This is an optimization exercise on Yosys and OpenROAD, whose aim is small area, not a production implementation.
The RTL was checked by simulation tests, not by an equivalence proof against the original design.
The series may have gaps, and a smaller design here may also do less where the tests do not look.
Power figures rest on the tool's default switching activity, not on a simulated workload.

==> run_1/closeup.png <==
Window x 76 to 96, y 76 to 96 µm. Cells in gray, sequential cells in the stronger gray; small squares are vias.
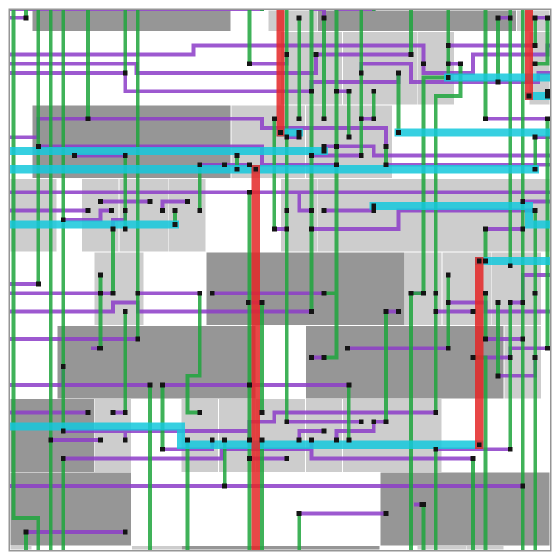
==> run_1/gates.png <==
(3 px per µm)
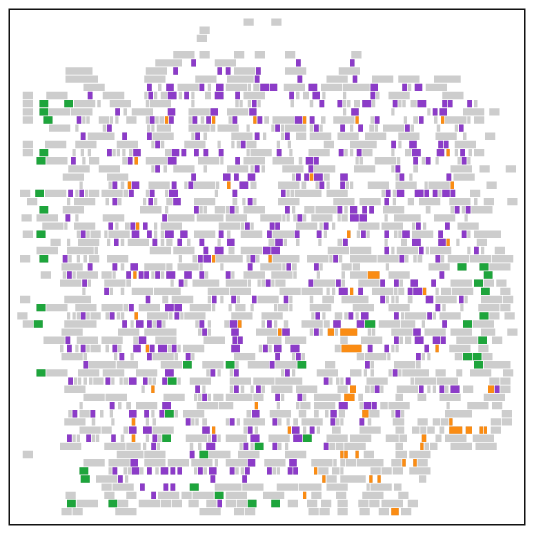
==> run_1/placed.png <==
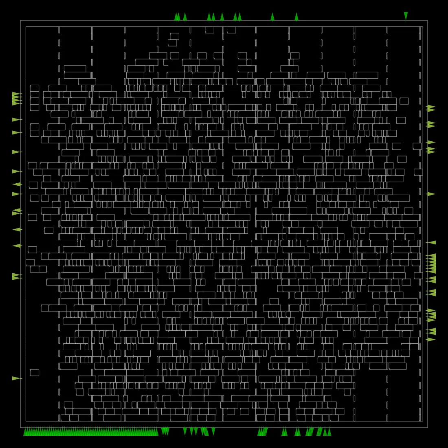
[run.sh]
#!/bin/bash
# synth_recipe.tcl (not shown) runs the flow's synth.tcl, then flattens the netlist and writes it again
# the make line also repeats each setting of config.mk as NAME=value (left out here)
make -C /OpenROAD-flow-scripts/flow DESIGN_CONFIG=/design/flow/config.mk WORK_HOME=/design/flow/orfs CLKGATE_MAP_FILE= SYNTH_SCRIPT=/design/flow/synth_recipe.tcl finish
[config.mk]
export PLATFORM = sky130hd
export DESIGN_NAME = S_AXI_LITE
export DESIGN_NICKNAME = S_AXI_LITE
export VERILOG_FILES = /design/flow/design.v
export SDC_FILE = /design/flow/constraint.sdc
export NUM_CORES = 4
export LEC_CHECK = 0
export CAP_MARGIN = 20
export CORE_MARGIN = 2
export CORE_UTILIZATION = 40
export SLEW_MARGIN = 20
[constraint.sdc]
create_clock -name core_clock -period 4.0 [get_ports {S_AXI_ACLK}]
set_input_delay 0.8000 -clock core_clock [delete_from_list [all_inputs] [get_ports {S_AXI_ACLK}]]
set_output_delay 0.8000 -clock core_clock [all_outputs]
set_load 0.01 [all_outputs]
[design.v]
module S_AXI_LITE#(
		parameter integer S_AXI_LITE_SIZE = 5,
		parameter integer S_AXI_DATA_SIZE = 32 
		)(
		input S_AXI_ACLK,
		input S_AXI_ARESETN,
        input  [ 31 : 0] S_AXI_LITE_ARADDR,
        output S_AXI_LITE_ARREADY,
        input  S_AXI_LITE_ARVALID,
        output S_AXI_LITE_RVALID,
        input  S_AXI_LITE_RREADY,
        output [S_AXI_DATA_SIZE - 1: 0] S_AXI_LITE_RDATA,
        input  [ 31 : 0] S_AXI_LITE_AWADDR,
        output S_AXI_LITE_AWREADY,
        input  S_AXI_LITE_AWVALID,
        input  S_AXI_LITE_WVALID,
        output S_AXI_LITE_WREADY,
        input  [S_AXI_DATA_SIZE - 1: 0] S_AXI_LITE_WDATA,
        output S_AXI_LITE_BVALID,
        input S_AXI_LITE_BREADY
		);
		reg [S_AXI_DATA_SIZE - 1: 0] axi_reg0;
		reg [S_AXI_DATA_SIZE - 1: 0] axi_reg1;
		reg [S_AXI_DATA_SIZE - 1: 0] axi_reg2;
		reg [S_AXI_DATA_SIZE - 1: 0] axi_reg3;
		reg [S_AXI_DATA_SIZE - 1: 0] axi_reg4;
		reg [S_AXI_DATA_SIZE - 1: 0] axi_reg5;
        reg [ 31 : 0] axi_araddr ;
        reg [ 31 : 0] axi_awaddr ;
        reg [S_AXI_DATA_SIZE - 1: 0] axi_wdata;
        reg [S_AXI_DATA_SIZE - 1: 0] axi_rdata;
        reg awready;
        reg wready;
        reg awlatch;
        reg bvalid;
        reg axi_wen;
        reg axi_wack;
        reg arready;
        reg rvalid;
        reg axi_rvalid;
        assign S_AXI_LITE_AWREADY = awready;
        assign S_AXI_LITE_WREADY  = wready;
        assign S_AXI_LITE_BVALID = bvalid;
        assign S_AXI_LITE_ARREADY = arready;
        assign S_AXI_LITE_RVALID = axi_rvalid;
        assign S_AXI_LITE_RDATA = axi_rdata;
        always@(posedge S_AXI_ACLK)
          if(S_AXI_ARESETN == 'b0)
            bvalid <= 0;
          else if(S_AXI_LITE_BREADY && ~bvalid)
            bvalid <= 'b1;
          else
            bvalid <= 'b0;
        always@(posedge S_AXI_ACLK)
          if(S_AXI_ARESETN == 'b0)
            awready <= 'b0;
          else if(S_AXI_LITE_AWVALID && S_AXI_LITE_WVALID && ~awready)
            awready <= 'b1;
          else if(wready)
            awready <= 'b0;
          else
            awready <= awready;
        always@(posedge S_AXI_ACLK)
            if(S_AXI_ARESETN == 'b0)
                axi_awaddr <= 0;
            else if (awready)
                axi_awaddr <= S_AXI_LITE_AWADDR;
            else
                axi_awaddr <= axi_awaddr;
        always@(posedge S_AXI_ACLK)
          if(S_AXI_ARESETN == 'b0)
            wready <= 0;
          else if(S_AXI_LITE_WVALID && ~wready && awready)
            wready <= 'b1;
          else
            wready <= 'b0;
        always@(posedge S_AXI_ACLK)
          if(S_AXI_ARESETN == 'b0) begin
            axi_wdata <= 0;
            axi_wen <= 0;
          end else if(awready && wready) begin
            axi_wdata <= S_AXI_LITE_WDATA;
            axi_wen <= 'b1;
          end else if(axi_wen)
            axi_wen <= 'b0;
          else begin
            axi_wdata <= axi_wdata;
            axi_wen <= axi_wen;
          end
        always@(posedge S_AXI_ACLK)
          if(S_AXI_ARESETN == 'b0)begin
		    axi_reg0 <= 0;
		    axi_reg1 <= 0;
		    axi_reg2 <= 0;
		    axi_reg3 <= 0;
		    axi_reg4 <= 0;
		    axi_reg5 <= 0;
		  end else if (axi_awaddr[ S_AXI_LITE_SIZE - 1 :0] == 5'd0)begin
            if(axi_wen) begin
             axi_reg0<= axi_wdata;
             axi_wack <= 'b1;
            end else begin
             axi_reg0<= axi_reg0;
             axi_wack <= 'b0;
            end
		  end else if (axi_awaddr[ S_AXI_LITE_SIZE - 1 :0] == 5'd4)begin
            if(axi_wen) begin
             axi_reg1<= axi_wdata;
             axi_wack <= 'b1;
            end else begin
             axi_reg1<= axi_reg1;
             axi_wack <= 'b0;
            end
		  end else if (axi_awaddr[ S_AXI_LITE_SIZE - 1 :0] == 5'd8)begin
            if(axi_wen) begin
             axi_reg2<= axi_wdata;
             axi_wack <= 'b1;
            end else begin
             axi_reg2<= axi_reg2;
             axi_wack <= 'b0;
            end
		  end else if (axi_awaddr[ S_AXI_LITE_SIZE - 1 :0] == 5'd12)begin
            if(axi_wen) begin
             axi_reg3<= axi_wdata;
             axi_wack <= 'b1;
            end else begin
             axi_reg3<= axi_reg3;
             axi_wack <= 'b0;
            end
		  end else if (axi_awaddr[ S_AXI_LITE_SIZE - 1 :0] == 5'd16)begin
            if(axi_wen) begin
             axi_reg4<= axi_wdata;
             axi_wack <= 'b1;
            end else begin
             axi_reg4<= axi_reg4;
             axi_wack <= 'b0;
            end
		  end else if (axi_awaddr[ S_AXI_LITE_SIZE - 1 :0] == 5'd20)begin
            if(axi_wen) begin
             axi_reg5<= axi_wdata;
             axi_wack <= 'b1;
            end else begin
             axi_reg5<= axi_reg5;
             axi_wack <= 'b0;
            end
		  end
        always@(posedge  S_AXI_ACLK)
          if(S_AXI_ARESETN == 'b0)
            arready <= 'b0;
          else if(S_AXI_LITE_ARVALID && ~arready)
            arready <= 'b1;
          else
            arready <= 'b0;
        always@(posedge S_AXI_ACLK)
          if(S_AXI_ARESETN == 'b0)
            axi_araddr <= 0;
          else if(arready)
            axi_araddr <= S_AXI_LITE_ARADDR;
          else
            axi_araddr <= axi_araddr;
        always@(posedge  S_AXI_ACLK)
          if(S_AXI_ARESETN == 'b0)
            rvalid <= 'b0;
          else if(arready && S_AXI_LITE_RREADY && ~rvalid)
            rvalid <= 'b1;
          else
            rvalid <= 'b0;
        always@(posedge S_AXI_ACLK)
          if(S_AXI_ARESETN == 'b0)begin
            axi_rvalid <= 'b0;
            axi_rdata <= 'b0;
		  end else if(axi_araddr[ S_AXI_LITE_SIZE - 1 :0] == 5'd0)begin
            if(rvalid)begin
              axi_rdata <= axi_reg0;
              axi_rvalid <= 'b1;
            end else begin
              axi_rvalid <= 'b0;
              axi_rdata <= axi_rdata;
            end
		  end else if(axi_araddr[ S_AXI_LITE_SIZE - 1 :0] == 5'd4)begin
            if(rvalid)begin
              axi_rdata <= axi_reg1;
              axi_rvalid <= 'b1;
            end else begin
              axi_rvalid <= 'b0;
              axi_rdata <= axi_rdata;
            end
		  end else if(axi_araddr[ S_AXI_LITE_SIZE - 1 :0] == 5'd8)begin
            if(rvalid)begin
              axi_rdata <= axi_reg2;
              axi_rvalid <= 'b1;
            end else begin
              axi_rvalid <= 'b0;
              axi_rdata <= axi_rdata;
            end
		  end else if(axi_araddr[ S_AXI_LITE_SIZE - 1 :0] == 5'd12)begin
            if(rvalid)begin
              axi_rdata <= axi_reg3;
              axi_rvalid <= 'b1;
            end else begin
              axi_rvalid <= 'b0;
              axi_rdata <= axi_rdata;
            end
		  end else if(axi_araddr[ S_AXI_LITE_SIZE - 1 :0] == 5'd16)begin
            if(rvalid)begin
              axi_rdata <= axi_reg4;
              axi_rvalid <= 'b1;
            end else begin
              axi_rvalid <= 'b0;
              axi_rdata <= axi_rdata;
            end
		  end else if(axi_araddr[ S_AXI_LITE_SIZE - 1 :0] == 5'd20)begin
            if(rvalid)begin
              axi_rdata <= axi_reg5;
              axi_rvalid <= 'b1;
            end else begin
              axi_rvalid <= 'b0;
              axi_rdata <= axi_rdata;
            end
			end else begin
              axi_rvalid <= 'b0;
              axi_rdata <= axi_rdata;
            end
endmodule
==> results.yml, run 1 <==
status:
  status: "no timing/DRC/antenna violations"
placement:
  place.gp.congestion: 0.740
  placed_cell_area_um2: 12200
  portBuffers: 85
  placedCellCount: 1741
floorplanning:
  dieArea_um2: 29300
  die_x_um: 171
  pin_count: 140
  start_util_pct: 40.4
  die_h_um: 171
  std_cell_rows: 61
drt:
  drt_wl_total_mm: 33.6
  drc_errors: 0
  viasPerCell: 5.47
  postRouteAntennaNets: 0
  drtIter0Drc: 920
  drt-pass1-iter-count: 6
setup_path:
  crit_chain: "clkdlybuf4s50_1"
  critPathKind: "reg2out"
  slowest_stage: "clkdlybuf4s50_1"
  critPathArrivalTime_ps: 1800
  slowest_delay_ps: 630
  worst-path-buf-inv: 1
  worstSetupEndpointType: "output port"
  worstPathMaxFanout: 10
  cp.required_ps: 3200
power_and_ir_drop:
  pwr-share-comb_pct: 5.1
  p_int_mw: 4.54
  clkPwrFrac_pct: 47.5
  sw_frac_of_total_pct: 22.6
  vdd_ir_drop_max_mv: 0.288
  power_density_nw_per_um2: 445
  netSwitchingPower_mw: 1.32
  p_seq_share_pct: 47.4
  total_power_mw: 5.86
  p_leak_nw: 4.34
yosys:
  ys_seq_area_share_pct: 48.8
  ys_types: 49
  syn_nets: 1494
  synthArstFlopShare_pct: 0
  synth_commonest_cells: "nand2_1, dfxtp_1, a21oi_1, clkbuf_1, o21ai_0"
  ys_seq_elements: 273
  yosysMostFrequentCell: "nand2_1"
  synth_top_area_share_pct: 48.8
  netlist_area_um2: 11200
  synth.area.top_cells: "dfxtp_1, nand2_1, a21oi_1, mux2i_1, clkbuf_1"
  yosysWarningCount: 1
  synth-main-ff-cell: "dfxtp_1"
sta:
  slew_violations: 0
  tightest_slew_ps: 1030
  rsz0062_at_grt: "no"
  setup_viol: 0
  finalHoldViolCount: 0
  hold_slack_ps: 420
  max_clock_freq_ghz: 0.385
  skew_ps: 18.6
  timing.slew.headroom_pct: 31.1
  post-route-min-period_ps: 2600
grt:
  overflow: 0
  grt_util_all_layers_pct: 22.6
  antenna_found_initial: 0
  grt_max_degree: 206
  grt_pass1_wl_mm: 51.9
clocking:
  cts_tree: "done"
  cts_inserted_buffers: 30
  cts_resized: 0
  cts.sinks: 273
  cts_setup_buffers: 0
  insertion_delay_ps: 560
layout:
  finalNetCount: 1498
  drive_above_1_share_pct: 5.51
  design_area_um2: 13200
  diodes: 0
worst_hold_path:
  hold_class: "reg2reg"
-- closeup.png (at the start) --
Green shows M2. Cyan shows M3. Purple shows M1. Red shows M4.
Netlist names of flops here include axi_reg2 (3). 28 logic cells have their middle in the window. Sequential cells in the window: 6. Most frequent: nand2_1 (10), dfxtp_1 (6), a21oi_1 (4).

-- gates.png (at the start) --
Green shows non-inverting ao/oa cells, cells 42, where all over the die. Orange shows nor cells, cells 57, where all over the die. Purple shows aoi and oai cells, cells 377.
Layout Cells excl Fill: 1794
commonest non-fill, non-tap cell in the layout: nand2_1
multi-input combinational area share: 39.5%

-- placed.png (at the start) --
Core Util, Final: 47.5%
Fillers: 2760
Seq area share: 41.5%
core area: 27700 µm²
Tap Count: 378

==> run 1: worst paths after layout <==
check | cells after the start | to | startpoint | slack [ps]
worst max-delay path | 1 | S_AXI_LITE_AWREADY | awready$_SDFFE_PN0P_ | 1400
worst min-delay path | 1 | bvalid$_SDFF_PN0_ | bvalid$_SDFF_PN0_ | 420
worst max register to register | 4 | axi_rdata[31]$_SDFFE_PN0P_ | axi_araddr[4]$_SDFFE_PN0P_ | 1440
worst min register to register | 1 | bvalid$_SDFF_PN0_ | bvalid$_SDFF_PN0_ | 420
==> run 1: logic make-up after synthesis <==
logic type	count (synthesis)	synth area share, %
compound gates	419	22.7
mux	43	3.86
simple gates	523	19.6
buf+inv	133	5.02
flops	273	48.8
==> run 1: placed cells by master, fill, tap and decap left out, drive strengths merged, types with 9 or more instances in the layout <==
cell             n
mux2i           42
a211oi          31
nand3           35
o32ai           21
nand2          389
a21oi          226
clkbuf          48
o21ai           54
a21boi          22
a22o            32
nor2            47
o221ai           9
o211ai          10
buf             17
o22a             9
dfxtp          273
clkdlybuf4s50   85
and3            26
==> run 1: final cells by class <==
cell class	instances	area, µm²
Fill cell	2760	14500
Sequential cell	273	5470
Multi-Input combinational cell	985	5200
Timing Repair Buffer	102	1020
Clock buffer	48	878
Tap cell	378	473
Clock inverter	5	111
Inverter	3	16.3
==> run 1: per-stage QoR <==
step / util (%) / setup WS (ps)
after floorplan: - / 2070
after global placement: 44.0 / 1160
after detailed placement: 44.0 / 1140
after CTS: 47.5 / 1380
after global routing: 47.5 / 1210
final: 47.5 / 1400
==> run 1: power by group through the flow <==
stage | combinational [mW] | sequential, mW | clock [mW]
detailed placement | 0.298 | 2.84 | 0
CTS | 0.299 | 2.78 | 2.83
floorplan | 0.176 | 2.81 | 0
global placement | 0.297 | 2.84 | 0
global route | 0.318 | 2.78 | 2.94
finish | 0.301 | 2.78 | 2.78
==> run 1: per-layer routing <==
layer  vias up  routed length [µm]  global-route usage [%]
met5         -                   0                       0
met4         0                 651                    6.04
met3        52                2280                    2.99
met2       340               15700                    38.1
met1      4620               14900                    30.6
li1       4804                   -                       -
==> run_1/routed.png <==
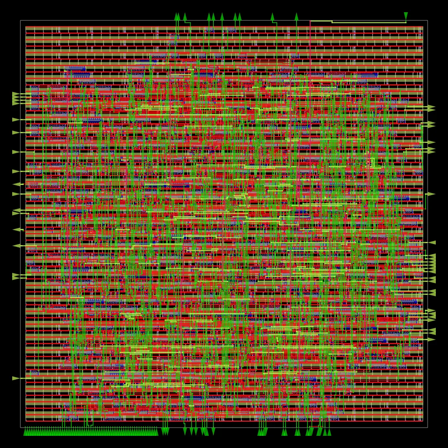

==> run 1 -> run 2 <==
==> design.v (replaced) <==
module S_AXI_LITE#(
		parameter integer S_AXI_LITE_SIZE = 5,
		parameter integer S_AXI_DATA_SIZE = 32
		)(
		input S_AXI_ACLK,
		input S_AXI_ARESETN,
        input  [ 31 : 0] S_AXI_LITE_ARADDR,
        output S_AXI_LITE_ARREADY,
        input  S_AXI_LITE_ARVALID,
        output S_AXI_LITE_RVALID,
        input  S_AXI_LITE_RREADY,
        output [S_AXI_DATA_SIZE - 1: 0] S_AXI_LITE_RDATA,
        input  [ 31 : 0] S_AXI_LITE_AWADDR,
        output S_AXI_LITE_AWREADY,
        input  S_AXI_LITE_AWVALID,
        input  S_AXI_LITE_WVALID,
        output S_AXI_LITE_WREADY,
        input  [S_AXI_DATA_SIZE - 1: 0] S_AXI_LITE_WDATA,
        output S_AXI_LITE_BVALID,
        input S_AXI_LITE_BREADY
		);
        reg [S_AXI_DATA_SIZE - 1: 0] axi_reg0;
        reg [S_AXI_DATA_SIZE - 1: 0] axi_reg1;
        reg [S_AXI_DATA_SIZE - 1: 0] axi_reg2;
        reg [S_AXI_DATA_SIZE - 1: 0] axi_reg3;
        reg [S_AXI_DATA_SIZE - 1: 0] axi_reg4;
        reg [S_AXI_DATA_SIZE - 1: 0] axi_reg5;
        reg [S_AXI_DATA_SIZE - 1: 0] axi_rdata;
        reg awready;
        reg wready;
        reg bvalid;
        reg arready;
        reg rpend;       
        reg axi_rvalid;
        assign S_AXI_LITE_AWREADY = awready;
        assign S_AXI_LITE_WREADY  = wready;
        assign S_AXI_LITE_BVALID  = bvalid;
        assign S_AXI_LITE_ARREADY = arready;
        assign S_AXI_LITE_RVALID  = axi_rvalid;
        assign S_AXI_LITE_RDATA   = axi_rdata;
        wire [4:0] wa = S_AXI_LITE_AWADDR[4:0];
        wire [4:0] ra = S_AXI_LITE_ARADDR[4:0];
        wire wr = awready & wready;
        wire rmapped = (ra[1:0] == 2'b00) & ~(ra[4] & ra[3]);
        always @(posedge S_AXI_ACLK) begin
          if (!S_AXI_ARESETN) begin
            bvalid     <= 1'b0;
            awready    <= 1'b0;
            wready     <= 1'b0;
            arready    <= 1'b0;
            rpend      <= 1'b0;
            axi_rvalid <= 1'b0;
          end else begin
            bvalid     <= S_AXI_LITE_BREADY & ~bvalid;
            awready    <= awready ? ~wready : (S_AXI_LITE_AWVALID & S_AXI_LITE_WVALID);
            wready     <= S_AXI_LITE_WVALID & ~wready & awready;
            arready    <= S_AXI_LITE_ARVALID & ~arready;
            rpend      <= arready & S_AXI_LITE_RREADY & rmapped;
            axi_rvalid <= rpend;
          end
        end
        always @(posedge S_AXI_ACLK) begin
          if (!S_AXI_ARESETN) begin
            axi_reg0 <= 0;
            axi_reg1 <= 0;
            axi_reg2 <= 0;
            axi_reg3 <= 0;
            axi_reg4 <= 0;
            axi_reg5 <= 0;
          end else if (wr) begin
            case (wa)
              5'd0:  axi_reg0 <= S_AXI_LITE_WDATA;
              5'd4:  axi_reg1 <= S_AXI_LITE_WDATA;
              5'd8:  axi_reg2 <= S_AXI_LITE_WDATA;
              5'd12: axi_reg3 <= S_AXI_LITE_WDATA;
              5'd16: axi_reg4 <= S_AXI_LITE_WDATA;
              5'd20: axi_reg5 <= S_AXI_LITE_WDATA;
              default: ;
            endcase
          end
        end
        always @(posedge S_AXI_ACLK)
          if (arready)
            casez (ra[4:2])
              3'b000: axi_rdata <= axi_reg0;
              3'b001: axi_rdata <= axi_reg1;
              3'b010: axi_rdata <= axi_reg2;
              3'b011: axi_rdata <= axi_reg3;
              3'b1?0: axi_rdata <= axi_reg4;
              3'b1?1: axi_rdata <= axi_reg5;
            endcase
endmodule
==> run_2/routed.png <==
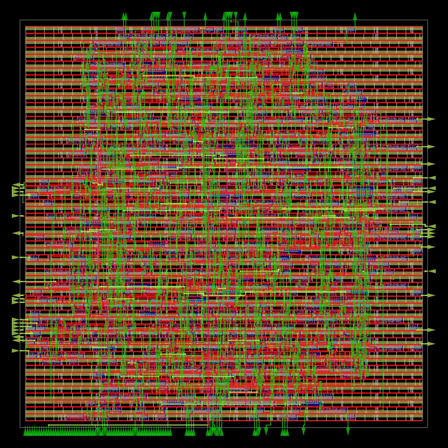
routed len/inst: 16.9 µm
vias: 7036
Metal-1 WL: 11.0 mm
total wire length: 23.2 mm

==> results.yml, run 2 <==
status:
  status: "no timing/DRC/antenna violations"
power_and_ir_drop:
  power_density_nw_per_um2: 417
  pwr-share-comb_pct: 6.0
  total_power_mw: 4.88
  p_seq_share_pct: 48.5
  sw_frac_of_total_pct: 22.1
  p_int_mw: 3.80
  vdd_ir_drop_max_mv: 0.168
  clkPwrFrac_pct: 45.5
  p_leak_nw: 4.93
  netSwitchingPower_mw: 1.08
floorplanning:
  pin_count: 140
  start_util_pct: 40.4
  dieArea_um2: 25700
  die_h_um: 160
  std_cell_rows: 57
  die_x_um: 160
layout:
  finalNetCount: 1133
  num-fill-cells: 2253
  layoutNonFillerInstCount: 1372
  drive_above_1_share_pct: 6.97
  diodes: 0
  areaGrowthSynthToFinish_pct: 19.5
  mostFrequentLayoutCell: "nand2_1"
  layout_common_cells: "nand2_1, mux2i_1, dfxtp_1"
sta:
  tightest_slew_ps: 1030
  slew_violations: 0
  post-route-min-period_ps: 2490
  hold_slack_ps: 435
  rsz0062_at_grt: "no"
  timing.slew.headroom_pct: 31.6
  finalSetupTns_ps: 0
  setup_viol: 0
  max_clock_freq_ghz: 0.401
  finalCritPeriodShare_pct: 62.3
  finalHoldViolCount: 0
  skew_ps: 13.4
placement:
  portBuffers: 85
  place.gp.congestion: 0.717
  hpwlAfterDp_mm: 13.1
  placedCellCount: 1327
yosys:
  synthCells: 977
  yosysMostFrequentCell: "nand2_1"
  ys_seq_area_share_pct: 50.4
  synth_top_area_share_pct: 40.5
  netlist_area_um2: 9780
  synth_edf_count: 32
  syn_nets: 1080
  synthArstFlopShare_pct: 0
  synth.area.top_cells: "dfxtp_1, mux2i_1, nand2_1, edfxtp_1, o32a_1"
  synth_top_cell_by_area: "dfxtp_1"
  ys_types: 28
  synth_commonest_cells: "nand2_1, mux2i_1, dfxtp_1, clkbuf_1, and3_1"
  ys_seq_elements: 230
  synth-main-ff-cell: "dfxtp_1"
  synth_area_per_cell_um2: 10.0
  yosysWarningCount: 1
worst_hold_path:
  hold_class: "reg2reg"
run:
  maxCapViolCount: 0
clocking:
  cts_resized: 0
  cts.sinks: 230
  cts_hold_buffers: 0
  clk_pin_slew_worst_paths_ps: 60
  insertion_delay_ps: 510
  htree_num_levels: 1
  clockRootBuffer: "clkbuf_16"
  cts_tree: "done"
  cts_buffer_depth: 3
  cts_setup_buffers: 0
  cts_inserted_buffers: 25
setup_path:
  critPathArrivalTime_ps: 2920
  crit_chain: "clkdlybuf4s50_1 > nor3_1 > and3b_2 > buf_4 > mux2i_1"
  worstSetupEndpointType: "flop"
  rrSetupSlack_ps: 1960
  critPathKind: "in2reg"
  cp.required_ps: 4430
  slowest_stage: "and3b_2"
  worstPathMaxFanout: 12
  start_kind: "input port"
  slowest_delay_ps: 590
grt:
  grt_pass1_wl_mm: 37.8
  grt_util_all_layers_pct: 18.1
  overflow: 0
  grt_pass1_vias: 6959
  grt_max_degree: 94
  antenna_found_initial: 0
drt:
  drc_errors: 0
  postRouteAntennaNets: 0
  drtIter0Drc: 400
  viasPerCell: 5.13
  drt-pass1-iter-count: 4
==> run_2/class_map.png <==
(2 px per µm) Fill, decap, tap and diode cells in gray.
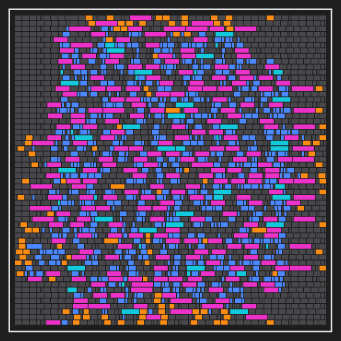
Cyan shows clock drivers and dummy loads, cells 45, share of their area 7.1%. Magenta shows registers, cells 230, share of their area 44%. Blue shows remaining logic cells, cells 665, share of their area 40%. Orange shows remaining buffers and delay cells, cells 108, share of their area 9.5%.
design area: 11700 µm²
Core Util, Final: 48.3%
Seq area share: 42.2%
core area: 24200 µm²

-- run 2: cell types whose count changed after synthesis, moves of 45 or more --
cell	previous run	this run
nand2_1	389	259
mux2i_1	42	225
dfxtp_1	273	198
a21oi_1	226	32
nor2_1	46	1
o21ai_0	50	0
-- run 2: critical path: cells and delay by family --
kind          cells  cell delay, ps
buf+inv           2             840
mux               1             230
simple gates      2            1020
-- run 2: cells by family after synthesis --
group / after synthesis / share of synthesized area (%)
multiplexers: 225 / 23.0
flip-flops: 230 / 50.4
AND/OR/NAND/NOR: 312 / 13.6
buffers and inverters: 114 / 5.23
AO/OA/AOI/OAI: 96 / 7.78
-- run 2: power by group through the flow --
stage | Combinational, mW | Clock, mW | Sequential (mW)
after global placement | 0.295 | 0 | 2.42
after CTS | 0.295 | 2.27 | 2.37
after detailed placement | 0.294 | 0 | 2.42
after global routing | 0.314 | 2.37 | 2.37
final | 0.292 | 2.22 | 2.37
after floorplan | 0.132 | 0 | 2.43
-- run 2: per-stage QoR --
step	worst slack, ps	cell area, µm²
after floorplan	1790	9780
after global placement	1020	10900
after detailed placement	983	10900
after CTS	1520	11700
after global routing	1390	11700
final	1510	11700
-- run 2: final timing paths --
kind                                            from  cells after the start                        end
worst max-delay path            S_AXI_LITE_AWADDR[1]                      5  axi_reg4[20]$_SDFFE_PN0P_
worst min-delay path                rpend$_SDFF_PN0_                      1      axi_rvalid$_SDFF_PN0_
worst max register to register    awready$_SDFF_PN0_                      4  axi_reg2[11]$_SDFFE_PN0P_
worst min register to register      rpend$_SDFF_PN0_                      1      axi_rvalid$_SDFF_PN0_
-- run 2: layer usage --
| layer | up-vias | GRT usage (%) | routed length [µm] |
|---|---|---|---|
| met5 | - | 0 | 0 |
| met4 | 0 | 4.34 | 312 |
| met3 | 23 | 2.12 | 929 |
| met2 | 116 | 30.6 | 11000 |
| met1 | 3379 | 24.9 | 11000 |
| li1 | 3518 | - | - |
-- run 2: cell type report --
| class | instances | area (µm²) | area share, % |
|---|---|---|---|
| Clock inverter | 3 | 15.0 | 0.128 |
| Tap cell | 324 | 405 | 3.47 |
| Clock buffer | 42 | 781 | 6.68 |
| Sequential cell | 230 | 4930 | 42.2 |
| Timing Repair Buffer | 108 | 1070 | 9.15 |
| Multi-Input combinational cell | 633 | 4370 | 37.4 |
| Inverter | 32 | 120 | 1.03 |
==> run_2/closeup.png <==
Window x 70 to 90, y 70 to 90 µm. Cells in gray, sequential cells in the stronger gray; small squares are vias.
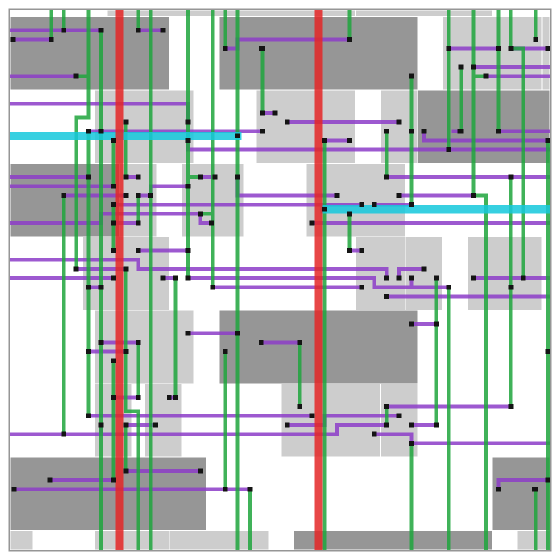

==> run 2 -> run 3 <==
--- a/design.v
+++ b/design.v
@@ -25,6 +25,7 @@
         reg [S_AXI_DATA_SIZE - 1: 0] axi_reg3;
         reg [S_AXI_DATA_SIZE - 1: 0] axi_reg4;
         reg [S_AXI_DATA_SIZE - 1: 0] axi_reg5;
+        reg [5:0] written;
         reg [S_AXI_DATA_SIZE - 1: 0] axi_rdata;
         reg awready;
         reg wready;
@@ -40,7 +41,6 @@
         assign S_AXI_LITE_RDATA   = axi_rdata;
         wire [4:0] wa = S_AXI_LITE_AWADDR[4:0];
         wire [4:0] ra = S_AXI_LITE_ARADDR[4:0];
-        wire wr = awready & wready;
         wire rmapped = (ra[1:0] == 2'b00) & ~(ra[4] & ra[3]);
         always @(posedge S_AXI_ACLK) begin
           if (!S_AXI_ARESETN) begin
@@ -59,34 +59,50 @@
             axi_rvalid <= rpend;
           end
         end
-        always @(posedge S_AXI_ACLK) begin
-          if (!S_AXI_ARESETN) begin
-            axi_reg0 <= 0;
-            axi_reg1 <= 0;
-            axi_reg2 <= 0;
-            axi_reg3 <= 0;
-            axi_reg4 <= 0;
-            axi_reg5 <= 0;
-          end else if (wr) begin
-            case (wa)
-              5'd0:  axi_reg0 <= S_AXI_LITE_WDATA;
-              5'd4:  axi_reg1 <= S_AXI_LITE_WDATA;
-              5'd8:  axi_reg2 <= S_AXI_LITE_WDATA;
-              5'd12: axi_reg3 <= S_AXI_LITE_WDATA;
-              5'd16: axi_reg4 <= S_AXI_LITE_WDATA;
-              5'd20: axi_reg5 <= S_AXI_LITE_WDATA;
-              default: ;
-            endcase
+        wire wsel = awready & wready & (wa[1:0] == 2'b00);
+        wire [5:0] we;
+        assign we[0] = wsel & (wa[4:2] == 3'd0);
+        assign we[1] = wsel & (wa[4:2] == 3'd1);
+        assign we[2] = wsel & (wa[4:2] == 3'd2);
+        assign we[3] = wsel & (wa[4:2] == 3'd3);
+        assign we[4] = wsel & (wa[4:2] == 3'd4);
+        assign we[5] = wsel & (wa[4:2] == 3'd5);
+        always @(posedge S_AXI_ACLK)
+          if (!S_AXI_ARESETN)
+            written <= 6'b0;
+          else
+            written <= written | we;
+        always @(posedge S_AXI_ACLK) if (we[0]) axi_reg0 <= S_AXI_LITE_WDATA;
+        always @(posedge S_AXI_ACLK) if (we[1]) axi_reg1 <= S_AXI_LITE_WDATA;
+        always @(posedge S_AXI_ACLK) if (we[2]) axi_reg2 <= S_AXI_LITE_WDATA;
+        always @(posedge S_AXI_ACLK) if (we[3]) axi_reg3 <= S_AXI_LITE_WDATA;
+        always @(posedge S_AXI_ACLK) if (we[4]) axi_reg4 <= S_AXI_LITE_WDATA;
+        always @(posedge S_AXI_ACLK) if (we[5]) axi_reg5 <= S_AXI_LITE_WDATA;
+        wire [5:0] rs;
+        assign rs[0] = arready & written[0] & ~ra[4] & ~ra[3] & ~ra[2];
+        assign rs[1] = arready & written[1] & ~ra[4] & ~ra[3] &  ra[2];
+        assign rs[2] = arready & written[2] & ~ra[4] &  ra[3] & ~ra[2];
+        assign rs[3] = arready & written[3] & ~ra[4] &  ra[3] &  ra[2];
+        assign rs[4] = arready & written[4] &  ra[4] & ~ra[2];
+        assign rs[5] = arready & written[5] &  ra[4] &  ra[2];
+        wire [S_AXI_DATA_SIZE - 1: 0] rdata_d;
+        genvar i;
+        generate
+          for (i = 0; i < S_AXI_DATA_SIZE; i = i + 1) begin : g_rd
+            S_AXI_LITE_rbit u_rbit (
+              .r({axi_reg5[i], axi_reg4[i], axi_reg3[i], axi_reg2[i], axi_reg1[i], axi_reg0[i]}),
+              .s(rs), .h(~arready), .q(axi_rdata[i]), .d(rdata_d[i]));
           end
-        end
+        endgenerate
         always @(posedge S_AXI_ACLK)
-          if (arready)
-            casez (ra[4:2])
-              3'b000: axi_rdata <= axi_reg0;
-              3'b001: axi_rdata <= axi_reg1;
-              3'b010: axi_rdata <= axi_reg2;
-              3'b011: axi_rdata <= axi_reg3;
-              3'b1?0: axi_rdata <= axi_reg4;
-              3'b1?1: axi_rdata <= axi_reg5;
-            endcase
+          axi_rdata <= rdata_d;
 endmodule
+module S_AXI_LITE_rbit (
+        input  [5:0] r,
+        input  [5:0] s,
+        input        h,
+        input        q,
+        output       d
+        );
+        assign d = |(r & s) | (h & q);
+endmodule
--- a/config.mk
+++ b/config.mk
@@ -9,3 +9,4 @@
 export CORE_MARGIN = 2
 export CORE_UTILIZATION = 40
 export SLEW_MARGIN = 20
+export SYNTH_HIERARCHICAL = 1
==> run_3/closeup.png <==
Window x 62 to 82, y 62 to 82 µm. Cells in gray, sequential cells in the stronger gray; small squares are vias.
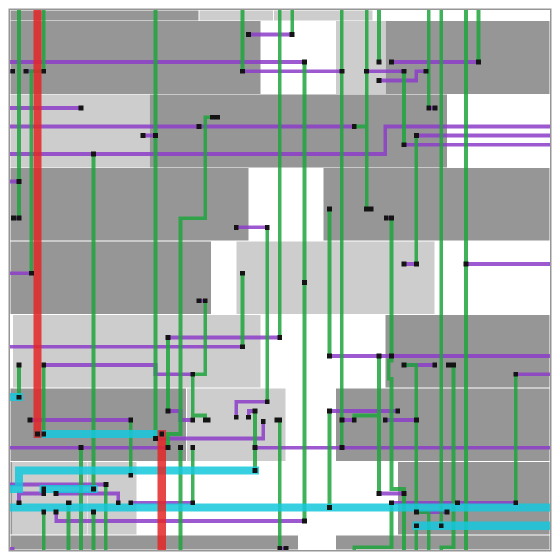
Red shows M4. Green shows M2. Purple shows M1. Cyan shows M3.
17 logic cells have their middle in the window. Most frequent: edfxtp_1 (8). Netlist names of flops here include axi_reg1 (3), axi_rdata (2), axi_reg3 (2). Sequential cells in the window: 10.

==> run_3/gates.png <==
(4 px per µm)
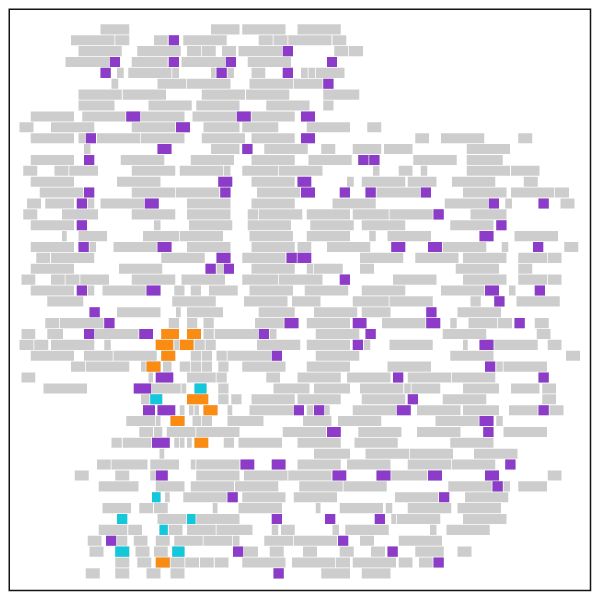
Cyan shows and/or cells, cells 8, where bottom left. Orange shows nor cells, cells 11. Purple shows aoi and oai cells, cells 103, where all over the die.
multi-input combinational area share: 13.0%
commonest non-fill, non-tap cell in the layout: edfxtp_1
Layout Cells excl Fill: 829

==> results.yml, run 3 <==
grt:
  busiest_layer: "met2"
  grt_util_all_layers_pct: 16.6
  antenna_found_initial: 0
  overflow: 0
  grt_pass1_vias: 4803
  gr-usage-met2_pct: 28.5
sta:
  finalHoldViolCount: 0
  finalCritPeriodShare_pct: 57.8
  rsz0062_at_grt: "no"
  skew_ps: 14.0
  timing.slew.headroom_pct: 47.0
  setup_viol: 0
  tightest_slew_ps: 794
status:
  status: "no timing/DRC/antenna violations"
floorplanning:
  start_util_pct: 40.8
power_and_ir_drop:
  seq_cell_power_mw: 2.66
  sw_frac_of_total_pct: 18.9
  netSwitchingPower_uw: 947
  clk-power_mw: 2.24
  total_power_mw: 5.00
layout:
  diodes: 0
  drive_above_1_share_pct: 13.1
yosys:
  syn_nets: 516
  ys_seq_area_share_pct: 83.7
  synth_area_per_cell_um2: 19.2
  yosysMostFrequentCell: "edfxtp_1"
  netlist_area_um2: 7940
  synthCells: 413
  ys_seq_elements: 236
  ys_types: 25
setup_path:
  r2r_end: "axi_rdata[11]$_DFF_P_"
  slowest_stage: "clkdlybuf4s50_1"
  worstPathMaxFanout: 6
  r2r-start: "arready$_SDFF_PN0_"
  slowest_delay_ps: 580
  rrSetupSlack_ps: 2280
  cpLargestDelayFamily: "buffers and inverters"
clocking:
  cts_setup_buffers: 0
  cts_resized: 0
  cts_inserted_buffers: 25
  clk_pin_slew_worst_paths_ps: 60
  cts_hold_buffers: 0
drt:
  routed.top_layer: "met4"
  wl_met3_mm: 1.11
  m1WireLength_mm: 7.44
  num_vias: 4536
placement:
  place.gp.congestion: 0.733
worst_hold_path:
  hold_class: "reg2reg"
run 3: cell types whose count changed in the layout (fill, tap and decap cells not counted), sizes merged, moves of 11 or more:
| cell | before | now |
|---|---|---|
| a21oi | 32 | 0 |
| a222oi | 0 | 32 |
| a22oi | 0 | 64 |
| and3 | 33 | 2 |
| clkbuf | 42 | 31 |
| dfxtp | 198 | 44 |
| edfxtp | 32 | 192 |
| inv | 32 | 4 |
| mux2i | 225 | 0 |
| nand2 | 259 | 12 |
| nand3 | 3 | 32 |
| o32a | 32 | 0 |
| o32ai | 32 | 0 |
run 3: worst max-delay path by stage:
| stage | end | from | slack (ps) | cells past startpoint |
|---|---|---|---|---|
| 2_1_floorplan | axi_reg0[0]$_DFFE_PP_ | S_AXI_LITE_AWADDR[0] | -750 | 3 |
| 3_3_place_gp | axi_rdata[4]$_DFF_P_ | S_AXI_LITE_ARADDR[2] | 1330 | 5 |
| 5_1_grt | S_AXI_LITE_ARREADY | arready$_SDFF_PN0_ | 1620 | 1 |
| 4_1_cts | S_AXI_LITE_ARREADY | arready$_SDFF_PN0_ | 1650 | 1 |
| 6_report | S_AXI_LITE_ARREADY | arready$_SDFF_PN0_ | 1690 | 1 |
| 3_5_place_dp | axi_rdata[11]$_DFF_P_ | S_AXI_LITE_ARADDR[2] | 1320 | 5 |
run 3: cells by family after synthesis:
| family | share of synthesized area (%) |
|---|---|
| compound gates | 11.0 |
| buf+inv | 0.346 |
| flops | 83.7 |
| simple gates | 4.96 |
run 3: stage by stage:
stage | util [%] | TNS (ps) | setup WS [ps] | cells
2_1_floorplan | - | -48000 | -750 | 413
3_3_place_gp | 48.0 | 0 | 1330 | 784
3_5_place_dp | 48.0 | 0 | 1320 | 784
4_1_cts | 52.2 | 0 | 1650 | 829
5_1_grt | 52.2 | 0 | 1620 | 829
6_report | 52.2 | 0 | 1690 | 829
run 3: area by class of cell:
cell class	instances	area (µm²)
multi-input combinational	172	1320
tap	265	332
timing repair buffer	108	1040
inverter	3	11.3
fill	1575	9310
clock buffer	31	648
sequential	236	6650
clock inverter	14	155
run 3: Yosys stat by module (local to each module, per instance):
| module | area, µm² | times used | flops+latches | cells |
|---|---|---|---|---|
| S_AXI_LITE | 6980 | 1 | 236 | 285 |
| S_AXI_LITE_rbit | 30.0 | 32 | 0 | 4 |
==> run_3/class_map.png <==
(2 px per µm) Fill, decap, tap and diode cells in gray.
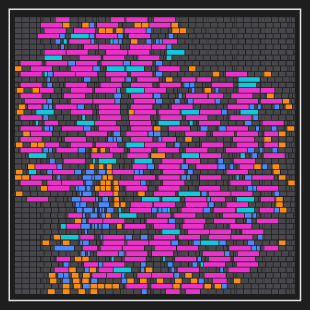

==> run 3 -> run 4 <==
==> flow/run.sh (new file) <==
#!/bin/bash
# Standard ORFS layout (standard.sh), with two changes:
#  - every port still gets its own buffer, but the smallest buffer cell
#    (buf_1) instead of the resizer's default pick;
#  - clock tree: larger sink clusters on clkbuf_16 and no dummy loads.
set -euo pipefail
export BUFFER_PORTS_ARGS="-buffer_cell sky130_fd_sc_hd__buf_1"
export CTS_ARGS="-sink_clustering_enable -repair_clock_nets -dont_use_dummy_load -sink_clustering_size 30 -sink_clustering_max_diameter 150 -buf_list sky130_fd_sc_hd__clkbuf_16"
bash standard.sh finish > standard_flow.log 2>&1
==> standard.sh (new file) <==
#!/bin/bash
# synth_recipe.tcl (not shown) runs the flow's synth.tcl, then flattens the netlist and writes it again
# the make line also repeats each setting of config.mk as NAME=value (left out here)
make -C /OpenROAD-flow-scripts/flow DESIGN_CONFIG=/design/flow/config.mk WORK_HOME=/design/flow/orfs CLKGATE_MAP_FILE= SYNTH_SCRIPT=/design/flow/synth_recipe.tcl "${@:-finish}"
removed: run.sh
==> run_4/class_map.png <==
(2 px per µm) Fill, decap, tap and diode cells in gray.
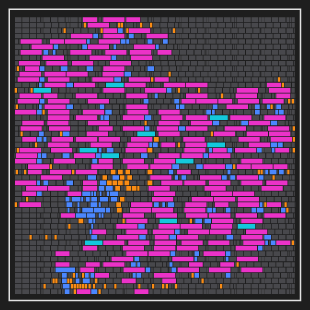
Cyan shows clock-net drivers, cells 11, share of their area 3.1%. Orange shows remaining buffers and delay cells, cells 106, share of their area 5.5%. Magenta shows registers, cells 236, share of their area 76%. Blue shows remaining logic cells, cells 175, share of their area 15%.
Seq area share: 73.2%
design area: 9080 µm²
core area: 19500 µm²
Core Util, Final: 46.6%

==> run_4/routed.png <==
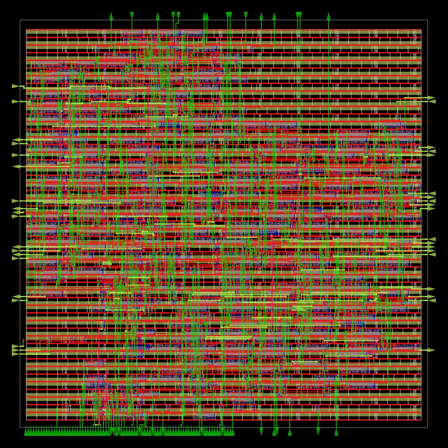
met3 WL post-DR: 1.14 mm
routed len/inst: 21.3 µm

==> results.yml, run 4 <==
status:
  status: "no timing/DRC/antenna violations"
sta:
  finalCritPeriodShare_pct: 54.7
  finalHoldViolCount: 0
  tightest_slew_ps: 841
  slew_violations: 0
  worst_slack_ps: 1810
  timing.slew.headroom_pct: 43.9
  skew_ps: 8.36
  finalSetupTns_ps: 0
  rsz0062_at_grt: "no"
  setup_viol: 0
clocking:
  cts_buffer_depth: 3
  cts_inserted_buffers: 11
  cts_setup_buffers: 0
  clk_pin_slew_worst_paths_ps: 110
  insertion_delay_ps: 460
  cts_hold_buffers: 0
  cts_resized: 0
  cts_tree: "done"
grt:
  grt_pass1_vias: 4509
  grt_max_degree: 33
  grt_pass1_wl_mm: 25.6
  grt_util_all_layers_pct: 15.7
  overflow: 0
  antenna_found_initial: 0
setup_path:
  cpLargestDelayFamily: "simple AND/OR/NAND/NOR gates"
  rrSetupSlack_ps: 1900
  r2r_end: "axi_rdata[5]$_DFF_P_"
  cp.required_ps: 4410
  critPathKind: "in2reg"
  slowest_stage: "nor3_4"
  r2r-start: "arready$_SDFF_PN0_"
  slowest_delay_ps: 690
  worstPathMaxFanout: 18
  crit_chain: "buf_1 > nand2b_1 > nor3_4 > buf_4 > a222oi_1 > nand3_1"
yosys:
  muxShareOfSynthArea_pct: 0
  synth_compound_area_share_pct: 11.0
  netlist_area_um2: 7940
  synth-simple-area-share_pct: 4.96
  ys_seq_area_share_pct: 83.7
  synth_commonest_cells: "edfxtp_1, a22oi_1, dfxtp_1, a222oi_1, nand3_1"
  synth_top_family_by_area: "compound AO/OA/AOI/OAI gates"
  synth-main-ff-cell: "edfxtp_1"
  synth_xor_area_share_pct: 0
  yosysWarningCount: 7
  yosysMostFrequentCell: "edfxtp_1"
  synthCells: 413
  synthAdderAreaFrac_pct: 0
  synth_area_per_cell_um2: 19.2
  ys_seq_elements: 236
  synth_edf_count: 192
  synth_top_cell_by_area: "edfxtp_1"
  synth.area.top_cells: "edfxtp_1, dfxtp_1, a22oi_1, a222oi_1, nand3_1"
  syn_nets: 516
  ys_types: 25
layout:
  num-fill-cells: 1645
  multi_input_area_um2: 1340
  areaGrowthSynthToFinish_pct: 14.3
  mostFrequentLayoutCell: "edfxtp_1"
  layoutNonFillerInstCount: 793
  drive_above_1_share_pct: 8.90
  finalNetCount: 633
  diodes: 0
  register_area_um2: 6650
drt:
  drtIter0Drc: 370
  num_vias: 4397
  postRouteAntennaNets: 0
worst_hold_path:
  holdPathStages: 1
  min_to: "axi_rvalid$_SDFF_PN0_"
  hold_class: "reg2reg"
placement:
  preCtsSetupSlack_ps: 1070
  placedCellCount: 782
  hpwlAfterDp_mm: 10.0
  placed_cell_area_um2: 8800
  place.gp.congestion: 0.769
power_and_ir_drop:
  power_density_nw_per_um2: 427
  vdd_ir_drop_max_mv: 0.394
  p_leak_nw: 2.84
floorplanning:
  std_cell_rows: 51
  pin_count: 140
  start_util_pct: 40.8
run:
  maxCapViolCount: 0
[run 4: final cells by class]
type                            count  share of cell area [%]
Inverter                            3                   0.124
Sequential cell                   236                    73.2
Timing Repair Buffer              106                    5.25
Multi-Input combinational cell    172                    14.7
Clock buffer                       11                    3.03
Tap cell                          265                    3.65
[run 4: stage by stage]
step	hold WS (ps)	power, mW
floorplan	412	2.72
global placement	418	2.77
detailed placement	420	2.78
CTS	445	3.91
global route	486	3.99
finish	442	3.88
[run 4: cells by family after synthesis]
logic type | after synthesis
and+or+nand+nor | 69
buffers and inverters | 5
AOI/OAI and AO/OA | 103
DFF | 236
[run 4: where the power goes]
part / switching [mW] / total, mW / internal, mW
Clock: 0.661 / 1.16 / 0.499
Combinational: 0.0512 / 0.0682 / 0.0170
Sequential: 0.00291 / 2.65 / 2.65
Total: 0.715 / 3.88 / 3.17
[run 4: how the worst max path moves through the flow]
stage / start / endpoint / slack [ps] / cells past startpoint
3_3_place_gp: S_AXI_LITE_ARADDR[4] / axi_rdata[15]$_DFF_P_ / 1060 / 6
4_1_cts: S_AXI_LITE_ARADDR[4] / axi_rdata[15]$_DFF_P_ / 1550 / 6
2_1_floorplan: S_AXI_LITE_AWADDR[0] / axi_reg0[0]$_DFFE_PP_ / -750 / 3
3_5_place_dp: S_AXI_LITE_ARADDR[4] / axi_rdata[5]$_DFF_P_ / 1070 / 6
6_report: S_AXI_LITE_ARADDR[4] / axi_rdata[5]$_DFF_P_ / 1810 / 6
5_1_grt: S_AXI_LITE_ARADDR[4] / axi_rdata[5]$_DFF_P_ / 1740 / 6
[run 4: routing by layer]
metal	vias up	part of all wire [%]	global-route usage, %
met2	161	50	27.5
met4	0	1.5	3.17
met3	23	6.8	2.67
met5	-	0	0
li1	2000	-	-
met1	2213	41	20.7
[run 4: Yosys stat by module (local to each module, per instance)]
| module | cells inside | times used |
|---|---|---|
| S_AXI_LITE_rbit | 4 | 32 |
| S_AXI_LITE | 285 | 1 |
==> run_4/closeup.png <==
Window x 62 to 82, y 62 to 82 µm. Cells in gray, sequential cells in the stronger gray; small squares are vias.
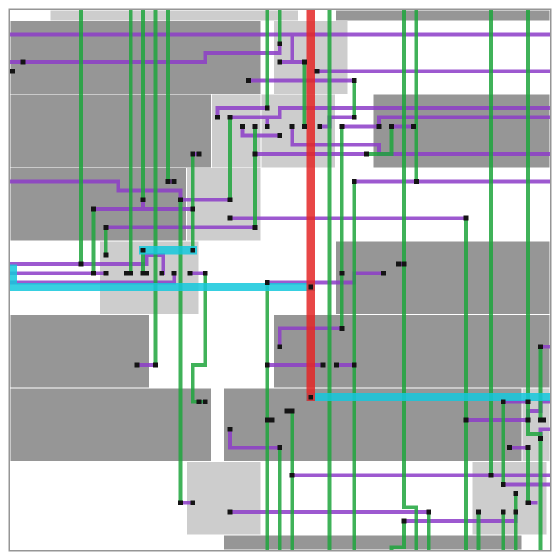

--- run 5 (changed files replaced; the others as in run 4) ---
==> design.v <==
module S_AXI_LITE#(
		parameter integer S_AXI_LITE_SIZE = 5,
		parameter integer S_AXI_DATA_SIZE = 32
		)(
		input S_AXI_ACLK,
		input S_AXI_ARESETN,
        input  [ 31 : 0] S_AXI_LITE_ARADDR,
        output S_AXI_LITE_ARREADY,
        input  S_AXI_LITE_ARVALID,
        output S_AXI_LITE_RVALID,
        input  S_AXI_LITE_RREADY,
        output [S_AXI_DATA_SIZE - 1: 0] S_AXI_LITE_RDATA,
        input  [ 31 : 0] S_AXI_LITE_AWADDR,
        output S_AXI_LITE_AWREADY,
        input  S_AXI_LITE_AWVALID,
        input  S_AXI_LITE_WVALID,
        output S_AXI_LITE_WREADY,
        input  [S_AXI_DATA_SIZE - 1: 0] S_AXI_LITE_WDATA,
        output S_AXI_LITE_BVALID,
        input S_AXI_LITE_BREADY
		);
        localparam integer H = S_AXI_DATA_SIZE / 2;
        reg [S_AXI_DATA_SIZE - 1: 0] axi_reg0;
        reg [S_AXI_DATA_SIZE - 1: 0] axi_reg1;
        reg [S_AXI_DATA_SIZE - 1: 0] axi_reg2;
        reg [S_AXI_DATA_SIZE - 1: 0] axi_reg3;
        reg [S_AXI_DATA_SIZE - 1: 0] axi_reg4;
        reg [S_AXI_DATA_SIZE - 1: 0] axi_reg5;
        reg [5:0] written;
        reg [S_AXI_DATA_SIZE - 1: 0] axi_rdata;
        reg awready;
        reg wready;
        reg bvalid;
        reg arready;
        reg rpend;       
        reg axi_rvalid;
        assign S_AXI_LITE_AWREADY = awready;
        assign S_AXI_LITE_WREADY  = wready;
        assign S_AXI_LITE_BVALID  = bvalid;
        assign S_AXI_LITE_ARREADY = arready;
        assign S_AXI_LITE_RVALID  = axi_rvalid;
        assign S_AXI_LITE_RDATA   = axi_rdata;
        wire [4:0] wa = S_AXI_LITE_AWADDR[4:0];
        wire [4:0] ra = S_AXI_LITE_ARADDR[4:0];
        wire rmapped = (ra[1:0] == 2'b00) & ~(ra[4] & ra[3]);
        always @(posedge S_AXI_ACLK) begin
          if (!S_AXI_ARESETN) begin
            bvalid     <= 1'b0;
            awready    <= 1'b0;
            wready     <= 1'b0;
            arready    <= 1'b0;
            rpend      <= 1'b0;
            axi_rvalid <= 1'b0;
          end else begin
            bvalid     <= S_AXI_LITE_BREADY & ~bvalid;
            awready    <= awready ? ~wready : (S_AXI_LITE_AWVALID & S_AXI_LITE_WVALID);
            wready     <= S_AXI_LITE_WVALID & ~wready & awready;
            arready    <= S_AXI_LITE_ARVALID & ~arready;
            rpend      <= arready & S_AXI_LITE_RREADY & rmapped;
            axi_rvalid <= rpend;
          end
        end
        wire wsel = awready & wready & (wa[1:0] == 2'b00);
        wire [1:0] wlo = {wsel & wa[2], wsel & ~wa[2]};
        wire [2:0] whi = {wa[4] & ~wa[3], ~wa[4] & wa[3], ~wa[4] & ~wa[3]};
        wire [5:0] we, we_l, we_h;
        S_AXI_LITE_dec u_wdec_l (.lo(wlo), .hi(whi), .y(we_l));
        S_AXI_LITE_dec u_wdec_h (.lo(wlo), .hi(whi), .y(we_h));
        assign we = we_l;
        always @(posedge S_AXI_ACLK)
          if (!S_AXI_ARESETN)
            written <= 6'b0;
          else
            written <= written | we;
        always @(posedge S_AXI_ACLK) begin
          if (we_l[0]) axi_reg0[H-1:0] <= S_AXI_LITE_WDATA[H-1:0];
          if (we_h[0]) axi_reg0[S_AXI_DATA_SIZE-1:H] <= S_AXI_LITE_WDATA[S_AXI_DATA_SIZE-1:H];
          if (we_l[1]) axi_reg1[H-1:0] <= S_AXI_LITE_WDATA[H-1:0];
          if (we_h[1]) axi_reg1[S_AXI_DATA_SIZE-1:H] <= S_AXI_LITE_WDATA[S_AXI_DATA_SIZE-1:H];
          if (we_l[2]) axi_reg2[H-1:0] <= S_AXI_LITE_WDATA[H-1:0];
          if (we_h[2]) axi_reg2[S_AXI_DATA_SIZE-1:H] <= S_AXI_LITE_WDATA[S_AXI_DATA_SIZE-1:H];
          if (we_l[3]) axi_reg3[H-1:0] <= S_AXI_LITE_WDATA[H-1:0];
          if (we_h[3]) axi_reg3[S_AXI_DATA_SIZE-1:H] <= S_AXI_LITE_WDATA[S_AXI_DATA_SIZE-1:H];
          if (we_l[4]) axi_reg4[H-1:0] <= S_AXI_LITE_WDATA[H-1:0];
          if (we_h[4]) axi_reg4[S_AXI_DATA_SIZE-1:H] <= S_AXI_LITE_WDATA[S_AXI_DATA_SIZE-1:H];
          if (we_l[5]) axi_reg5[H-1:0] <= S_AXI_LITE_WDATA[H-1:0];
          if (we_h[5]) axi_reg5[S_AXI_DATA_SIZE-1:H] <= S_AXI_LITE_WDATA[S_AXI_DATA_SIZE-1:H];
        end
        wire [1:0] rlo = {arready & ra[2], arready & ~ra[2]};
        wire [2:0] rhi = {ra[4], ~ra[4] & ra[3], ~ra[4] & ~ra[3]};
        wire [5:0] rs_l, rs_h;
        S_AXI_LITE_decg u_rdec_l (.lo(rlo), .hi(rhi), .g(written), .y(rs_l));
        S_AXI_LITE_decg u_rdec_h (.lo(rlo), .hi(rhi), .g(written), .y(rs_h));
        wire [1:0] hold;
        S_AXI_LITE_inv u_hold_l (.a(arready), .y(hold[0]));
        S_AXI_LITE_inv u_hold_h (.a(arready), .y(hold[1]));
        wire [S_AXI_DATA_SIZE - 1: 0] rdata_d;
        genvar i;
        generate
          for (i = 0; i < S_AXI_DATA_SIZE; i = i + 1) begin : g_rd
            S_AXI_LITE_rbit u_rbit (
              .r({axi_reg5[i], axi_reg4[i], axi_reg3[i], axi_reg2[i], axi_reg1[i], axi_reg0[i]}),
              .s(i < H ? rs_l : rs_h), .h(i < H ? hold[0] : hold[1]),
              .q(axi_rdata[i]), .d(rdata_d[i]));
          end
        endgenerate
        always @(posedge S_AXI_ACLK)
          axi_rdata <= rdata_d;
endmodule
module S_AXI_LITE_dec (
        input  [1:0] lo,
        input  [2:0] hi,
        output [5:0] y
        );
        assign y = {hi[2] & lo[1], hi[2] & lo[0], hi[1] & lo[1], hi[1] & lo[0],
                    hi[0] & lo[1], hi[0] & lo[0]};
endmodule
module S_AXI_LITE_decg (
        input  [1:0] lo,
        input  [2:0] hi,
        input  [5:0] g,
        output [5:0] y
        );
        assign y = g & {hi[2] & lo[1], hi[2] & lo[0], hi[1] & lo[1], hi[1] & lo[0],
                        hi[0] & lo[1], hi[0] & lo[0]};
endmodule
module S_AXI_LITE_inv (
        input  a,
        output y
        );
        assign y = ~a;
endmodule
module S_AXI_LITE_rbit (
        input  [5:0] r,
        input  [5:0] s,
        input        h,
        input        q,
        output       d
        );
        wire n1, n2;
        S_AXI_LITE_aoi222 u_n1 (.a1(r[0]), .a2(s[0]), .b1(r[1]), .b2(s[1]), .c1(h),    .c2(q),    .y(n1));
        S_AXI_LITE_aoi222 u_n2 (.a1(r[2]), .a2(s[2]), .b1(r[3]), .b2(s[3]), .c1(r[4]), .c2(s[4]), .y(n2));
        assign d = ~(n1 & n2 & ~(r[5] & s[5]));
endmodule
module S_AXI_LITE_aoi222 (
        input  a1, a2, b1, b2, c1, c2,
        output y
        );
        assign y = ~((a1 & a2) | (b1 & b2) | (c1 & c2));
endmodule
==> flow/run.sh <==
#!/bin/bash
# Standard ORFS layout (standard.sh), with two changes:
#  - every port still gets its own buffer, but the smallest buffer cell
#    (buf_1) instead of the resizer's default pick;
#  - clock tree: clkbuf_4 sink buffers on clusters of up to 10 flip-flops,
#    and no dummy loads.
set -euo pipefail
export BUFFER_PORTS_ARGS="-buffer_cell sky130_fd_sc_hd__buf_1"
export CTS_ARGS="-sink_clustering_enable -repair_clock_nets -dont_use_dummy_load -sink_clustering_size 10 -sink_clustering_max_diameter 60 -buf_list sky130_fd_sc_hd__clkbuf_4"
bash standard.sh finish > standard_flow.log 2>&1
==> run_5/closeup.png <==
Window x 62 to 82, y 62 to 82 µm. Cells in gray, sequential cells in the stronger gray; small squares are vias.
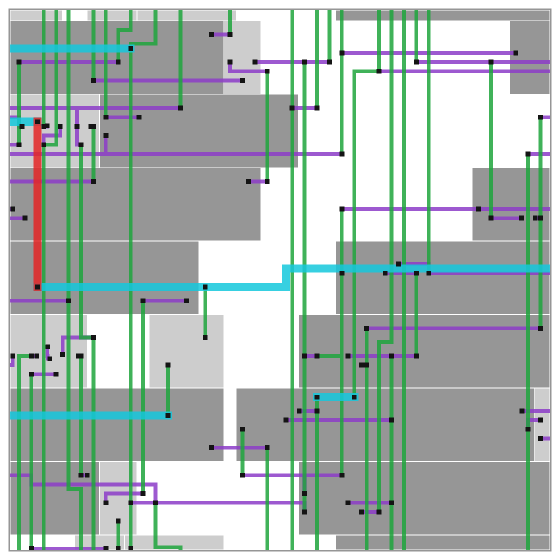
Purple shows M1. Green shows M2. Cyan shows M3. Red shows M4.
Netlist names of flops here include axi_reg5 (3), axi_reg0 (2). 14 logic cells have their middle in the window. Most frequent: edfxtp_1 (8), nand2_1 (2), a222oi_1 (2). Sequential cells in the window: 9.

==> run_5/gates.png <==
(4 px per µm)
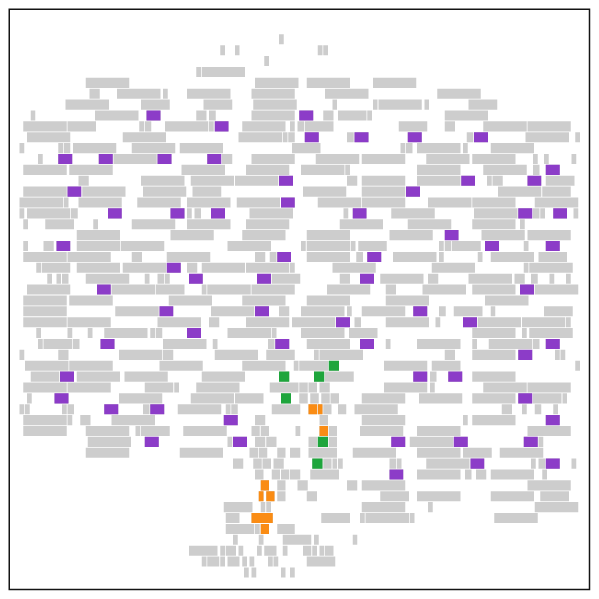
Orange shows nor cells, cells 8, where bottom middle. Green shows non-inverting ao/oa cells, cells 6. Purple shows aoi and oai cells, cells 64.
Layout Cells excl Fill: 802
multi-input combinational area share: 14.2%

==> results.yml, run 5 <==
status:
  status: "no timing/DRC/antenna violations"
clocking:
  cts_inserted_buffers: 27
  insertion_delay_ps: 640
  cts_resized: 0
  cts_buffer_depth: 3
  clk_pin_slew_worst_paths_ps: 110
  cts_setup_buffers: 0
  cts_tree: "done"
  cts_hold_buffers: 0
power_and_ir_drop:
  power_density_nw_per_um2: 421
  total_power_mw: 3.72
  vdd_ir_drop_max_mv: 0.207
drt:
  postRouteAntennaNets: 0
  wl_met3_mm: 1.22
  routedWlPerCell_um: 21.4
  route.met2.wl_mm: 8.72
  drtIter0Drc: 472
  num_vias: 4444
  routed.top_layer: "met4"
setup_path:
  cpLargestDelayFamily: "simple AND/OR/NAND/NOR gates"
  slowest_stage: "and2_1"
  crit_end: "axi_reg1[31]$_DFFE_PP_"
  rrSetupSlack_ps: 1780
  slowest_delay_ps: 890
  critPathKind: "reg2reg"
  crit_chain: "nand2_1 > nor4b_2 > and2_1"
  r2r_end: "axi_reg1[31]$_DFFE_PP_"
  r2r-start: "awready$_SDFF_PN0_"
  cp.required_ps: 4230
sta:
  finalCritPeriodShare_pct: 55.6
  hold_slack_ps: 404
  timing.slew.headroom_pct: 30.6
  setup_viol: 0
  skew_ps: 40.7
  slew_violations: 0
  tightest_slew_ps: 1040
  finalHoldViolCount: 0
grt:
  grt_pass1_vias: 4600
  antenna_found_initial: 1
  overflow: 0
  grt_max_degree: 18
  grt_pass1_wl_mm: 25.5
yosys:
  synth_top_cell_by_area: "edfxtp_1"
  synth.area.top_cells: "edfxtp_1, dfxtp_1, a222oi_1, nand3_1, nand2_1"
  ys_types: 19
  syn_nets: 520
  yosysWarningCount: 7
  synthCells: 417
  ys_seq_elements: 236
  netlist_area_um2: 7920
  synth-main-ff-cell: "edfxtp_1"
  ys_seq_area_share_pct: 83.9
  synth_commonest_cells: "edfxtp_1, a222oi_1, dfxtp_1, nand2_1, nand3_1"
placement:
  placedCellCount: 774
  hpwlAfterDp_mm: 9.73
worst_hold_path:
  hold_class: "in2reg"
floorplanning:
  start_util_pct: 40.7
  pin_count: 140
layout:
  postLayoutCoreUtil_pct: 45.3
  finalNetCount: 641
## run 5: final cells by class
| cell class | count | area, µm² |
|---|---|---|
| inverter | 2 | 7.51 |
| tap | 265 | 332 |
| fill | 1723 | 10600 |
| antenna | 1 | 2.50 |
| multi-input combinational | 178 | 1260 |
| clock buffer | 27 | 203 |
| sequential | 236 | 6650 |
| timing repair buffer | 93 | 379 |
## run 5: per-stage QoR
step                      instance area [µm²]  worst slack, ps
final                                    8830             1780
after global routing                     8820             1620
after CTS                                8820             1730
after detailed placement                 8620             1320
after global placement                   8620             1390
after floorplan                          7920             1860
## run 5: cell families (layout without fill, tap and decap cells)
group / Yosys count / after routing / share of synthesized area (%)
other: 0 / 1 / 0
buffers and inverters: 3 / 122 / 0.190
and+or+nand+nor: 108 / 108 / 7.21
AOI/OAI and AO/OA: 70 / 70 / 8.66
DFF: 236 / 236 / 83.9
## run 5: how the worst min path moves through the flow
stage	start	endpoint	slack (ps)	depth (start not counted)
floorplan	rpend$_SDFF_PN0_	axi_rvalid$_SDFF_PN0_	410	1
global placement	rpend$_SDFF_PN0_	axi_rvalid$_SDFF_PN0_	420	1
detailed placement	rpend$_SDFF_PN0_	axi_rvalid$_SDFF_PN0_	430	1
CTS	S_AXI_LITE_AWVALID	awready$_SDFF_PN0_	360	3
global route	S_AXI_LITE_ARVALID	arready$_SDFF_PN0_	390	2
finish	S_AXI_LITE_AWVALID	awready$_SDFF_PN0_	400	3
## run 5: worst register-to-register path: cells and delay by family, from the launching register on
family | cells | cell delay (ps)
simple gates | 3 | 1430
flops | 1 | 400
## run 5: modules after synthesis (local to each module, per instance)
module | area [µm²] | cells inside
S_AXI_LITE | 6840 | 263
S_AXI_LITE_dec | 37.5 | 6
S_AXI_LITE_decg | 37.5 | 6
S_AXI_LITE_aoi222 | 10.0 | 1
S_AXI_LITE_rbit | 8.76 | 2
S_AXI_LITE_inv | 3.75 | 1
## run 5: metal layers
layer / track usage [%] / vias to the layer above
li1: - / 2022
met2: 30.1 / 160
met5: 0 / -
met1: 19.7 / 2224
met4: 5.01 / 0
met3: 3.39 / 38
## run 5: power by group
part | switching (mW) | internal [mW] | leakage, nW
logic | 0.0434 | 0.0158 | 0.660
clock network | 0.693 | 0.310 | 0.124
registers | 0.00264 | 2.65 | 2.08
==> run_5/class_map.png <==
(2 px per µm) Fill, decap, tap and diode cells in gray.
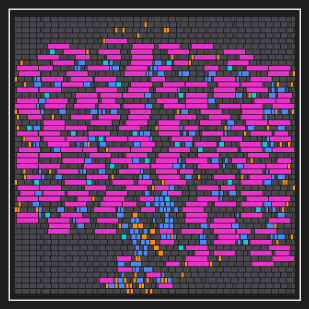

==> run 5 -> run 6 <==
--- a/config.mk
+++ b/config.mk
@@ -8,5 +8,6 @@
 export CAP_MARGIN = 20
 export CORE_MARGIN = 2
 export CORE_UTILIZATION = 40
+export GPL_TIMING_DRIVEN = 0
 export SLEW_MARGIN = 20
 export SYNTH_HIERARCHICAL = 1
==> run_6/class_map.png <==
(2 px per µm) Fill, decap, tap and diode cells in gray.
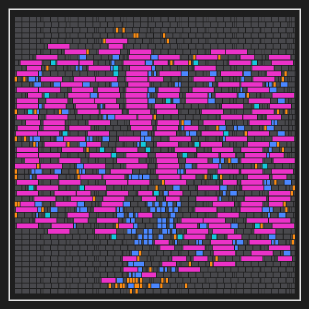
Orange shows remaining buffers and delay cells, cells 86, share of their area 3.9%. Blue shows remaining logic cells, cells 180, share of their area 15%. Magenta shows registers, cells 236, share of their area 79%. Cyan shows clock-net drivers, cells 27, share of their area 2.4%.
Core Util, Final: 45.1%
row count: 51

==> results.yml, run 6 <==
yosys:
  ys_seq_elements: 236
  ys_seq_area_share_pct: 83.9
  synth_edf_count: 192
  syn_nets: 520
  synthCells: 417
  synth_commonest_cells: "edfxtp_1, a222oi_1, dfxtp_1, nand2_1, nand3_1"
  synth_top_cell_by_area: "edfxtp_1"
  synth_area_per_cell_um2: 19.0
  netlist_area_um2: 7920
  yosysWarningCount: 7
  synthArstFlopShare_pct: 0
  synth.area.top_cells: "edfxtp_1, dfxtp_1, a222oi_1, nand3_1, nand2_1"
  synth-main-ff-cell: "edfxtp_1"
  ys_types: 19
  synth_top_area_share_pct: 72.8
floorplanning:
  start_util_pct: 40.7
  core_um2: 19500
  pin_count: 140
  die_x_um: 145
  dieArea_um2: 20900
  die_h_um: 145
sta:
  hold_slack_ps: 409
  max_clock_freq_ghz: 0.427
  finalHoldViolCount: 0
  skew_ps: 53.9
  timing.slew.headroom_pct: 26.3
  finalCritPeriodShare_pct: 58.5
  setup_viol: 0
  tightest_slew_ps: 1110
  rsz0062_at_grt: "no"
  slew_violations: 0
setup_path:
  worstSetupEndpointType: "flop"
  worstPathMaxFanout: 17
  critPathKind: "reg2reg"
  rrSetupSlack_ps: 1660
  start_kind: "flop"
  r2r_end: "axi_reg0[6]$_DFFE_PP_"
  cp.required_ps: 4260
  critPathArrivalTime_ps: 2600
  crit_end: "axi_reg0[6]$_DFFE_PP_"
  r2r-start: "awready$_SDFF_PN0_"
  crit_start: "awready$_SDFF_PN0_"
power_and_ir_drop:
  vdd_ir_drop_max_mv: 0.255
  p_leak_nw: 2.82
  total_power_mw: 3.71
  power_density_nw_per_um2: 423
grt:
  overflow: 0
  grt_util_all_layers_pct: 16.8
  grt_pass1_vias: 4585
  grt_max_degree: 18
  antenna_found_initial: 0
  grt_pass1_wl_mm: 25.9
clocking:
  cts_setup_buffers: 0
  insertion_delay_ps: 640
  clockRootBuffer: "clkbuf_4"
  cts_inserted_buffers: 27
  htree_num_levels: 1
  cts_hold_buffers: 0
  cts_resized: 0
  cts_buffer_depth: 3
  clk_pin_slew_worst_paths_ps: 110
  cts_tree: "done"
drt:
  routedWlPerCell_um: 21.8
  num_vias: 4436
  drtIter0Drc: 517
  postRouteAntennaNets: 0
  drt-pass1-iter-count: 8
worst_hold_path:
  min_from: "S_AXI_LITE_AWVALID"
  hold_class: "in2reg"
placement:
  hpwlAfterDp_mm: 9.67
  portBuffers: 85
layout:
  diodes: 0
  mostFrequentLayoutCell: "edfxtp_1"
  finalNetCount: 634
status:
  status: "no timing/DRC/antenna violations"
==> run_6/placed.png <==
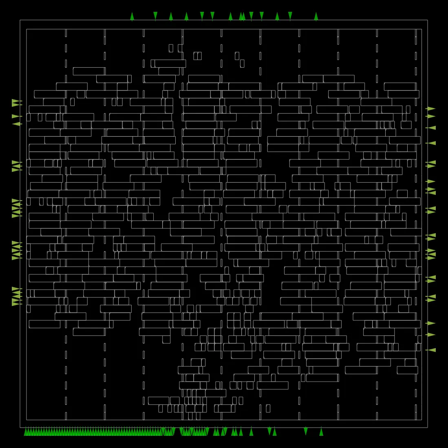
Layout Cells excl Fill: 794
Tap Count: 265
seq_cells: 236

run 6: critical path, stage by stage, from the launching register on:
cell	delay [ps]
dfxtp_1	400
nand2_1	100
nor4_1	510
and2_1	960
run 6: area by class of cell:
type / count / area [µm²]
fill: 1727 / 10700
sequential: 236 / 6650
multi-input combinational: 178 / 1260
tap: 265 / 332
timing repair buffer: 85 / 319
clock buffer: 27 / 203
buffer: 1 / 7.51
inverter: 2 / 7.51
run 6: per-stage QoR:
stage | area (µm²) | setup slack (ps) | instances
floorplan | 7920 | 1860 | 417
global placement | 8570 | 1150 | 767
detailed placement | 8570 | 1100 | 767
CTS | 8770 | 1620 | 794
global route | 8770 | 1410 | 794
finish | 8770 | 1660 | 794
run 6: where the power goes:
part | total [mW] | switching (mW) | internal (mW) | leakage, nW
clock | 0.996 | 0.685 | 0.310 | 0.124
sequential | 2.65 | 0.00278 | 2.65 | 2.08
combinational | 0.0604 | 0.0440 | 0.0164 | 0.621
total | 3.71 | 0.732 | 2.98 | 2.82
run 6: how the worst min path moves through the flow:
stage	end	cells past startpoint
after floorplan	axi_rvalid$_SDFF_PN0_	1
after global placement	axi_rvalid$_SDFF_PN0_	1
after detailed placement	axi_rvalid$_SDFF_PN0_	1
after CTS	awready$_SDFF_PN0_	3
after global routing	arready$_SDFF_PN0_	2
final	awready$_SDFF_PN0_	3
run 6: logic make-up after synthesis:
family                 synth area share [%]
and+or+nand+nor                        7.21
DFF                                    83.9
buffers and inverters                 0.190
AOI/OAI and AO/OA                      8.66
run 6: layer usage:
metal  global-route usage (%)  vias up  share of wire (%)
met5                        0        -                  0
met4                     4.65        0                2.5
met3                     3.69       38                8.3
met2                     30.0      178                 51
met1                     20.7     2212                 38
li1                         -     2008                  -
run 6: per-module statistics from Yosys (local to each module, per instance):
module	cell area, µm²	cells
S_AXI_LITE_aoi222	10.0	1
S_AXI_LITE_rbit	8.76	2
S_AXI_LITE_inv	3.75	1
S_AXI_LITE	6840	263
S_AXI_LITE_dec	37.5	6
S_AXI_LITE_decg	37.5	6
==> run_6/layers.png <==
(2 px per µm)
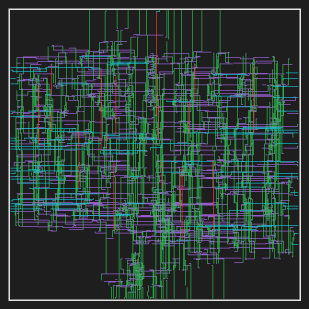

==> run 6 -> run 7 <==
==> run.sh (new file) <==
#!/bin/bash
# synth_recipe.tcl (not shown) runs the flow's synth.tcl, then flattens the netlist and writes it again
# the make line also repeats each setting of config.mk as NAME=value (left out here)
make -C /OpenROAD-flow-scripts/flow DESIGN_CONFIG=/design/flow/config.mk WORK_HOME=/design/flow/orfs CLKGATE_MAP_FILE= SYNTH_SCRIPT=/design/flow/synth_recipe.tcl finish
--- a/config.mk
+++ b/config.mk
@@ -8,6 +8,9 @@
 export CAP_MARGIN = 20
 export CORE_MARGIN = 2
 export CORE_UTILIZATION = 40
+export CTS_BUF_LIST = sky130_fd_sc_hd__clkbuf_4
+export CTS_CLUSTER_DIAMETER = 60
+export CTS_CLUSTER_SIZE = 10
 export GPL_TIMING_DRIVEN = 0
 export SLEW_MARGIN = 20
 export SYNTH_HIERARCHICAL = 1
removed: flow/run.sh
removed: standard.sh
==> run_7/layers.png <==
(2 px per µm)
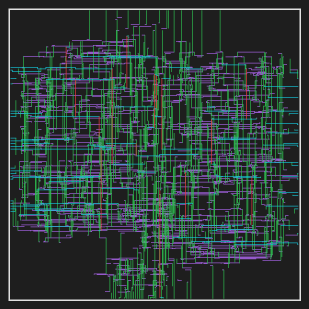
Red shows M4, wire length 393 µm. Cyan shows M3, wire length 1260 µm. Purple shows M1, wire length 6720 µm. Green shows M2, wire length 8730 µm.
routed len/inst: 20.9 µm
vias: 4438
gr usage total: 16.7%
total wire length: 17.1 mm

==> run_7/routed.png <==
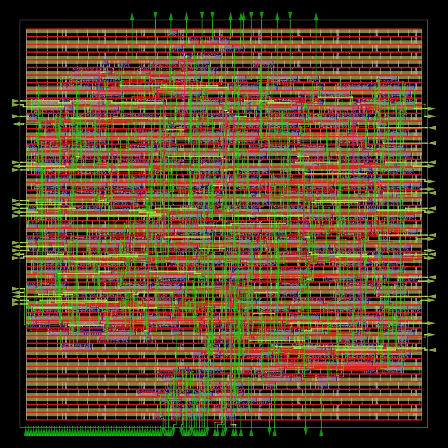
Metal-1 WL: 6.72 mm
uppermost layer routed: met4
routed wl met2: 8.73 mm
met3 WL post-DR: 1.26 mm

==> results.yml, run 7 <==
yosys:
  yosysWarningCount: 7
  synth.area.top_cells: "edfxtp_1, dfxtp_1, a222oi_1, nand3_1, nand2_1"
  synth_top_area_share_pct: 72.8
  ys_seq_area_share_pct: 83.9
  synthArstFlopShare_pct: 0
  synthCells: 417
  synth_area_per_cell_um2: 19.0
  synth_edf_count: 192
  netlist_area_um2: 7920
  ys_seq_elements: 236
  ys_types: 19
  synth_top_cell_by_area: "edfxtp_1"
  syn_nets: 520
  synth-main-ff-cell: "edfxtp_1"
  synth_commonest_cells: "edfxtp_1, a222oi_1, dfxtp_1, nand2_1, nand3_1"
setup_path:
  cp.required_ps: 4250
  worstPathMaxFanout: 17
  worstSetupEndpointType: "flop"
  rrSetupSlack_ps: 1660
  critPathKind: "in2reg"
  critPathArrivalTime_ps: 2790
  start_kind: "input port"
sta:
  worst_slack_ps: 1470
  tightest_slew_ps: 1070
  finalCritPeriodShare_pct: 63.3
  finalHoldViolCount: 0
  setup_viol: 0
  rsz0062_at_grt: "no"
  skew_ps: 35.6
  timing.slew.headroom_pct: 28.5
  slew_violations: 0
  hold_slack_ps: 444
power_and_ir_drop:
  power_density_nw_per_um2: 431
  total_power_mw: 4.09
  p_leak_nw: 3.15
  vdd_ir_drop_max_mv: 0.245
grt:
  overflow: 0
  antenna_found_initial: 2
  grt_pass1_vias: 4567
  grt_max_degree: 18
  grt_pass1_wl_mm: 25.9
floorplanning:
  core_um2: 19500
  pin_count: 140
  std_cell_rows: 51
  dieArea_um2: 20900
  die_x_um: 145
  die_h_um: 145
  start_util_pct: 40.7
layout:
  postLayoutCoreUtil_pct: 48.8
  layoutNonFillerInstCount: 817
  mostFrequentLayoutCell: "edfxtp_1"
  design_area_um2: 9490
  finalNetCount: 634
drt:
  postRouteAntennaNets: 0
  drt-pass1-iter-count: 8
  drtIter0Drc: 582
placement:
  placed_cell_area_um2: 9100
  preCtsSetupSlack_ps: 808
  hpwlAfterDp_mm: 9.54
  placedCellCount: 767
  portBuffers: 85
clocking:
  cts_setup_buffers: 0
  cts_buffer_depth: 3
  cts_resized: 0
  cts_tree: "done"
  cts_hold_buffers: 0
  clk_pin_slew_worst_paths_ps: 110
  insertion_delay_ps: 650
  cts_inserted_buffers: 27
  htree_num_levels: 1
worst_hold_path:
  holdPathStages: 1
  hold_class: "reg2reg"
status:
  status: "no timing/DRC/antenna violations"
==> run 7: cell counts after synthesis <==
No cell type changed its count.
==> run 7: report_power, final <==
part	switching, mW	internal (mW)	leakage, nW	total, mW
Clock	0.743	0.598	0.235	1.34
Sequential	0.00264	2.65	2.08	2.65
Combinational	0.0449	0.0505	0.834	0.0954
Total	0.790	3.30	3.15	4.09
==> run 7: path summary, 6_finish.rpt <==
kind | start | end
max | S_AXI_LITE_AWADDR[1] | axi_reg0[4]$_DFFE_PP_
min | rpend$_SDFF_PN0_ | axi_rvalid$_SDFF_PN0_
max reg2reg | awready$_SDFF_PN0_ | axi_reg0[4]$_DFFE_PP_
min reg2reg | rpend$_SDFF_PN0_ | axi_rvalid$_SDFF_PN0_
==> run 7: critical path, stage by stage <==
cell	delay, ps
clkdlybuf4s50_1	440
nor4_1	640
and2_1	900
==> run 7: final cells by class <==
| type | instances | area (µm²) |
|---|---|---|
| diodes | 1 | 2.50 |
| plain buffers | 1 | 7.51 |
| clock buffers | 48 | 360 |
| clock inverters | 1 | 30.0 |
| fillers | 1666 | 9970 |
| inverters | 2 | 7.51 |
| multi-input cells | 178 | 1260 |
| flip-flops and latches | 236 | 6650 |
| well taps | 265 | 332 |
| repair buffers | 85 | 851 |
==> run 7: per-module statistics from Yosys, one instance, submodules excluded <==
module	flip-flops and latches	cell area, µm²	cells inside
S_AXI_LITE_decg	0	37.5	6
S_AXI_LITE_dec	0	37.5	6
S_AXI_LITE	236	6840	263
S_AXI_LITE_rbit	0	8.76	2
S_AXI_LITE_aoi222	0	10.0	1
S_AXI_LITE_inv	0	3.75	1
==> run 7: kinds of logic (layout without fill, tap and decap cells) <==
logic type / count (synthesis) / after routing / synth area share [%]
flip-flops: 236 / 236 / 83.9
other: 0 / 1 / 0
AO/OA/AOI/OAI: 70 / 70 / 8.66
buffers and inverters: 3 / 137 / 0.190
AND/OR/NAND/NOR: 108 / 108 / 7.21
==> run 7: layer usage <==
metal	GRT usage [%]	up-vias	part of all wire, %
met5	0	-	0
met4	5.11	0	2.3
met3	3.65	35	7.4
met2	29.8	169	51
met1	20.2	2205	39
li1	-	2029	-

afterwards: timing with drivers on the ports:
No port has a modelled driver above. Below, the same layouts with a new extraction and two added sets of constraints. Step 1: set_driving_cell puts a clkbuf_16 on S_AXI_ACLK and a buf_2 on each other input, an assumption about the parent block. Step 2 times the ports against the registers' clock, not the clock port: input delays grow and output delays shrink by t, the midpoint of the rising clock arrivals with the driver on. Three values: ideal, step 1, step 2; two values: the first two.
| run | shift t [ns] | setup slack, ns | latest minus earliest clock arrival (ns) |
|---|---|---|---|
| run 1 | 0.597 | 1.404 / 1.357 / 1.103 | 0.020 / 0.020 |
| run 2 | 0.548 | 1.507 / 1.530 / 0.981 | 0.015 / 0.015 |
| run 3 | 0.542 | 1.689 / 1.647 / 1.281 | 0.014 / 0.015 |
| run 4 | 0.494 | 1.810 / 1.824 / 1.330 | 0.011 / 0.010 |
| run 5 | 0.660 | 1.776 / 1.776 / 1.338 | 0.044 / 0.044 |
| run 6 | 0.647 | 1.659 / 1.659 / 1.140 | 0.054 / 0.055 |
| run 7 | 0.673 | 1.466 / 1.474 / 0.809 | 0.038 / 0.038 |
After both steps every run listed still meets setup and hold. The setup slack of run 7, which loses most, moves by +0.008 ns with the drivers and by -0.657 ns with both steps.
